This design comes from an exercise in tuning for small area, a short achievable clock period and few clock cycles on the open sky130 flow, not from production work.
RTL that was checked went through simulation tests only; none was proved equivalent to the original.
The series may have gaps, and a smaller design here may also do less where the tests do not look.
The RTL of runs 3 to 5 was laid out without a check of its function.

### A small window of the routed layout, run 1

Region (158, 91) to (178, 111) um. Cells in grey, sequential cells in the stronger grey; small squares are vias.
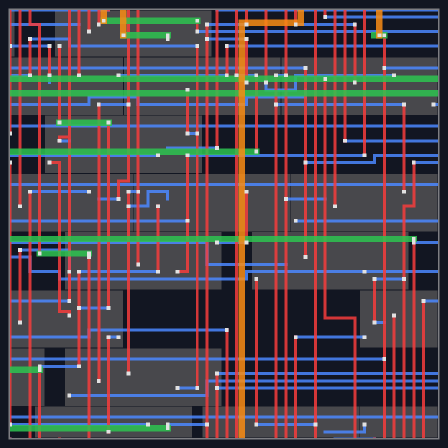
### Cell placement, run 1

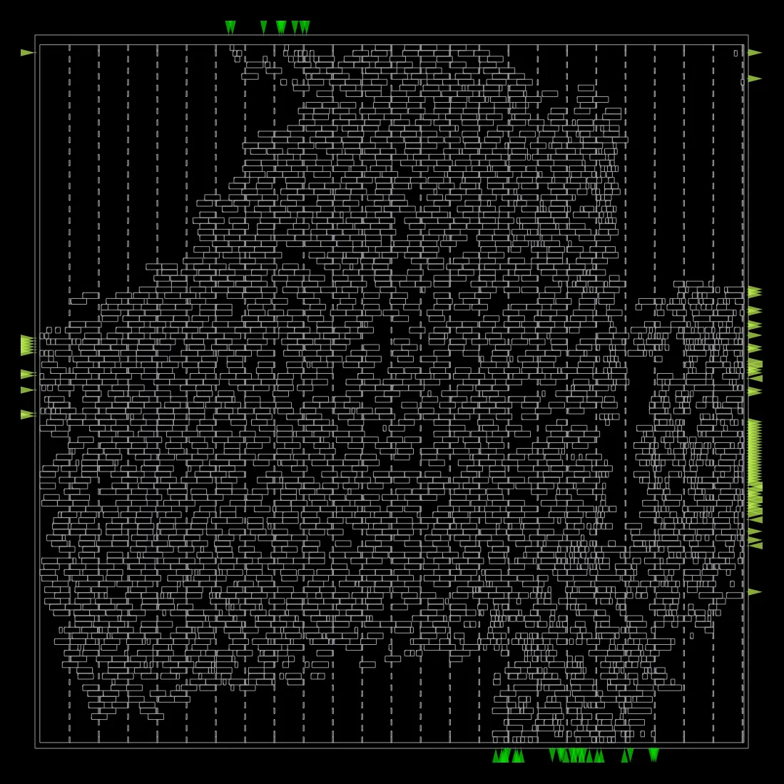
### Where the registers sit, run 1

Scale: 1 px per um. Other sequential cells in the stronger grey, the rest of the logic in the fainter grey.
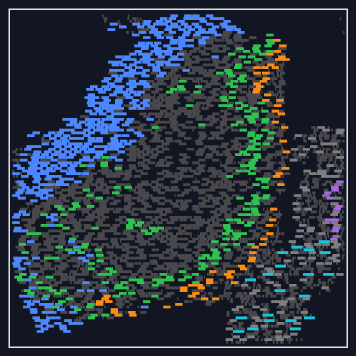
==> flow/design.v, too long to show whole: its modules and the start of the top module <==
// module CONV: 2273 lines
// module CONV_fa: 4 lines
module  CONV(
            input		  clk,
            input		  reset,
            output		  busy,
            input		  ready,
            output [11:0] iaddr,
            input  [19:0] idata,
            output	 	  cwr,
            output [11:0] caddr_wr,
            output [19:0] cdata_wr,
            output	 	  crd,
            output [11:0] caddr_rd,
            input  [19:0] cdata_rd,
            output [ 2:0] csel
        );
  // ...
==> flow/flow/run.sh <==
#!/bin/bash
# Own layout flow: the standard flow (standard.sh, unchanged synthesis,
# floorplan, power grid and tap cells), with buf_2 cells as the port buffers
# instead of the delay buffer buffer_ports picks by default, and repair_timing
# aiming for 6.8 ns of setup slack.
# The full make/ORFS output goes to flow_standard.log in the work folder;
# ORFS also keeps a log per step under orfs/logs.
set -euo pipefail
bash standard.sh \
  "BUFFER_PORTS_ARGS=-buffer_cell sky130_fd_sc_hd__buf_2" \
  SETUP_SLACK_MARGIN=6.8 \
  finish > flow_standard.log 2>&1
==> flow/standard.sh <==
#!/bin/bash
# synth_recipe.tcl (not shown) runs the flow's synth.tcl, then flattens the netlist and writes it again
# the make line also repeats each setting of config.mk as NAME=value (left out here)
make -C /OpenROAD-flow-scripts/flow DESIGN_CONFIG=/design/flow/config.mk WORK_HOME=/design/flow/orfs CLKGATE_MAP_FILE= SYNTH_SCRIPT=/design/flow/synth_recipe.tcl "${@:-finish}"
==> flow/config.mk <==
export PLATFORM = sky130hd
export DESIGN_NAME = CONV
export DESIGN_NICKNAME = CONV
export VERILOG_FILES = /design/flow/design.v
export SDC_FILE = /design/flow/constraint.sdc
export NUM_CORES = 4
export LEC_CHECK = 0
export CAP_MARGIN = 20
export CORE_MARGIN = 2
export CORE_UTILIZATION = 40
export CTS_CLUSTER_DIAMETER = 100
export CTS_CLUSTER_SIZE = 25
export SLEW_MARGIN = 20
export SYNTH_HIERARCHICAL = 1
==> flow/constraint.sdc <==
create_clock -name core_clock -period 10.0 [get_ports {clk}]
set_input_delay 2.0000 -clock core_clock [delete_from_list [all_inputs] [get_ports {clk}]]
set_output_delay 2.0000 -clock core_clock [all_outputs]
set_load 0.01 [all_outputs]
==> flow_summary.toml, run 1 <==
[grt]
overflow = 0
grt_pass1_vias = 23900
number_of_antenna_violations_at_the_first_check_in_global_routing = 9
globalRouteMet2Util_pct = 33.6

[synthesis]
synth_top_cells_by_area = "fa_1, dfxtp_1, ha_1"
synthDistinctLibCells = 64
synth_compound_gate_area_share_pct = 2.62
synthesized_instance_count = 2809
synth_top_area_share_pct = 44.7
synth_seq_cells = 915
synth_mux_area_share_pct = 1.50
synth-async-reset-ratio_pct = 0.437
synthSimpleGateAreaFrac_pct = 2.90

[sta]
final_hold_viol_count = 0
finalWorstPathRequiredPeriod_ns = 3.20
report.final.setup_viol = 0
clock-skew-final_ns = 0.0405
timing.fmax_ghz = 0.312

[setup_path]
r2r_worst_path_depth = 5
timing.critical_path.cells = "inv_1, fa_1, fa_1, fa_1, fa_1"
setup.worst_path.class = "flip-flop to flip-flop"
critical_path.n_buffers_inverters = 1
path_length_in_cells_of_the_critical_path = 5
crit_path_start_kind = "flip-flop"

[placement]
port-buffer-count = 102
dp_cells = 4362
dpl_cell_area_mm2 = 0.0464
place.gp.congestion = 0.987
dpl_worst_slack_ns = 6.47
hpwl_mm = 94.4

[drt]
drcViolationCount = 0
ant_nets = 0
wl_met2_mm = 53.9
vias = 22000
wirelength_met1_mm = 51.9

[die]
starting_density_of_the_core_pct = 40.4
die_h_um = 336
io-pin-count = 105
die_area_mm2 = 0.113

[finish]
nNonClkInverters = 223
fin_cells = 4440
fraction_of_area_in_multi_input_gates_pct = 51.3
area.growth.synth_to_final_pct = 8.64
drive_gt1_share_pct = 11.6
multi_input_area_mm2 = 0.0246
final-nonclk-buf-share_pct = 1.41

[cts]
cts_buffers = 45
ctsRootBufferMaster = "clkbuf_16"
clock_latency_ns = 0.68

[run_status]
run_status = "finished clean"

[min_path]
whs_path_depth = 0
Testbench counts for the RTL of run 1, summed over its fixed seeds: cycles 94,302.
About 'A small window of the routed layout':
[green] metal 3
[blue] metal 1
[red] metal 2
[orange] metal 4
most frequent: fa_1 (14)
cells with their middle in the window: 14
sequential cells in the window: 0

About 'Cell placement':
core area: 0.109 mm2
total number of tap cells: 1476
fill count: 9826
num rows: 121

About 'Where the registers sit':
[purple] caddr_wr_r | placed flops: 12 | where: east
[orange] r2 | placed flops: 73
[cyan] pa_r | placed flops: 20 | where: south-east
[blue] sr | placed flops: 460
[green] r1 | placed flops: 241
not coloured: 109
area of all sequential standard cells: 0.0187 mm2
flip-flop and latch share of the layout cell area: 38.9%

==> run 2: changes to the inputs <==
==> flow/flow/run.sh (replaced) <==
#!/bin/bash
# Own layout flow: the standard flow (standard.sh, unchanged synthesis,
# floorplan, power grid and tap cells), with buf_2 cells as the port buffers
# instead of the delay buffer buffer_ports picks by default, and repair_timing
# aiming for 7.0 ns of setup slack.
# The full make/ORFS output goes to flow_standard.log in the work folder;
# ORFS also keeps a log per step under orfs/logs.
set -euo pipefail
bash standard.sh \
  "BUFFER_PORTS_ARGS=-buffer_cell sky130_fd_sc_hd__buf_2" \
  SETUP_SLACK_MARGIN=7.0 \
  finish > flow_standard.log 2>&1
--- a/flow/config.mk
+++ b/flow/config.mk
@@ -6,4 +6,5 @@
 export NUM_CORES = 4
 export LEC_CHECK = 0
+export ABC_AREA = 1
 export CAP_MARGIN = 20
 export CORE_MARGIN = 2
### Cell placement, run 2

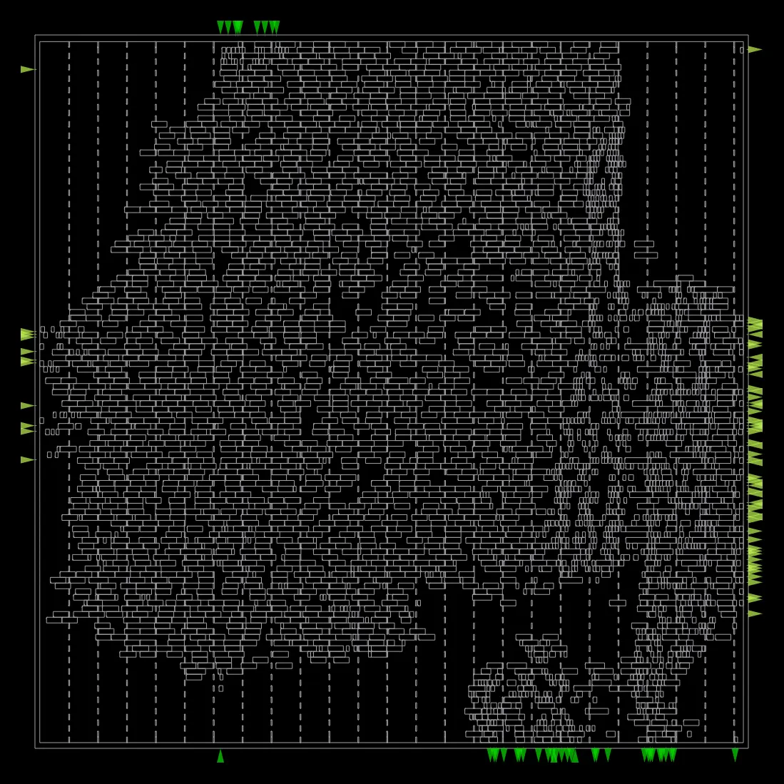
core area: 0.112 mm2
Seq cells: 915
fill count: 10300

==> run 2 against run 1 <==
  * Sequential share of layout area decreased by 0.94 points
  * Setup slack lost 0.057 ns
  * Core utilization increased by 0.21 points
  * Sequential cell count did not move
  * First-iteration DRC count decreased by 0.49%
  * Fmax down 1.7%
  * Via count is 9.6% higher
  * Critical path type is now flip-flop to output port
==> flow_summary.toml, run 2 <==
[cts]
cts_buffers = 48
clock_latency_ns = 0.71
ctsRootBufferMaster = "clkbuf_16"

[finish]
area.growth.synth_to_final_pct = 9.52
sh_seq_area_pct = 37.9
fin_cells = 4981
fraction_of_area_in_multi_input_gates_pct = 50.3
final-nonclk-buf-share_pct = 1.65
multi_input_area_mm2 = 0.0249
regArea_mm2 = 0.0188

[setup_path]
r2r_worst_path_depth = 4
crit_path_start_kind = "flip-flop"
timing.critical_path.cells = "buf_2"
setup.worst_path.class = "flip-flop to output port"

[placement]
dp_cells = 4901
place.gp.congestion = 0.987
port-buffer-count = 102
dpl_worst_slack_ns = 6.55
dpl_cell_area_mm2 = 0.0476
hpwl_mm = 102

[synthesis]
synth_mux_area_share_pct = 0
synthSimpleGateAreaFrac_pct = 6.56
synth_top_cells_by_area = "fa_1, dfxtp_1, inv_1"
synthesized_instance_count = 3312
synthDistinctLibCells = 48
synth_top_area_share_pct = 43.7

[drt]
wl_met2_mm = 57.8
drcViolationCount = 0
wirelength_met1_mm = 54.2

[grt]
number_of_antenna_violations_at_the_first_check_in_global_routing = 5
grt_pass1_vias = 25900
overflow = 0
globalRouteMet2Util_pct = 34.9

[die]
die_h_um = 340
floorplan.rows = 123

[sta]
clock-skew-final_ns = 0.0419
timing.fmax_ghz = 0.307
final_hold_viol_count = 0
report.final.setup_viol = 0

[min_path]
whs_path_depth = 0

[run_status]
run_status = "finished clean"
### PDN straps and rails, run 2

Scale: 1.5 px per um. Pins as bars on the die edge.
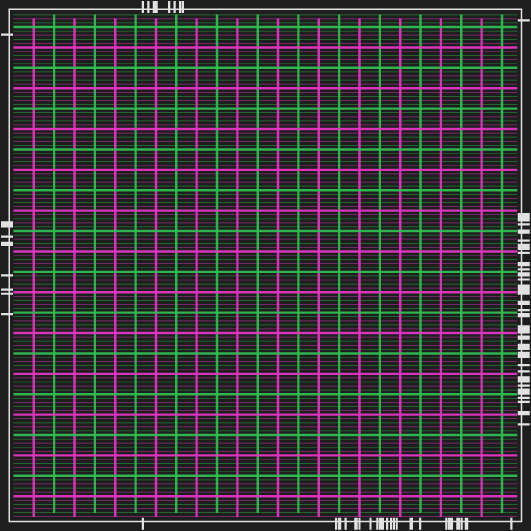
[green] VDD
[magenta] VSS
signal pins: 105
rows: 123
met4 straps: 24

==> run 3: changes to the inputs <==
--- a/flow/design.v
+++ b/flow/design.v
@@ -2204,9 +2204,10 @@
 wire w2141, w2142;
 CONV_fa uw2141 (r1[241], w2043, w2140, w2141, w2142);
-reg [73:0] r2;
-always @(posedge clk) r2 <= {w2045, w2142, w2141, w2139, w2138, w2136, w2135, w2133, w2132, w2130, w2129, w2127, w2126, w2124, w2123, w2121, w2120, w2118, w2117, w2115, w2114, w2112, w2111, w2109, w2108, w2106, w2105, w2103, w2102, w2100, w2099, w2097, w2096, w2094, w2093, w2091, w2090, w2088, w2087, w2085, w2084, w2082, w2081, w2079, w2078, w2076, w2075, w2073, w2072, w2070, w2069, w2068, w2067, w2065, w2064, w2062, w2061, w2059, w2058, w2056, w2055, w2053, w2052, w2050, w2049, w2047, r1[8], w2046, r1[5], r1[4], r1[3], r1[2], r1[1], r1[0]};
-wire [37:0] suma = {~r2[72], r2[70], ~r2[68], r2[66], ~r2[64], ~r2[62], r2[60], r2[58], r2[56], ~r2[54], ~r2[52], r2[50], r2[48], r2[46], r2[44], ~r2[42], r2[40], r2[38], r2[36], r2[34], r2[32], ~r2[30], r2[28], r2[26], r2[24], r2[22], ~r2[20], ~r2[18], r2[16], r2[14], r2[12], ~r2[10], r2[8], ~r2[6], ~r2[4], r2[3], r2[1], ~r2[0]};
-wire [37:0] sumb = {~r2[73], ~r2[71], r2[69], ~r2[67], r2[65], ~r2[63], ~r2[61], r2[59], r2[57], r2[55], ~r2[53], ~r2[51], r2[49], r2[47], r2[45], r2[43], ~r2[41], r2[39], r2[37], r2[35], r2[33], r2[31], ~r2[29], r2[27], r2[25], r2[23], r2[21], ~r2[19], ~r2[17], r2[15], r2[13], r2[11], ~r2[9], ~r2[7], r2[5], 1'b0, ~r2[2], 1'b0};
-wire [37:0] acc  = suma + sumb;
+wire [16:0] lowsum = {1'b0, {w2076, w2073, w2070, w2068, ~w2065, ~w2062, w2059, w2056, w2053, ~w2050, w2047, ~w2046, ~r1[4], r1[3], r1[1], ~r1[0]}} + {1'b0, {~w2078, w2075, w2072, w2069, w2067, ~w2064, ~w2061, w2058, w2055, w2052, ~w2049, ~r1[8], r1[5], 1'b0, ~r1[2], 1'b0}};
+reg [44:0] r2;
+always @(posedge clk) r2 <= {w2045, w2142, w2141, w2139, w2138, w2136, w2135, w2133, w2132, w2130, w2129, w2127, w2126, w2124, w2123, w2121, w2120, w2118, w2117, w2115, w2114, w2112, w2111, w2109, w2108, w2106, w2105, w2103, w2102, w2100, w2099, w2097, w2096, w2094, w2093, w2091, w2090, w2088, w2087, w2085, w2084, w2082, w2081, w2079, lowsum[16]};
+wire [37:0] suma = {~r2[43], r2[41], ~r2[39], r2[37], ~r2[35], ~r2[33], r2[31], r2[29], r2[27], ~r2[25], ~r2[23], r2[21], r2[19], r2[17], r2[15], ~r2[13], r2[11], r2[9], r2[7], r2[5], r2[3], ~r2[1], 1'b0, 1'b0, 1'b0, 1'b0, 1'b0, 1'b0, 1'b0, 1'b0, 1'b0, 1'b0, 1'b0, 1'b0, 1'b0, 1'b0, 1'b0, 1'b0};
+wire [37:0] sumb = {~r2[44], ~r2[42], r2[40], ~r2[38], r2[36], ~r2[34], ~r2[32], r2[30], r2[28], r2[26], ~r2[24], ~r2[22], r2[20], r2[18], r2[16], r2[14], ~r2[12], r2[10], r2[8], r2[6], r2[4], r2[2], 1'b0, 1'b0, 1'b0, 1'b0, 1'b0, 1'b0, 1'b0, 1'b0, 1'b0, 1'b0, 1'b0, 1'b0, 1'b0, 1'b0, 1'b0, 1'b0};
+wire [37:0] acc = {suma[37:16] + sumb[37:16] + r2[0], 16'd0};
 wire [19:0] relu = acc[37] ? 20'd0 : acc[35:16];
 wire       wlow  = wq < 7'd2;
==> flow/flow/run.sh (replaced) <==
#!/bin/bash
# Own layout flow: the standard flow (standard.sh, unchanged synthesis,
# floorplan, power grid and tap cells), with buf_2 cells as the port buffers
# instead of the delay buffer buffer_ports picks by default, and repair_timing
# aiming for 6.8 ns of setup slack.
# The full make/ORFS output goes to flow_standard.log in the work folder;
# ORFS also keeps a log per step under orfs/logs.
set -euo pipefail
bash standard.sh \
  "BUFFER_PORTS_ARGS=-buffer_cell sky130_fd_sc_hd__buf_2" \
  SETUP_SLACK_MARGIN=6.8 \
  finish > flow_standard.log 2>&1
--- a/flow/config.mk
+++ b/flow/config.mk
@@ -6,5 +6,4 @@
 export NUM_CORES = 4
 export LEC_CHECK = 0
-export ABC_AREA = 1
 export CAP_MARGIN = 20
 export CORE_MARGIN = 2
### Wiring by layer, run 3

Scale: 1.5 px per um.
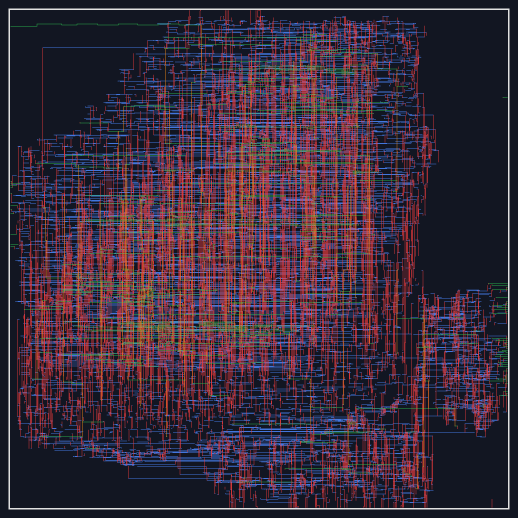
[orange] metal 4 | wire length: 5470 um
[red] metal 2 | wire length: 60.8 mm
[blue] metal 1 | wire length: 52.1 mm
[green] metal 3 | wire length: 7360 um

==> run 3 against run 2 <==
  * Design area shrank 4.6%
  * Hold slack better by 0.0073 ns
  * Non-clock buffer count grew 13
  * Setup slack worse by 0.10 ns
  * Sequential cell count decreased by 28
  * Critical path type is now flip-flop to flip-flop
  * Critical endpoint is now r2[0]$_DFF_P_
  * Global-route usage rose by 0.18 points
  * Core utilization grew 0.12 points
  * Final cell count decreased by 14%
  * First-iteration DRC count down 11%
==> flow_summary.toml, run 3 <==
[synthesis]
synthSimpleGateAreaFrac_pct = 2.62
synth_seq_cells = 887
synth_compound_gate_area_share_pct = 2.63
synthesized_instance_count = 2719
synth_mux_area_share_pct = 0.634
synth_top_area_share_pct = 46.0

[cts]
ctsRootBufferMaster = "clkbuf_16"
clock_latency_ns = 0.70

[sta]
report.final.setup_viol = 0
final_hold_viol_count = 0
timing.fmax_ghz = 0.298

[placement]
place.gp.congestion = 0.981
hpwl_mm = 97.4
dp_cells = 4215
port-buffer-count = 102
dpl_worst_slack_ns = 6.50

[die]
die_h_um = 332
io-pin-count = 105

[finish]
regArea_mm2 = 0.0181
nNonClkInverters = 223
design.seq.count = 887
final-nonclk-buf-share_pct = 2.00
area.growth.synth_to_final_pct = 9.93
num-fill-cells = 9425
drive_gt1_share_pct = 13.6

[grt]
grt_pass1_vias = 24500
overflow = 0
globalRouteMet2Util_pct = 38.4

[run_status]
run_status = "finished clean"

[drt]
drcViolationCount = 0
vias = 21400
ant_nets = 0
wl_met2_mm = 60.8

[setup_path]
path_length_in_cells_of_the_critical_path = 8
critical_path.n_buffers_inverters = 1
### Cell placement, run 3

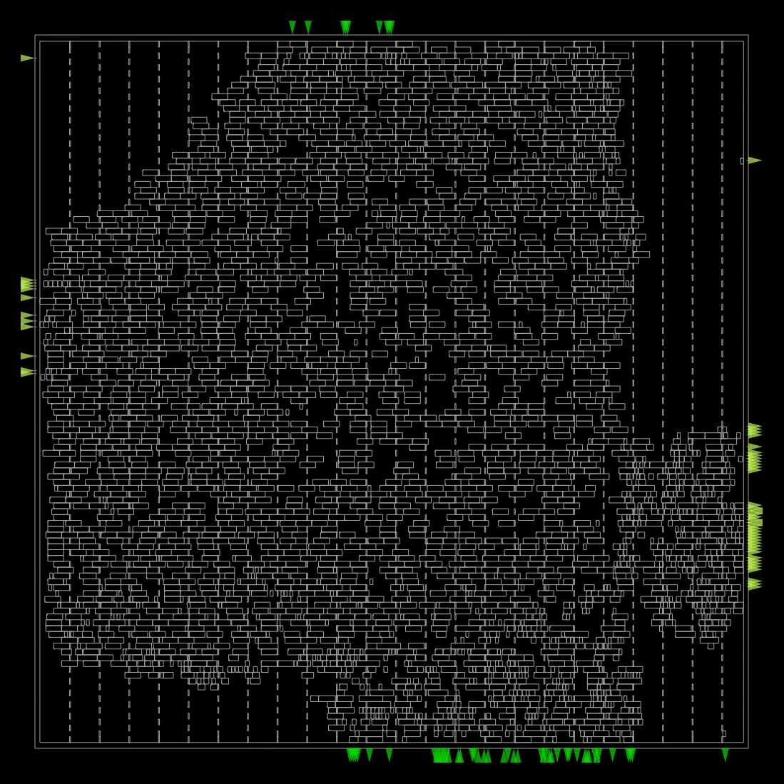
core area: 0.107 mm2
num rows: 120
flip-flop and latch share of the layout cell area: 38.3%
final cell count without fillers: 4303
total number of tap cells: 1403

==> run 4: changes to the inputs <==
--- a/flow/design.v
+++ b/flow/design.v
@@ -2204,10 +2204,10 @@
 wire w2141, w2142;
 CONV_fa uw2141 (r1[241], w2043, w2140, w2141, w2142);
-wire [16:0] lowsum = {1'b0, {w2076, w2073, w2070, w2068, ~w2065, ~w2062, w2059, w2056, w2053, ~w2050, w2047, ~w2046, ~r1[4], r1[3], r1[1], ~r1[0]}} + {1'b0, {~w2078, w2075, w2072, w2069, w2067, ~w2064, ~w2061, w2058, w2055, w2052, ~w2049, ~r1[8], r1[5], 1'b0, ~r1[2], 1'b0}};
-reg [44:0] r2;
-always @(posedge clk) r2 <= {w2045, w2142, w2141, w2139, w2138, w2136, w2135, w2133, w2132, w2130, w2129, w2127, w2126, w2124, w2123, w2121, w2120, w2118, w2117, w2115, w2114, w2112, w2111, w2109, w2108, w2106, w2105, w2103, w2102, w2100, w2099, w2097, w2096, w2094, w2093, w2091, w2090, w2088, w2087, w2085, w2084, w2082, w2081, w2079, lowsum[16]};
-wire [37:0] suma = {~r2[43], r2[41], ~r2[39], r2[37], ~r2[35], ~r2[33], r2[31], r2[29], r2[27], ~r2[25], ~r2[23], r2[21], r2[19], r2[17], r2[15], ~r2[13], r2[11], r2[9], r2[7], r2[5], r2[3], ~r2[1], 1'b0, 1'b0, 1'b0, 1'b0, 1'b0, 1'b0, 1'b0, 1'b0, 1'b0, 1'b0, 1'b0, 1'b0, 1'b0, 1'b0, 1'b0, 1'b0};
-wire [37:0] sumb = {~r2[44], ~r2[42], r2[40], ~r2[38], r2[36], ~r2[34], ~r2[32], r2[30], r2[28], r2[26], ~r2[24], ~r2[22], r2[20], r2[18], r2[16], r2[14], ~r2[12], r2[10], r2[8], r2[6], r2[4], r2[2], 1'b0, 1'b0, 1'b0, 1'b0, 1'b0, 1'b0, 1'b0, 1'b0, 1'b0, 1'b0, 1'b0, 1'b0, 1'b0, 1'b0, 1'b0, 1'b0};
-wire [37:0] acc = {suma[37:16] + sumb[37:16] + r2[0], 16'd0};
+wire [12:0] lowsum = {1'b0, {~w2065, ~w2062, w2059, w2056, w2053, ~w2050, w2047, ~w2046, ~r1[4], r1[3], r1[1], ~r1[0]}} + {1'b0, {w2067, ~w2064, ~w2061, w2058, w2055, w2052, ~w2049, ~r1[8], r1[5], 1'b0, ~r1[2], 1'b0}};
+reg [52:0] r2;
+always @(posedge clk) r2 <= {w2045, w2142, w2141, w2139, w2138, w2136, w2135, w2133, w2132, w2130, w2129, w2127, w2126, w2124, w2123, w2121, w2120, w2118, w2117, w2115, w2114, w2112, w2111, w2109, w2108, w2106, w2105, w2103, w2102, w2100, w2099, w2097, w2096, w2094, w2093, w2091, w2090, w2088, w2087, w2085, w2084, w2082, w2081, w2079, w2078, w2076, w2075, w2073, w2072, w2070, w2069, w2068, lowsum[12]};
+wire [37:0] suma = {~r2[51], r2[49], ~r2[47], r2[45], ~r2[43], ~r2[41], r2[39], r2[37], r2[35], ~r2[33], ~r2[31], r2[29], r2[27], r2[25], r2[23], ~r2[21], r2[19], r2[17], r2[15], r2[13], r2[11], ~r2[9], r2[7], r2[5], r2[3], r2[1], 1'b0, 1'b0, 1'b0, 1'b0, 1'b0, 1'b0, 1'b0, 1'b0, 1'b0, 1'b0, 1'b0, 1'b0};
+wire [37:0] sumb = {~r2[52], ~r2[50], r2[48], ~r2[46], r2[44], ~r2[42], ~r2[40], r2[38], r2[36], r2[34], ~r2[32], ~r2[30], r2[28], r2[26], r2[24], r2[22], ~r2[20], r2[18], r2[16], r2[14], r2[12], r2[10], ~r2[8], r2[6], r2[4], r2[2], 1'b0, 1'b0, 1'b0, 1'b0, 1'b0, 1'b0, 1'b0, 1'b0, 1'b0, 1'b0, 1'b0, 1'b0};
+wire [37:0] acc = {suma[37:12] + sumb[37:12] + r2[0], 12'd0};
 wire [19:0] relu = acc[37] ? 20'd0 : acc[35:16];
 wire       wlow  = wq < 7'd2;
### Where the registers sit, run 4

Scale: 1 px per um. Other sequential cells in the stronger grey, the rest of the logic in the fainter grey.
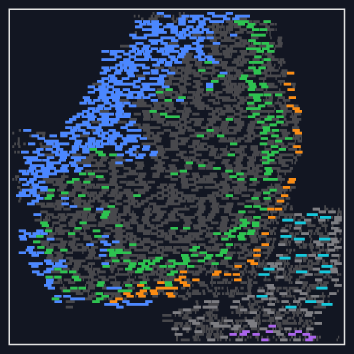
[orange] r2 | placed flops: 53
[purple] caddr_wr_r | placed flops: 12 | where: south-east
[blue] sr | placed flops: 460
[green] r1 | placed flops: 241
[cyan] pa_r | placed flops: 20 | where: south-east

==> run 4 against run 3 <==
  * Core utilization decreased by 0.51 points
  * Synthesized cell count rose by 1.6%
  * First-iteration DRC count rose by 12%
  * Setup slack improved by 0.14 ns
  * Routed wire length fell by 3.5%
  * Sequential cell count rose by 8
  * Register-to-register slack improved by 0.18 ns
  * Critical path type is now flip-flop to output port
==> flow_summary.toml, run 4 <==
[setup_path]
worst_path_max_delay_cell = "dfrtp_2"
worstSetupEndpointType = "output port"
critical_path.n_buffers_inverters = 1
timing.critical_path.cells = "buf_2"
crit_path_start_kind = "flip-flop"
setup.worst_path.class = "flip-flop to output port"
path_length_in_cells_of_the_critical_path = 1
worst-endpoint-required_ns = 8.00
r2r_worst_path_depth = 4
cp_max_fo = 3
worstPathArrival_ns = 1.22
regToRegSetupSlack_ns = 6.82
cp_top_family = "flip-flops"

[die]
io-pin-count = 105
well_tap_count = 1414
design.core.area_mm2 = 0.108
die_area_mm2 = 0.111
floorplan.rows = 121
die_width_um = 334
die_h_um = 334
starting_density_of_the_core_pct = 40.1

[sta]
finalWorstPathRequiredPeriod_ns = 3.22
final_hold_viol_count = 0
unrepaired_setup_endpoints_after_global_routing = "true"
report.final.setup_viol = 0
timing.final.crit_share_pct = 32.2
timing.fmax_ghz = 0.310
sum_of_negative_setup_slack_ns = 0
setup_slack_after_layout_ns = 6.78
clock-skew-final_ns = 0.0483

[grt]
groute.usage.overall_pct = 22.2
met3_usage_pct = 6.87
wire_length_of_the_first_global_routing_pass_mm = 172
overflow = 0
number_of_antenna_violations_at_the_first_check_in_global_routing = 5
globalRouteMet2Util_pct = 32.9
grtUsageMet1_pct = 30.3
grt_pass1_vias = 23700

[finish]
multi_input_area_mm2 = 0.0244
nNetsFinal = 4021
regArea_mm2 = 0.0182
area.growth.synth_to_final_pct = 8.98
fin_cells = 4331
number_of_flip_flops_in_the_largest_register = 460
design.seq.count = 895
postLayoutCellArea_mm2 = 0.0474
nNonClkInverters = 217
final-nonclk-buf-share_pct = 1.41
drive_gt1_share_pct = 10.9
fraction_of_area_in_multi_input_gates_pct = 51.4
largest_cell_class = "multi-input gates"
final_cell_mix = "fa_1, dfxtp_1, inv_1"
layout_commonest_cell = "fa_1"

[run_status]
run_status = "finished clean"

[min_path]
whs_path_depth = 0
hold_path_class = "flip-flop to flip-flop"

[cts]
cts_hold_buf = 0
ctsRootBufferMaster = "clkbuf_16"
cts_setup_buffers = 8
htree_num_levels = 2
clock_latency_ns = 0.69
numClockSinks = 895
cts.reportedPaths.clkPinSlew_ns = 0.09
cts_buffers = 49
tritoncts_clock_tree = "built"

[synthesis]
synth_most_common_cell = "fa_1"
synth_seq_cells = 895
share_of_the_yosys_chip_area_belonging_to_registers_pct = 41.7
ys_warn_count = 7
synth_top_cells_by_area = "fa_1, dfxtp_1, ha_1"
synthDistinctLibCells = 69
netlist_top_cells_count = "fa_1, dfxtp_1, inv_1"
synthesized_instance_count = 2762
synthSimpleGateAreaFrac_pct = 2.46
synth_compound_gate_area_share_pct = 3.54
synth_top_area_share_pct = 45.4
synth_mux_area_share_pct = 0.566
synth-async-reset-ratio_pct = 0.447
synth.cell_area_mm2 = 0.0435
avgSynthCellArea_um2 = 15.8
yosys.area.top_type = "fa_1"
synth_fa_ha_area_share_pct = 48.1

[placement]
place.gp.congestion = 1.03
dpl_cell_area_mm2 = 0.0456
dp_cells = 4250
dpl_worst_slack_ns = 6.58
port-buffer-count = 102
hpwl_mm = 93.7

[drt]
routedWlPerCell_um = 28.0
vias_per_cell = 5.10
ant_nets = 0
wl_met3_mm = 12.0
drt_first_iter_violations = 2013
wl_met2_mm = 53.3
wirelength_met1_mm = 50.2
detailedRoute.firstPassIterationCount = 5
vias = 22100
drcViolationCount = 0
### Cell placement, run 4

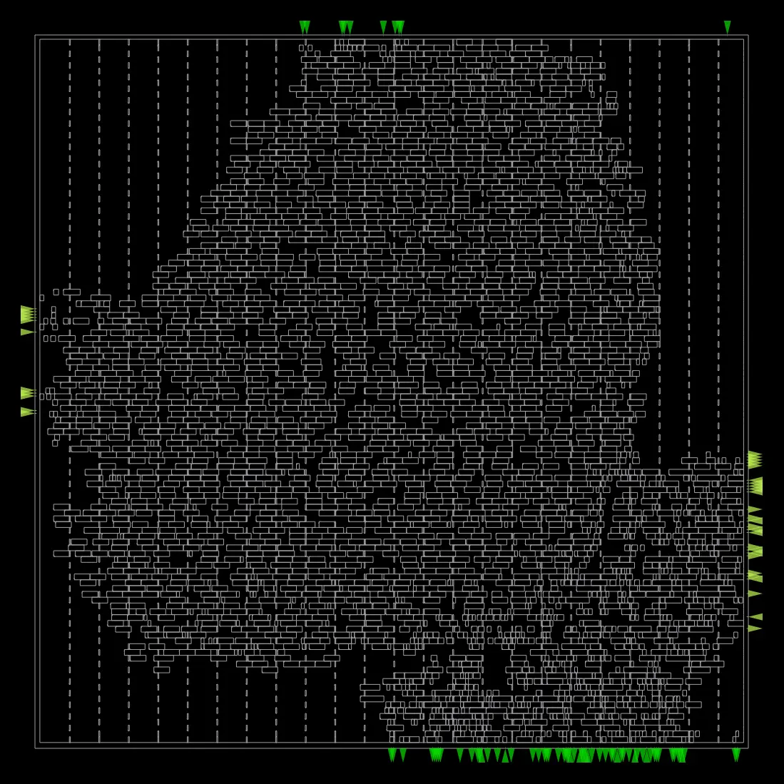
final core utilization: 43.8%
flip-flop and latch share of the layout cell area: 38.4%
fill count: 9655

==> run 5: changes to the inputs <==
--- a/flow/design.v
+++ b/flow/design.v
@@ -26,5 +26,5 @@
 reg [11:0] caddr_wr_r, caddr_rd_r;
 reg [19:0] cdata_wr_r;
-reg [19:0] rb, pm, pa_r;
+reg [19:0] pm, pa_r;
 assign busy     = busy_r;
 assign iaddr    = {ry[5:0], rx[5:0]};
@@ -2204,10 +2204,10 @@
 wire w2141, w2142;
 CONV_fa uw2141 (r1[241], w2043, w2140, w2141, w2142);
-wire [12:0] lowsum = {1'b0, {~w2065, ~w2062, w2059, w2056, w2053, ~w2050, w2047, ~w2046, ~r1[4], r1[3], r1[1], ~r1[0]}} + {1'b0, {w2067, ~w2064, ~w2061, w2058, w2055, w2052, ~w2049, ~r1[8], r1[5], 1'b0, ~r1[2], 1'b0}};
-reg [52:0] r2;
-always @(posedge clk) r2 <= {w2045, w2142, w2141, w2139, w2138, w2136, w2135, w2133, w2132, w2130, w2129, w2127, w2126, w2124, w2123, w2121, w2120, w2118, w2117, w2115, w2114, w2112, w2111, w2109, w2108, w2106, w2105, w2103, w2102, w2100, w2099, w2097, w2096, w2094, w2093, w2091, w2090, w2088, w2087, w2085, w2084, w2082, w2081, w2079, w2078, w2076, w2075, w2073, w2072, w2070, w2069, w2068, lowsum[12]};
-wire [37:0] suma = {~r2[51], r2[49], ~r2[47], r2[45], ~r2[43], ~r2[41], r2[39], r2[37], r2[35], ~r2[33], ~r2[31], r2[29], r2[27], r2[25], r2[23], ~r2[21], r2[19], r2[17], r2[15], r2[13], r2[11], ~r2[9], r2[7], r2[5], r2[3], r2[1], 1'b0, 1'b0, 1'b0, 1'b0, 1'b0, 1'b0, 1'b0, 1'b0, 1'b0, 1'b0, 1'b0, 1'b0};
-wire [37:0] sumb = {~r2[52], ~r2[50], r2[48], ~r2[46], r2[44], ~r2[42], ~r2[40], r2[38], r2[36], r2[34], ~r2[32], ~r2[30], r2[28], r2[26], r2[24], r2[22], ~r2[20], r2[18], r2[16], r2[14], r2[12], r2[10], ~r2[8], r2[6], r2[4], r2[2], 1'b0, 1'b0, 1'b0, 1'b0, 1'b0, 1'b0, 1'b0, 1'b0, 1'b0, 1'b0, 1'b0, 1'b0};
-wire [37:0] acc = {suma[37:12] + sumb[37:12] + r2[0], 12'd0};
+wire [14:0] lowsum = {1'b0, {w2070, w2068, ~w2065, ~w2062, w2059, w2056, w2053, ~w2050, w2047, ~w2046, ~r1[4], r1[3], r1[1], ~r1[0]}} + {1'b0, {w2072, w2069, w2067, ~w2064, ~w2061, w2058, w2055, w2052, ~w2049, ~r1[8], r1[5], 1'b0, ~r1[2], 1'b0}};
+reg [48:0] r2;
+always @(posedge clk) r2 <= {w2045, w2142, w2141, w2139, w2138, w2136, w2135, w2133, w2132, w2130, w2129, w2127, w2126, w2124, w2123, w2121, w2120, w2118, w2117, w2115, w2114, w2112, w2111, w2109, w2108, w2106, w2105, w2103, w2102, w2100, w2099, w2097, w2096, w2094, w2093, w2091, w2090, w2088, w2087, w2085, w2084, w2082, w2081, w2079, w2078, w2076, w2075, w2073, lowsum[14]};
+wire [37:0] suma = {~r2[47], r2[45], ~r2[43], r2[41], ~r2[39], ~r2[37], r2[35], r2[33], r2[31], ~r2[29], ~r2[27], r2[25], r2[23], r2[21], r2[19], ~r2[17], r2[15], r2[13], r2[11], r2[9], r2[7], ~r2[5], r2[3], r2[1], 1'b0, 1'b0, 1'b0, 1'b0, 1'b0, 1'b0, 1'b0, 1'b0, 1'b0, 1'b0, 1'b0, 1'b0, 1'b0, 1'b0};
+wire [37:0] sumb = {~r2[48], ~r2[46], r2[44], ~r2[42], r2[40], ~r2[38], ~r2[36], r2[34], r2[32], r2[30], ~r2[28], ~r2[26], r2[24], r2[22], r2[20], r2[18], ~r2[16], r2[14], r2[12], r2[10], r2[8], r2[6], ~r2[4], r2[2], 1'b0, 1'b0, 1'b0, 1'b0, 1'b0, 1'b0, 1'b0, 1'b0, 1'b0, 1'b0, 1'b0, 1'b0, 1'b0, 1'b0};
+wire [37:0] acc = {suma[37:14] + sumb[37:14] + r2[0], 14'd0};
 wire [19:0] relu = acc[37] ? 20'd0 : acc[35:16];
 wire       wlow  = wq < 7'd2;
@@ -2220,5 +2220,5 @@
 wire       l0we  = wq != 7'd0 && ws != 4'd8;
 wire [6:0] wx    = wq - 7'd1;
-wire [19:0] pmax = (rb > pm) ? rb : pm;
+wire [19:0] pmax = (cdata_rd > pm) ? cdata_rd : pm;
 always @(posedge clk or posedge reset) begin
     if (reset) begin
@@ -2264,11 +2264,10 @@
         caddr_wr_r <= {ws[2:0], wr[2:0], wx[5:0]};
     caddr_rd_r <= {psx[2:0], ph, wr[2], wr[0], pi, wr[1]};
-    cdata_wr_r <= wr[3] ? (wr[0] ? pmax : pa_r) : relu;
-    rb <= cdata_rd;
-    if (wr == 4'd2 || wr == 4'd6)
-        pm <= rb;
-    else
+    cdata_wr_r <= wr[3] ? (wr[0] ? pm : pa_r) : relu;
+    if (wr == 4'd1 || wr == 4'd5)
+        pm <= cdata_rd;
+    else if (wr != 4'd9)
         pm <= pmax;
-    if (wr == 4'd5)
+    if (wr == 4'd4)
         pa_r <= pmax;
 end
### PDN straps and rails, run 5

Scale: 1.5 px per um. Pins as bars on the die edge.
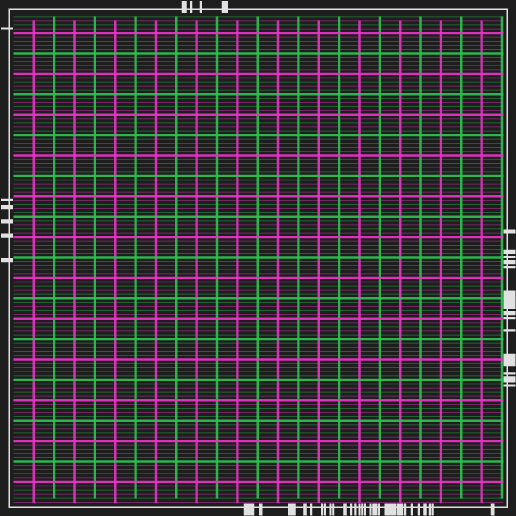
[green] VDD
[magenta] VSS
rows: 119
met1 rails: 120
met5 straps: 23
core area: 0.106 mm2
die height: 331 um
die width: 331 um

==> run 5 against run 4 <==
  * Still clean on timing, DRC and antenna
  * Critical path depth rose by 9
  * Fmax is 7.7% lower
  * Sequential cell count is 24 lower
  * First-iteration DRC count down 9.9%
  * Register-to-register slack worse by 0.04 ns
  * Via count decreased by 3.3%
  * Global-route usage up 1.5 points
  * Critical path type is now primary input to flip-flop
  * Critical endpoint is now pm[5]$_DFFE_PP_
  * Largest cell class unchanged
  * Highest routed layer unchanged
==> flow_summary.toml, run 5 <==
[drt]
drt_first_iter_violations = 1813
vias_per_cell = 5.05
ant_nets = 0
routedWlPerCell_um = 29.6
vias = 21400
detailedRoute.firstPassIterationCount = 5
wl_met3_mm = 9.64
wl_met2_mm = 58.6
drcViolationCount = 0
wirelength_met1_mm = 51.1

[synthesis]
synth_top_cells_by_area = "fa_1, dfxtp_1, edfxtp_1"
synthFlopType = "dfxtp_1"
ys_warn_count = 7
share_of_the_yosys_chip_area_belonging_to_registers_pct = 41.8
avgSynthCellArea_um2 = 16.1
netlist_top_cells_count = "fa_1, dfxtp_1, inv_1"
post_synth_xor_area_fraction_pct = 1.02
synth_mux_area_share_pct = 1.05
synth-async-reset-ratio_pct = 0.459
synth_most_common_cell = "fa_1"
synthDistinctLibCells = 59
synthSimpleGateAreaFrac_pct = 2.31
synth_top_family_by_area = "adder cells"
synth_seq_cells = 871
synth_compound_gate_area_share_pct = 2.35
synth.cell_area_mm2 = 0.0428
synthesized_instance_count = 2652
synth_top_area_share_pct = 46.3
synth_fa_ha_area_share_pct = 49.0

[placement]
dpl_cell_area_mm2 = 0.0451
place.gp.congestion = 0.982
dp_cells = 4134
hpwl_mm = 96.4
port-buffer-count = 102
dpl_worst_slack_ns = 5.15

[sta]
timing.final.crit_share_pct = 34.9
report.final.setup_viol = 0
sum_of_negative_setup_slack_ns = 0
timing.fmax_ghz = 0.286
final_hold_viol_count = 0
clock-skew-final_ns = 0.0462
drv_slew = 0
setup_slack_after_layout_ns = 6.51
finalWorstPathRequiredPeriod_ns = 3.49
unrepaired_setup_endpoints_after_global_routing = "true"

[setup_path]
setup.worst_path.class = "primary input to flip-flop"
regToRegSetupSlack_ns = 6.78
cp_top_family = "compound AO/OA/AOI/OAI gates"
critical_path.n_buffers_inverters = 1
worstPathArrival_ns = 3.91
path_length_in_cells_of_the_critical_path = 10
timing.critical_path.cells = "buf_8, ha_4, a21o_1, a21o_1, a21oi_2, nor2_2, a211oi_2, a31oi_4, a21o_4, mux2_4"
crit_path_start_kind = "primary input"
cp_max_fo = 7
worstSetupEndpointType = "flip-flop"
worst_path_max_delay_cell = "mux2_4"
worst-endpoint-required_ns = 10.42

[cts]
cts_buffers = 44
clock_latency_ns = 0.69
ctsRootBufferMaster = "clkbuf_16"
cts_setup_buffers = 13
max-clock-path-buffers = 3
cts.reportedPaths.clkPinSlew_ns = 0.10
numClockSinks = 871
htree_num_levels = 2
post_cts_resized = 154

[grt]
met3_usage_pct = 4.86
globalRouteMet2Util_pct = 37.7
groute.usage.overall_pct = 23.7
wire_length_of_the_first_global_routing_pass_mm = 178
grt_pass1_vias = 24500
grtUsageMet1_pct = 31.6
number_of_antenna_violations_at_the_first_check_in_global_routing = 9

[finish]
regArea_mm2 = 0.0180
num-fill-cells = 9247
postLayoutCellArea_mm2 = 0.0473
layout_commonest_cell = "fa_1"
fraction_of_area_in_multi_input_gates_pct = 51.6
largest_cell_class = "multi-input gates"
drive_gt1_share_pct = 14.2
multi_input_area_mm2 = 0.0244
fin_cells = 4228
sh_seq_area_pct = 38.1
final_cell_mix = "fa_1, dfxtp_1, inv_1"
final-nonclk-buf-share_pct = 2.13
layout.comb_gates.multi_input = 1545
area.growth.synth_to_final_pct = 10.7
design.seq.count = 871
number_of_flip_flops_in_the_largest_register = 460
nNonClkInverters = 219
nNetsFinal = 3945

[die]
die_area_mm2 = 0.110
floorplan.rows = 119
io-pin-count = 105
well_tap_count = 1391
starting_density_of_the_core_pct = 40.4

[min_path]
whs_path_depth = 0
hold_path_class = "flip-flop to flip-flop"

[run_status]
run_status = "finished clean"
### Wiring by layer, run 5

Scale: 1.5 px per um.
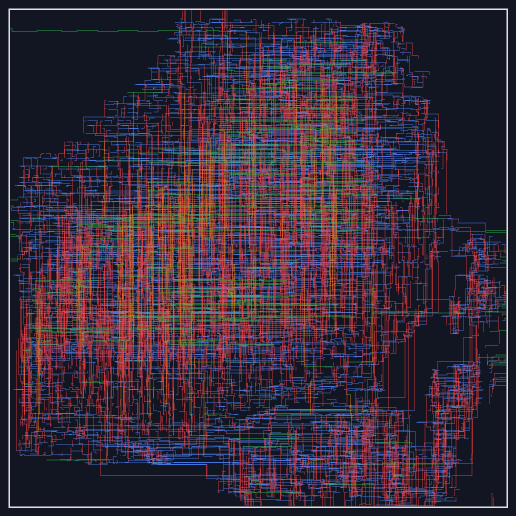
[orange] metal 4 | wire length: 5900 um
[red] metal 2 | wire length: 58.6 mm
[blue] metal 1 | wire length: 51.1 mm
[green] metal 3 | wire length: 9640 um

==> run 6: changes to the inputs <==
--- a/flow/design.v
+++ b/flow/design.v
@@ -26,5 +26,5 @@
 reg [11:0] caddr_wr_r, caddr_rd_r;
 reg [19:0] cdata_wr_r;
-reg [19:0] pm, pa_r;
+reg [19:0] rb, pm, pa_r;
 assign busy     = busy_r;
 assign iaddr    = {ry[5:0], rx[5:0]};
@@ -2220,5 +2220,5 @@
 wire       l0we  = wq != 7'd0 && ws != 4'd8;
 wire [6:0] wx    = wq - 7'd1;
-wire [19:0] pmax = (cdata_rd > pm) ? cdata_rd : pm;
+wire [19:0] pmax = (rb > pm) ? rb : pm;
 always @(posedge clk or posedge reset) begin
     if (reset) begin
@@ -2264,10 +2264,11 @@
         caddr_wr_r <= {ws[2:0], wr[2:0], wx[5:0]};
     caddr_rd_r <= {psx[2:0], ph, wr[2], wr[0], pi, wr[1]};
-    cdata_wr_r <= wr[3] ? (wr[0] ? pm : pa_r) : relu;
-    if (wr == 4'd1 || wr == 4'd5)
-        pm <= cdata_rd;
-    else if (wr != 4'd9)
+    cdata_wr_r <= wr[3] ? (wr[0] ? pmax : pa_r) : relu;
+    rb <= cdata_rd;
+    if (wr == 4'd2 || wr == 4'd6)
+        pm <= rb;
+    else
         pm <= pmax;
-    if (wr == 4'd4)
+    if (wr == 4'd5)
         pa_r <= pmax;
 end
==> flow/flow/run.sh (replaced) <==
#!/bin/bash
# Own layout flow: the standard flow (standard.sh, unchanged synthesis,
# floorplan, power grid and tap cells), with buf_2 cells as the port buffers
# instead of the delay buffer buffer_ports picks by default, and repair_timing
# aiming for 7.0 ns of setup slack.
# The full make/ORFS output goes to flow_standard.log in the work folder;
# ORFS also keeps a log per step under orfs/logs.
set -euo pipefail
bash standard.sh \
  "BUFFER_PORTS_ARGS=-buffer_cell sky130_fd_sc_hd__buf_2" \
  SETUP_SLACK_MARGIN=7.0 \
  finish > flow_standard.log 2>&1
### PDN straps and rails, run 6

Scale: 1.5 px per um. Pins as bars on the die edge.
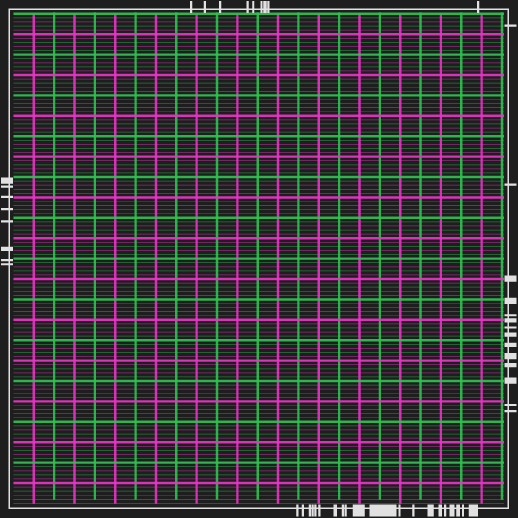
[magenta] VSS
[green] VDD
rows: 120
signal pins: 105

==> run 6 against run 5 <==
  * Still clean
  * Via count increased by 0.82%
  * Non-clock buffer count decreased by 8
  * Count of clock-buffer cells in the layout increased by 4
  * Area after synthesis increased by 0.46%
  * Synthesized cell count increased by 2.4%
  * Critical endpoint is now busy
==> flow_summary.toml, run 6 <==
[finish]
finish.utilization_pct = 44.4
area.growth.synth_to_final_pct = 10.4
layout.comb_gates.multi_input = 1563
sh_seq_area_pct = 38.7
drive_gt1_share_pct = 15.2
layout_commonest_cell = "fa_1"
nNetsFinal = 3997
number_of_flip_flops_in_the_largest_register = 460
final_cell_mix = "fa_1, dfxtp_1, inv_1"
largest_cell_class = "multi-input gates"
design.seq.count = 891
fraction_of_area_in_multi_input_gates_pct = 50.7
multi_input_area_mm2 = 0.0241

[synthesis]
share_of_the_yosys_chip_area_belonging_to_registers_pct = 42.0
synth_mux_area_share_pct = 0.597
synth_top_area_share_pct = 46.1
ys_warn_count = 7
avgSynthCellArea_um2 = 15.8
synthSimpleGateAreaFrac_pct = 2.16
synthDistinctLibCells = 58
synth_seq_cells = 891

[sta]
timing.final.crit_share_pct = 32.4
report.final.setup_viol = 0
clock-skew-final_ns = 0.0485
finalWorstPathRequiredPeriod_ns = 3.24

[cts]
cts.reportedPaths.clkPinSlew_ns = 0.10
cts_hold_buf = 0
max-clock-path-buffers = 3

[placement]
hpwl_mm = 97.1
dp_cells = 4205

[setup_path]
setup.worst_path.class = "flip-flop to output port"
regToRegSetupSlack_ns = 7.03
r2r_worst_path_depth = 4
timing.critical_path.cells = "buf_2"
worst_path_max_delay_cell = "dfrtp_1"
crit_path_start_kind = "flip-flop"
cp_max_fo = 3
cp_top_family = "flip-flops"

[drt]
wl_met3_mm = 9.73
ant_nets = 0
vias_per_cell = 5.01
wirelength_met1_mm = 54.6

[min_path]
hold_path_class = "flip-flop to flip-flop"
whs_path_depth = 0

[grt]
grtUsageMet1_pct = 33.1
met3_usage_pct = 5.49
overflow = 0

[run_status]
run_status = "finished clean"

[die]
floorplan.rows = 120
starting_density_of_the_core_pct = 40.2
io-pin-count = 105
Testbench counts for the RTL of run 6, summed over its fixed seeds: cycles 94,302.
### Wiring by layer, run 6

Scale: 1.5 px per um.
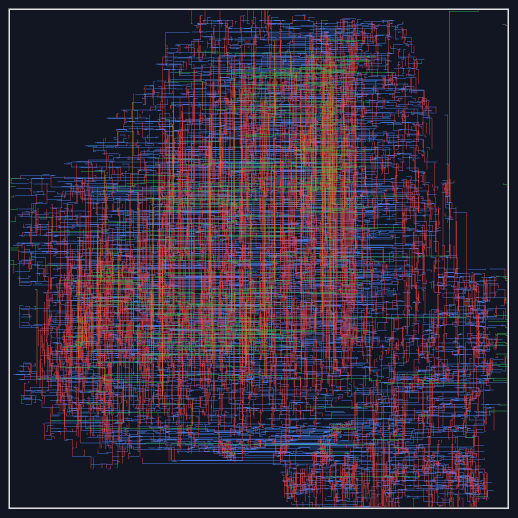
[orange] metal 4 | wire length: 4760 um
[green] metal 3 | wire length: 9730 um
[red] metal 2 | wire length: 57.5 mm
[blue] metal 1 | wire length: 54.6 mm
via total after detailed routing: 21500
DR WL/cell: 29.5 um
global routing usage summed across all routing layers: 23.6%

==> run 7: changes to the inputs <==
==> flow/flow/run.sh (replaced) <==
#!/bin/bash
# Own layout flow: the standard flow (standard.sh, unchanged synthesis,
# floorplan, power grid and tap cells), with buf_2 cells as the port buffers
# instead of the delay buffer buffer_ports picks by default, and repair_timing
# aiming for 6.8 ns of setup slack.
# The full make/ORFS output goes to flow_standard.log in the work folder;
# ORFS also keeps a log per step under orfs/logs.
set -euo pipefail
bash standard.sh \
  "BUFFER_PORTS_ARGS=-buffer_cell sky130_fd_sc_hd__buf_2" \
  SETUP_SLACK_MARGIN=6.8 \
  finish > flow_standard.log 2>&1
### Wiring by layer, run 7

Scale: 1.5 px per um.
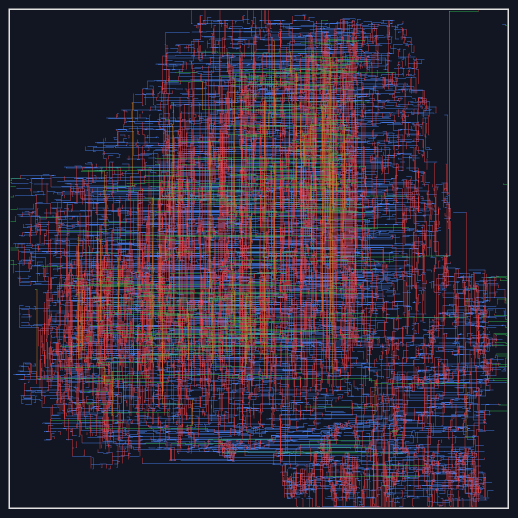
[blue] metal 1 | wire length: 54.5 mm
[orange] metal 4 | wire length: 4870 um
[green] metal 3 | wire length: 9820 um
[red] metal 2 | wire length: 57.2 mm

==> run 7 against run 6 <==
  * Still clean on timing, DRC and antenna
  * Setup slack worse by 0.00062 ns
  * Global-route usage fell by 0.21 points
  * Die area unchanged
  * Design area shrank 1.2%
  * Hold slack barely moved
  * Core utilization decreased by 0.53 points
  * Via count down 0.44%
  * Fmax about the same
  * Clock skew is 0.0026 ns higher
  * Critical path depth stayed put
  * Critical path type unchanged
  * Critical endpoint is now crd
  * Highest routed layer unchanged
==> flow_summary.toml, run 7 <==
[setup_path]
worstSetupEndpointType = "output port"
cp_max_fo = 3
regToRegSetupSlack_ns = 6.80
setup.worst_path.class = "flip-flop to output port"
crit_path_start_kind = "flip-flop"
critical_path.n_buffers_inverters = 1
worst_path_max_delay_cell = "dfrtp_1"
path_length_in_cells_of_the_critical_path = 1
cp_top_family = "flip-flops"

[finish]
sh_seq_area_pct = 38.8
regArea_mm2 = 0.0182
area.growth.synth_to_final_pct = 9.07
drive_gt1_share_pct = 10.9
layout_commonest_cell = "fa_1"
final-nonclk-buf-share_pct = 1.53
largest_cell_class = "multi-input gates"
finish.utilization_pct = 43.9
final_cell_mix = "fa_1, dfxtp_1, inv_1"
layout.comb_gates.multi_input = 1563
design.seq.count = 891
fraction_of_area_in_multi_input_gates_pct = 51.0
nNonClkInverters = 240
postLayoutCellArea_mm2 = 0.0468
num-fill-cells = 9350
multi_input_area_mm2 = 0.0239

[synthesis]
ys_warn_count = 7
synth.cell_area_mm2 = 0.0429
synth_mux_area_share_pct = 0.597
synth_seq_cells = 891
share_of_the_yosys_chip_area_belonging_to_registers_pct = 42.0
synth_compound_gate_area_share_pct = 2.59
synthSimpleGateAreaFrac_pct = 2.16
netlist_top_cells_count = "fa_1, dfxtp_1, inv_1"
post_synth_xor_area_fraction_pct = 1.10
synthDistinctLibCells = 58
synth-async-reset-ratio_pct = 0.449

[drt]
drcViolationCount = 0
drt_first_iter_violations = 1758
routedWlPerCell_um = 29.5

[cts]
cts.reportedPaths.clkPinSlew_ns = 0.10
cts_setup_buffers = 9
post_cts_resized = 75
cts_buffers = 45
numClockSinks = 891
tritoncts_clock_tree = "built"

[die]
die_area_mm2 = 0.110
die_h_um = 332
starting_density_of_the_core_pct = 40.2
die_width_um = 332
well_tap_count = 1403
design.core.area_mm2 = 0.107

[sta]
unrepaired_setup_endpoints_after_global_routing = "true"
report.final.setup_viol = 0
clock-skew-final_ns = 0.0511
timing.final.crit_share_pct = 32.4
final_hold_viol_count = 0
sum_of_negative_setup_slack_ns = 0
drv_slew = 0

[placement]
hpwl_mm = 97.1
port-buffer-count = 102
dp_cells = 4205
dpl_cell_area_mm2 = 0.0451

[min_path]
whs_path_depth = 0
hold_path_class = "flip-flop to flip-flop"

[grt]
groute.usage.overall_pct = 23.4
grt_pass1_vias = 24400
met3_usage_pct = 5.58
number_of_antenna_violations_at_the_first_check_in_global_routing = 10
globalRouteMet2Util_pct = 35.9

[run_status]
run_status = "finished clean"
### Where the registers sit, run 7

Scale: 1 px per um. Other sequential cells in the stronger grey, the rest of the logic in the fainter grey.
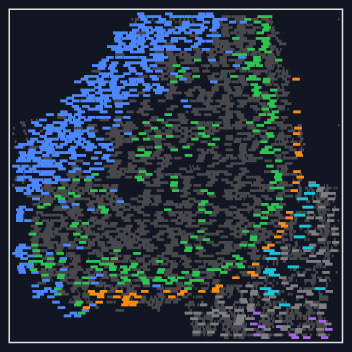
[orange] r2 | placed flops: 49
[cyan] pa_r | placed flops: 20 | where: south-east
[purple] caddr_wr_r | placed flops: 12 | where: south-east
[green] r1 | placed flops: 241 | where: widely spread
[blue] sr | placed flops: 460

==> run 8: changes to the inputs <==
--- a/flow/config.mk
+++ b/flow/config.mk
@@ -9,4 +9,5 @@
 export CORE_MARGIN = 2
 export CORE_UTILIZATION = 40
+export CTS_BUF_LIST = sky130_fd_sc_hd__clkbuf_16
 export CTS_CLUSTER_DIAMETER = 100
 export CTS_CLUSTER_SIZE = 25
### Where the registers sit, run 8

Scale: 1 px per um. Other sequential cells in the stronger grey, the rest of the logic in the fainter grey.
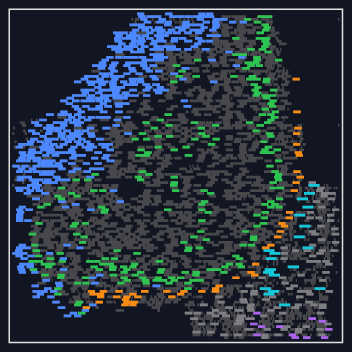
[cyan] pa_r | placed flops: 20 | where: south-east
[green] r1 | placed flops: 241 | where: widely spread
[orange] r2 | placed flops: 49
[purple] caddr_wr_r | placed flops: 12 | where: south-east
[blue] sr | placed flops: 460
not coloured: 109

==> run 8 against run 7 <==
  * Routed wire length hardly changed
  * Fmax hardly changed
  * Critical path type unchanged
  * Area after synthesis is the same
  * Still clean on timing, DRC and antenna
==> flow_summary.toml, run 8 <==
[setup_path]
path_length_in_cells_of_the_critical_path = 1
regToRegSetupSlack_ns = 6.81
r2r_worst_path_depth = 5
worstSetupEndpointType = "output port"

[run_status]
run_status = "finished clean"

[synthesis]
avgSynthCellArea_um2 = 15.8
netlist_top_cells_count = "fa_1, dfxtp_1, inv_1"
synth_compound_gate_area_share_pct = 2.59
synthFlopType = "dfxtp_1"
synthesized_instance_count = 2715
synth_fa_ha_area_share_pct = 48.8
synth-async-reset-ratio_pct = 0.449
synthDistinctLibCells = 58
yosys.area.top_type = "fa_1"
synth_top_cells_by_area = "fa_1, dfxtp_1, ha_1"

[die]
die_h_um = 332
design.core.area_mm2 = 0.107
die_area_mm2 = 0.110

[cts]
htree_num_levels = 2
cts_hold_buf = 0
tritoncts_clock_tree = "built"

[sta]
unrepaired_setup_endpoints_after_global_routing = "true"
finalWorstPathRequiredPeriod_ns = 3.24
setup_slack_after_layout_ns = 6.76
report.final.setup_viol = 0
sum_of_negative_setup_slack_ns = 0

[drt]
detailedRoute.firstPassIterationCount = 5
routedWlPerCell_um = 29.5
ant_nets = 0
vias = 21500
wl_met3_mm = 10.3
wirelength_met1_mm = 54.0

[finish]
number_of_flip_flops_in_the_largest_register = 460
nNetsFinal = 3990
layout.comb_gates.multi_input = 1563
layout_commonest_cell = "fa_1"
drive_gt1_share_pct = 11.0
nNonClkInverters = 240

[placement]
place.gp.congestion = 1.03
port-buffer-count = 102

[grt]
groute.usage.overall_pct = 23.4
### A small window of the routed layout, run 8

Region (156, 90) to (176, 110) um. Cells in grey, sequential cells in the stronger grey; small squares are vias.
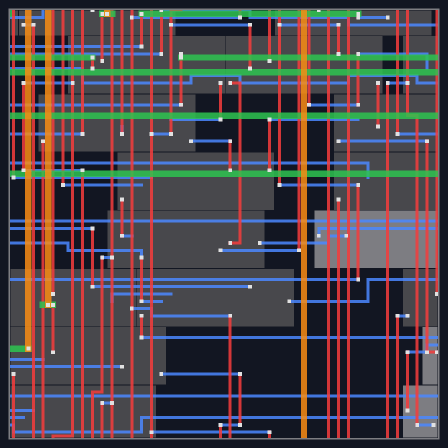
[orange] metal 4
[red] metal 2
[green] metal 3
[blue] metal 1
most frequent: fa_1 (11), dfxtp_1 (1)
sequential cells in the window: 1
cells with their middle in the window: 12

==> run 9: changes to the inputs <==
--- a/flow/config.mk
+++ b/flow/config.mk
@@ -9,7 +9,7 @@
 export CORE_MARGIN = 2
 export CORE_UTILIZATION = 40
-export CTS_BUF_LIST = sky130_fd_sc_hd__clkbuf_16
+export CTS_BUF_LIST = sky130_fd_sc_hd__clkbuf_8 sky130_fd_sc_hd__clkbuf_16
 export CTS_CLUSTER_DIAMETER = 100
-export CTS_CLUSTER_SIZE = 25
+export CTS_CLUSTER_SIZE = 20
 export SLEW_MARGIN = 20
 export SYNTH_HIERARCHICAL = 1
### Wiring by layer, run 9

Scale: 1.5 px per um.
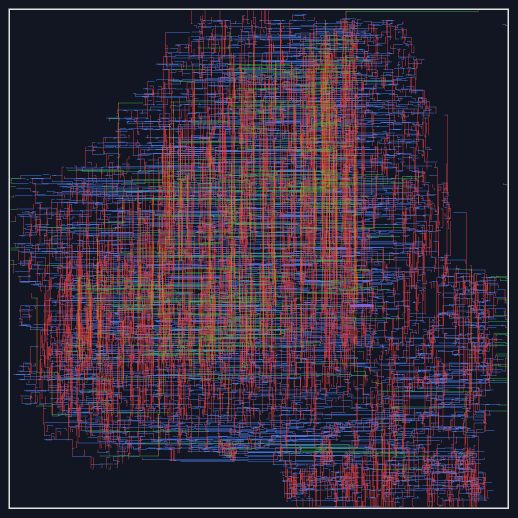
[purple] metal 5 | wire length: 13.8 um
[blue] metal 1 | wire length: 53.9 mm
[orange] metal 4 | wire length: 5050 um
[red] metal 2 | wire length: 56.9 mm
[green] metal 3 | wire length: 10300 um
DR WL/cell: 29.4 um
via total after detailed routing: 21500
global routing usage summed across all routing layers: 23.4%

==> run 9 against run 8 <==
  * Area after synthesis unchanged
  * Sequential share of layout area decreased by 0.17 points
  * First-iteration DRC count increased by 1.9%
  * Clock skew about the same
  * Critical path depth unchanged
  * Hold slack got worse by 0.019 ns
  * Count of clock-buffer cells in the layout increased by 8
  * Sequential cell count unchanged
  * Core utilization increased by 0.20 points
  * Critical endpoint is now busy
  * Highest routed layer is now met5
==> flow_summary.toml, run 9 <==
[die]
die_h_um = 332
well_tap_count = 1403
die_width_um = 332
io-pin-count = 105
starting_density_of_the_core_pct = 40.2

[synthesis]
avgSynthCellArea_um2 = 15.8
synth_top_area_share_pct = 46.1
post_synth_xor_area_fraction_pct = 1.10
synth.cell_area_mm2 = 0.0429
synthDistinctLibCells = 58
netlist_top_cells_count = "fa_1, dfxtp_1, inv_1"

[placement]
dpl_cell_area_mm2 = 0.0451
port-buffer-count = 102
dp_cells = 4205
dpl_worst_slack_ns = 6.39
place.gp.congestion = 1.03

[setup_path]
cp_max_fo = 3
setup.worst_path.class = "flip-flop to output port"
crit_path_start_kind = "flip-flop"
timing.critical_path.cells = "buf_2"
path_length_in_cells_of_the_critical_path = 1
worstSetupEndpointType = "output port"
worst-endpoint-required_ns = 8.00
cp_top_family = "flip-flops"
critical_path.n_buffers_inverters = 1

[drt]
detailedRoute.firstPassIterationCount = 5
wl_met3_mm = 10.3
ant_nets = 0
vias_per_cell = 5.00

[run_status]
run_status = "finished clean"

[grt]
grt_pass1_vias = 24400
met3_usage_pct = 5.73
wire_length_of_the_first_global_routing_pass_mm = 179

[finish]
final-nonclk-buf-share_pct = 1.54
drive_gt1_share_pct = 11.3
largest_cell_class = "multi-input gates"
num-fill-cells = 9330
layout.comb_gates.multi_input = 1563
final_cell_mix = "fa_1, dfxtp_1, inv_1"
fin_cells = 4301

[sta]
timing.final.crit_share_pct = 32.5
clock-skew-final_ns = 0.0492
finalWorstPathRequiredPeriod_ns = 3.25
sum_of_negative_setup_slack_ns = 0
report.final.setup_viol = 0

[cts]
htree_num_levels = 2
cts.reportedPaths.clkPinSlew_ns = 0.09
max-clock-path-buffers = 3
post_cts_resized = 81
ctsRootBufferMaster = "clkbuf_16"

[min_path]
hold_path_class = "flip-flop to flip-flop"
### Cell placement, run 9

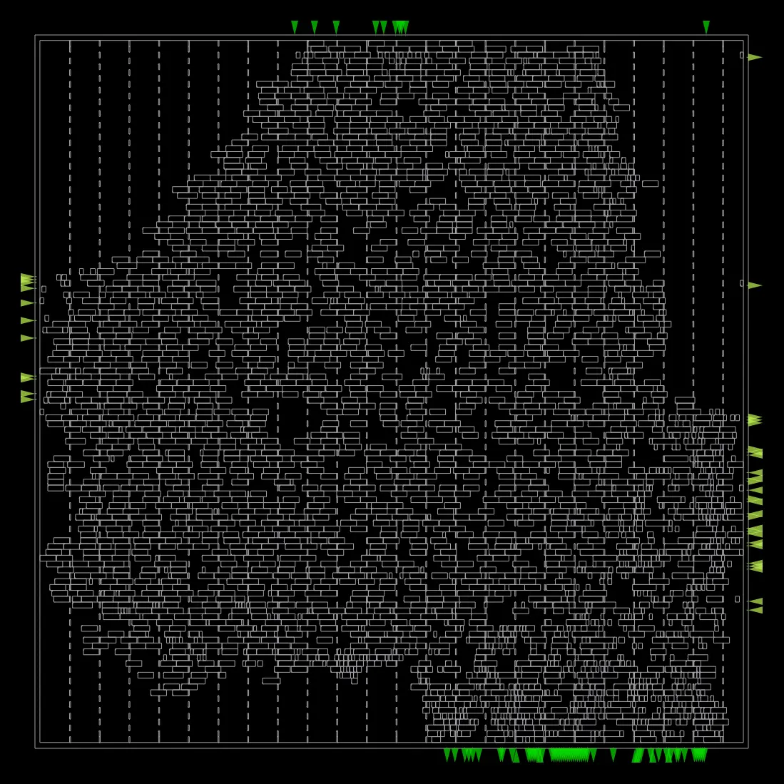
Seq cells: 891
flip-flop and latch share of the layout cell area: 38.7%
core area: 0.107 mm2
final core utilization: 44.1%

==> run 10: changes to the inputs <==
==> flow/flow/run.sh (replaced) <==
#!/bin/bash
# Own layout flow: the standard flow (standard.sh, unchanged synthesis,
# floorplan, power grid and tap cells), with buf_2 cells as the port buffers
# instead of the delay buffer buffer_ports picks by default
# The full make/ORFS output goes to flow_standard.log in the work folder;
# ORFS also keeps a log per step under orfs/logs.
set -euo pipefail
bash standard.sh \
  "BUFFER_PORTS_ARGS=-buffer_cell sky130_fd_sc_hd__buf_2" \
  finish > flow_standard.log 2>&1
--- a/flow/config.mk
+++ b/flow/config.mk
@@ -9,7 +9,6 @@
 export CORE_MARGIN = 2
 export CORE_UTILIZATION = 40
-export CTS_BUF_LIST = sky130_fd_sc_hd__clkbuf_8 sky130_fd_sc_hd__clkbuf_16
 export CTS_CLUSTER_DIAMETER = 100
-export CTS_CLUSTER_SIZE = 20
+export CTS_CLUSTER_SIZE = 25
 export SLEW_MARGIN = 20
 export SYNTH_HIERARCHICAL = 1
### Cell placement, run 10

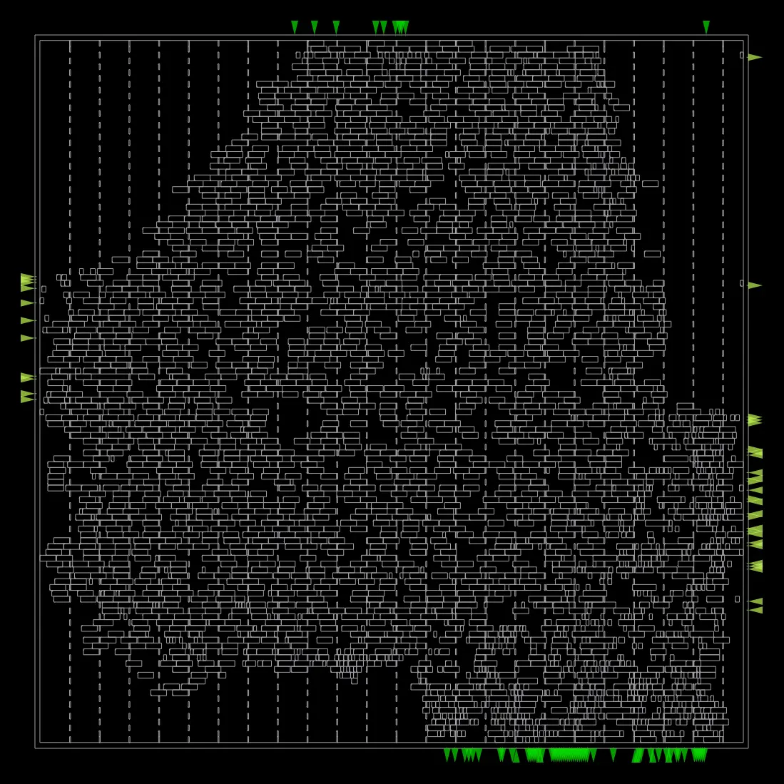
fill count: 9356
final core utilization: 43.6%

==> run 10 against run 9 <==
  * Via count down 0.59%
  * Register-to-register slack got worse by 0.42 ns
  * Die area is the same
  * Routed wire length shrank 0.93%
  * Design area shrank 1.2%
  * Final cell count fell by 0.67%
  * Non-clock buffer count decreased by 13
  * Sequential cell count did not move
  * Critical endpoint is now cdata_wr_r[19]$_DFF_P_
  * Highest routed layer is now met4
==> flow_summary.toml, run 10 <==
[grt]
number_of_antenna_violations_at_the_first_check_in_global_routing = 11
globalRouteMet2Util_pct = 35.7
met3_usage_pct = 5.63
groute.usage.overall_pct = 23.4

[synthesis]
synth_top_area_share_pct = 46.1
synth_compound_gate_area_share_pct = 2.59
synth_seq_cells = 891
synth_most_common_cell = "fa_1"
share_of_the_yosys_chip_area_belonging_to_registers_pct = 42.0
synthSimpleGateAreaFrac_pct = 2.16
synth.cell_area_mm2 = 0.0429
synth_fa_ha_area_share_pct = 48.8
post_synth_xor_area_fraction_pct = 1.10
yosys.area.top_type = "fa_1"
ys_warn_count = 7
synth_top_family_by_area = "adder cells"
synth_top_cells_by_area = "fa_1, dfxtp_1, ha_1"
synthDistinctLibCells = 58
avgSynthCellArea_um2 = 15.8
synthesized_instance_count = 2715

[finish]
final-nonclk-buf-share_pct = 1.26
nNetsFinal = 3975
nNonClkInverters = 240
final_cell_mix = "fa_1, dfxtp_1, inv_1"
fraction_of_area_in_multi_input_gates_pct = 51.2
layout_commonest_cell = "fa_1"
drive_gt1_share_pct = 6.87

[die]
die_area_mm2 = 0.110
die_width_um = 332
well_tap_count = 1403
die_h_um = 332

[run_status]
run_status = "finished clean"

[sta]
timing.fmax_ghz = 0.278
setup_slack_after_layout_ns = 6.40
drv_slew = 0
final_hold_viol_count = 0
sum_of_negative_setup_slack_ns = 0
clock-skew-final_ns = 0.0498
report.final.setup_viol = 0
finalWorstPathRequiredPeriod_ns = 3.60

[cts]
max-clock-path-buffers = 3
cts.reportedPaths.clkPinSlew_ns = 0.10
numClockSinks = 891
cts_setup_buffers = 0
ctsRootBufferMaster = "clkbuf_16"
clock_latency_ns = 0.69
post_cts_resized = 0

[drt]
drt_first_iter_violations = 1792
vias = 21400
wl_met2_mm = 56.3
vias_per_cell = 5.01
wl_met3_mm = 9.92

[setup_path]
cp_max_fo = 12
crit_path_start_kind = "flip-flop"
r2r_worst_path_depth = 11
worstSetupEndpointType = "flip-flop"
setup.worst_path.class = "flip-flop to flip-flop"
worst-endpoint-required_ns = 10.56

[placement]
port-buffer-count = 102
place.gp.congestion = 1.03
dp_cells = 4205

[min_path]
hold_path_class = "flip-flop to flip-flop"
### Wiring by layer, run 10

Scale: 1.5 px per um.
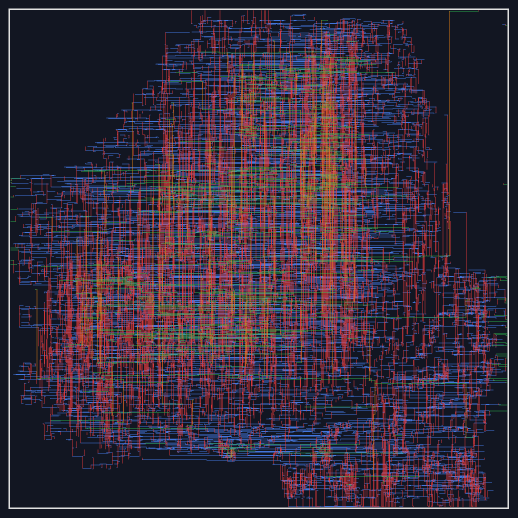
[red] metal 2 | wire length: 56.3 mm
[green] metal 3 | wire length: 9920 um
[blue] metal 1 | wire length: 53.8 mm
[orange] metal 4 | wire length: 5060 um
total length of routed wires: 125 mm
DR WL/cell: 29.3 um

==> run 11: changes to the inputs <==
==> flow/run.sh (new file) <==
#!/bin/bash
# synth_recipe.tcl (not shown) runs the flow's synth.tcl, then flattens the netlist and writes it again
# the make line also repeats each setting of config.mk as NAME=value (left out here)
make -C /OpenROAD-flow-scripts/flow DESIGN_CONFIG=/design/flow/config.mk WORK_HOME=/design/flow/orfs CLKGATE_MAP_FILE= SYNTH_SCRIPT=/design/flow/synth_recipe.tcl finish
removed: flow/flow/run.sh
removed: flow/standard.sh
### Wiring by layer, run 11

Scale: 1.5 px per um.
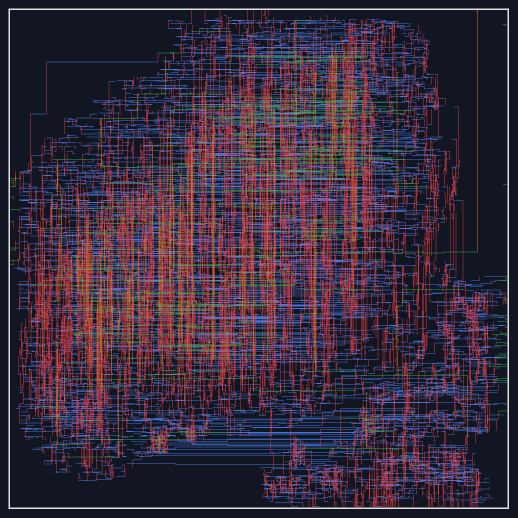
[orange] metal 4 | wire length: 5380 um
[blue] metal 1 | wire length: 55.4 mm
[red] metal 2 | wire length: 58.2 mm
[green] metal 3 | wire length: 8410 um

==> run 11 against run 10 <==
  * Clock skew down 0.016 ns
  * Final cell count up 0.33%
  * Register-to-register slack about the same
  * Synthesized cell count unchanged
  * Core utilization up 0.62 points
  * Critical path type is now flip-flop to output port
  * Largest cell class unchanged
==> flow_summary.toml, run 11 <==
[run_status]
run_status = "finished clean"

[setup_path]
cp_max_fo = 5
regToRegSetupSlack_ns = 6.39
setup.worst_path.class = "flip-flop to output port"
crit_path_start_kind = "flip-flop"
timing.critical_path.cells = "clkdlybuf4s50_1"
critical_path.n_buffers_inverters = 1
worst-endpoint-required_ns = 8.00
r2r_worst_path_depth = 4
worstPathArrival_ns = 1.70
cp_top_family = "buffers and inverters"

[finish]
area.growth.synth_to_final_pct = 9.80
fraction_of_area_in_multi_input_gates_pct = 50.5
fin_cells = 4286
nNonClkInverters = 240
design.seq.count = 891
num-fill-cells = 9385
multi_input_area_mm2 = 0.0238
drive_gt1_share_pct = 3.79
postLayoutCellArea_mm2 = 0.0472
nNetsFinal = 3982
largest_cell_class = "multi-input gates"
layout.comb_gates.multi_input = 1561
sh_seq_area_pct = 38.3

[cts]
numClockSinks = 891
post_cts_resized = 0
cts_setup_buffers = 0
cts_buffers = 47
cts_hold_buf = 0
max-clock-path-buffers = 3
cts.reportedPaths.clkPinSlew_ns = 0.10
tritoncts_clock_tree = "built"
ctsRootBufferMaster = "clkbuf_16"

[sta]
sum_of_negative_setup_slack_ns = 0
drv_slew = 0
report.final.setup_viol = 0
finalWorstPathRequiredPeriod_ns = 3.70
timing.final.crit_share_pct = 37.0
setup_slack_after_layout_ns = 6.30
clock-skew-final_ns = 0.0338
unrepaired_setup_endpoints_after_global_routing = "false"
timing.fmax_ghz = 0.270

[placement]
port-buffer-count = 102
dpl_worst_slack_ns = 6.51
dpl_cell_area_mm2 = 0.0457
place.gp.congestion = 0.982
hpwl_mm = 98.8
dp_cells = 4211

[synthesis]
synth_fa_ha_area_share_pct = 48.8
avgSynthCellArea_um2 = 15.8
ys_warn_count = 7
share_of_the_yosys_chip_area_belonging_to_registers_pct = 42.0
synthSimpleGateAreaFrac_pct = 2.16
synth_top_cells_by_area = "fa_1, dfxtp_1, ha_1"
synth_most_common_cell = "fa_1"
yosys.area.top_type = "fa_1"
synthFlopType = "dfxtp_1"
post_synth_xor_area_fraction_pct = 1.10
synth_seq_cells = 891
synth-async-reset-ratio_pct = 0.449
synth_top_area_share_pct = 46.1
synthDistinctLibCells = 58
synth_compound_gate_area_share_pct = 2.59
netlist_top_cells_count = "fa_1, dfxtp_1, inv_1"

[die]
io-pin-count = 105
die_h_um = 332
die_area_mm2 = 0.110
design.core.area_mm2 = 0.107
starting_density_of_the_core_pct = 40.2
well_tap_count = 1403
die_width_um = 332

[grt]
groute.usage.overall_pct = 23.8
grtUsageMet1_pct = 33.3
number_of_antenna_violations_at_the_first_check_in_global_routing = 5
wire_length_of_the_first_global_routing_pass_mm = 181
met3_usage_pct = 4.59
globalRouteMet2Util_pct = 37.0

[min_path]
hold_path_class = "flip-flop to flip-flop"
whs_path_depth = 0

[drt]
ant_nets = 0
wl_met3_mm = 8.41
drcViolationCount = 0
wirelength_met1_mm = 55.4
routedWlPerCell_um = 29.7
vias = 21400
drt_first_iter_violations = 1750
detailedRoute.firstPassIterationCount = 5
totalWireLength_mm = 127
### Where the registers sit, run 11

Scale: 1 px per um. Other sequential cells in the stronger grey, the rest of the logic in the fainter grey.
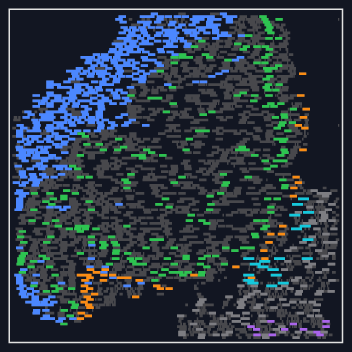
[orange] r2 | placed flops: 49
[cyan] pa_r | placed flops: 20 | where: south-east
[purple] caddr_wr_r | placed flops: 12 | where: south-east
[blue] sr | placed flops: 460
[green] r1 | placed flops: 241 | where: widely spread
not coloured: 109
final core utilization: 44.2%
area of all sequential standard cells: 0.0181 mm2

==> run 12: too many edits to list; what changed since run 11 <==
flow/design.v: 2279 -> 2162 lines; modules unchanged: 0
  CONV: edited, 2274 -> 2161 lines
  removed: CONV_fa
--- a/flow/config.mk
+++ b/flow/config.mk
@@ -9,6 +9,3 @@
 export CORE_MARGIN = 2
 export CORE_UTILIZATION = 40
-export CTS_CLUSTER_DIAMETER = 100
-export CTS_CLUSTER_SIZE = 25
 export SLEW_MARGIN = 20
-export SYNTH_HIERARCHICAL = 1
### Cell placement, run 12

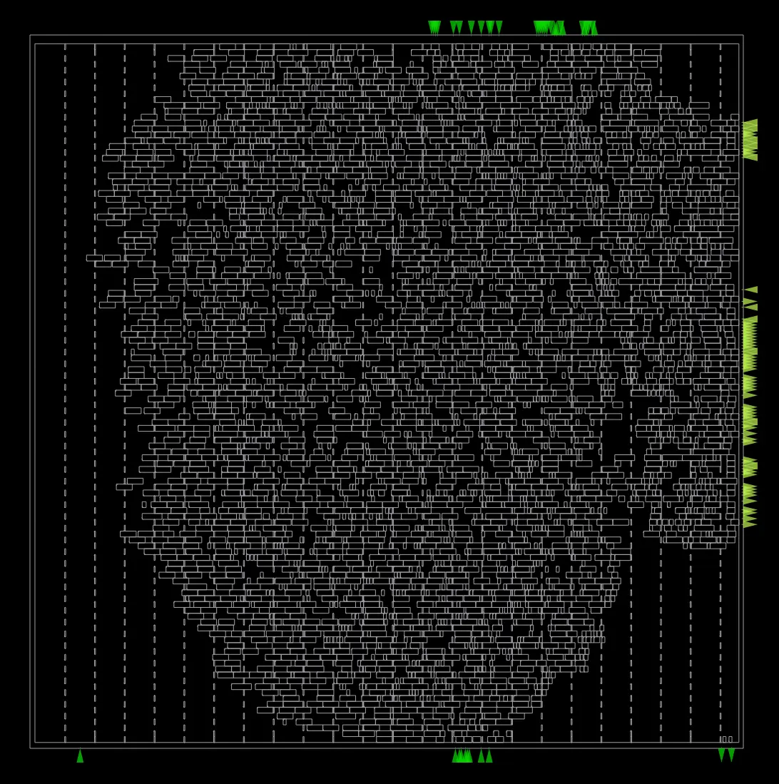
Seq cells: 676
num rows: 119

==> run 12 against run 11 <==
  * Count of clock-buffer cells in the layout is 44 higher
  * Die area fell by 0.71%
  * Clock skew shrank 0.013 ns
  * Design area increased by 1.8%
  * Final cell count increased by 19%
  * Critical path type is now flip-flop to flip-flop
==> flow_summary.toml, run 12 <==
[cts]
post_cts_resized = 0
clock_latency_ns = 0.66
ctsRootBufferMaster = "clkbuf_16"
tritoncts_clock_tree = "built"
htree_num_levels = 3
cts_buffers = 75
max-clock-path-buffers = 3
cts_setup_buffers = 0
cts_hold_buf = 0

[run_status]
run_status = "finished clean"

[setup_path]
worst_path_max_delay_cell = "dfxtp_1"
timing.critical_path.cells = "inv_1, fa_1, inv_1, fa_1, fa_1, fa_1, fa_1, inv_1, fa_1, inv_1, fa_1, fa_1, inv_1, fa_1"
regToRegSetupSlack_ns = 3.81
cp_max_fo = 6
setup.worst_path.class = "flip-flop to flip-flop"
path_length_in_cells_of_the_critical_path = 14
r2r_worst_path_depth = 14
cp_top_family = "adder cells"
crit_path_start_kind = "flip-flop"

[sta]
drv_slew = 0
timing.fmax_ghz = 0.162
finalWorstPathRequiredPeriod_ns = 6.19
setup_slack_after_layout_ns = 3.81
timing.final.crit_share_pct = 61.9
clock-skew-final_ns = 0.0207
unrepaired_setup_endpoints_after_global_routing = "false"

[min_path]
hold_path_class = "flip-flop to flip-flop"
whs_path_depth = 0

[grt]
grt_pass1_vias = 26200
wire_length_of_the_first_global_routing_pass_mm = 184
met3_usage_pct = 5.73
globalRouteMet2Util_pct = 37.9
number_of_antenna_violations_at_the_first_check_in_global_routing = 4
grtUsageMet1_pct = 32.2
groute.usage.overall_pct = 24.2

[die]
starting_density_of_the_core_pct = 40.4
die_width_um = 330
die_area_mm2 = 0.109
design.core.area_mm2 = 0.106
io-pin-count = 105
well_tap_count = 1391

[finish]
largest_cell_class = "multi-input gates"
finish.utilization_pct = 45.5
number_of_flip_flops_in_the_largest_register = 459
regArea_mm2 = 0.0138
drive_gt1_share_pct = 5.10
multi_input_area_mm2 = 0.0242
area.growth.synth_to_final_pct = 12.6
nNonClkInverters = 1184
final_cell_mix = "inv_1, fa_1, dfxtp_1"
fraction_of_area_in_multi_input_gates_pct = 50.4
nNetsFinal = 4799
num-fill-cells = 9634
final-nonclk-buf-share_pct = 2.42
fin_cells = 5113
postLayoutCellArea_mm2 = 0.0480
sh_seq_area_pct = 28.7
layout.comb_gates.multi_input = 1605

[drt]
vias = 23800
wl_met3_mm = 9.97
drcViolationCount = 0
totalWireLength_mm = 126
ant_nets = 0
wirelength_met1_mm = 53.1
routedWlPerCell_um = 24.7
detailedRoute.firstPassIterationCount = 5
vias_per_cell = 4.66
wl_met2_mm = 57.3

[synthesis]
netlist_top_cells_count = "inv_1, fa_1, dfxtp_1"
synthFlopType = "dfxtp_1"
synth_mux_area_share_pct = 0.605
synth_top_family_by_area = "adder cells"
synth_top_cells_by_area = "fa_1, dfxtp_1, inv_1"
synth_compound_gate_area_share_pct = 3.56
synth_most_common_cell = "inv_1"
avgSynthCellArea_um2 = 12.2
synth_top_area_share_pct = 44.9
synth_fa_ha_area_share_pct = 48.9
yosys.area.top_type = "fa_1"
synthSimpleGateAreaFrac_pct = 2.46
share_of_the_yosys_chip_area_belonging_to_registers_pct = 32.3
synthesized_instance_count = 3508

[placement]
dp_cells = 4977
place.gp.congestion = 1.03
hpwl_mm = 108
dpl_worst_slack_ns = 3.86
port-buffer-count = 102
dpl_cell_area_mm2 = 0.0453
Testbench counts for the RTL of run 12, summed over its fixed seeds: cycles 94,284.
### Where the registers sit, run 12

Scale: 1 px per um. Other sequential cells in the stronger grey, the rest of the logic in the fainter grey.
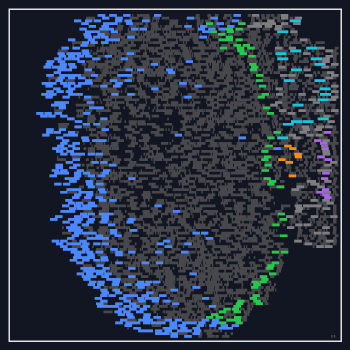
[orange] wq | placed flops: 7 | where: east
[cyan] pa_r | placed flops: 20 | where: north-east
[green] r1 | placed flops: 76 | where: a column on the right
[purple] caddr_wr_r | placed flops: 12 | where: east
[blue] sr | placed flops: 459
not coloured: 102

afterwards: timing with drivers on the ports:
No port has a modelled driver above. Below, the same layouts with a new extraction and two added sets of constraints.
Step 1, drivers: a clkbuf_16 drives clk and a buf_2 each remaining input, both assumed.
Step 2 times the ports against the registers' clock, not the clock port: input delays grow and output delays shrink by t, the midpoint of the rising clock arrivals with the driver on.
a / b / c = ideal ports / drivers / drivers and shift; a / b = the first two.
run | t, ns | slack for setup (ns) | worst data-port slew with drivers (ns)
run 1 | 0.731 | 6.796 / 6.735 / 6.796 | 0.05
run 2 | 0.761 | 6.739 / 6.663 / 6.795 | 0.04
run 3 | 0.734 | 6.639 / 6.639 / 6.639 | 0.04
run 4 | 0.730 | 6.777 / 6.707 / 6.816 | 0.07
run 5 | 0.734 | 6.507 / 6.536 / 5.803 | 0.07
run 6 | 0.733 | 6.763 / 6.690 / 7.015 | 0.05
run 7 | 0.732 | 6.763 / 6.691 / 6.800 | 0.05
run 8 | 0.732 | 6.763 / 6.691 / 6.814 | 0.05
run 9 | 0.751 | 6.753 / 6.673 / 6.821 | 0.05
run 10 | 0.731 | 6.397 / 6.397 / 6.397 | 0.05
run 11 | 0.717 | 6.303 / 6.236 / 6.394 | 0.05
run 12 | 0.726 | 3.809 / 3.809 / 3.809 | 0.05
After both steps setup and hold are still met in every run listed. For run 5, which loses most, drivers alone change the setup slack by +0.029 ns; drivers and shift together by -0.704 ns.
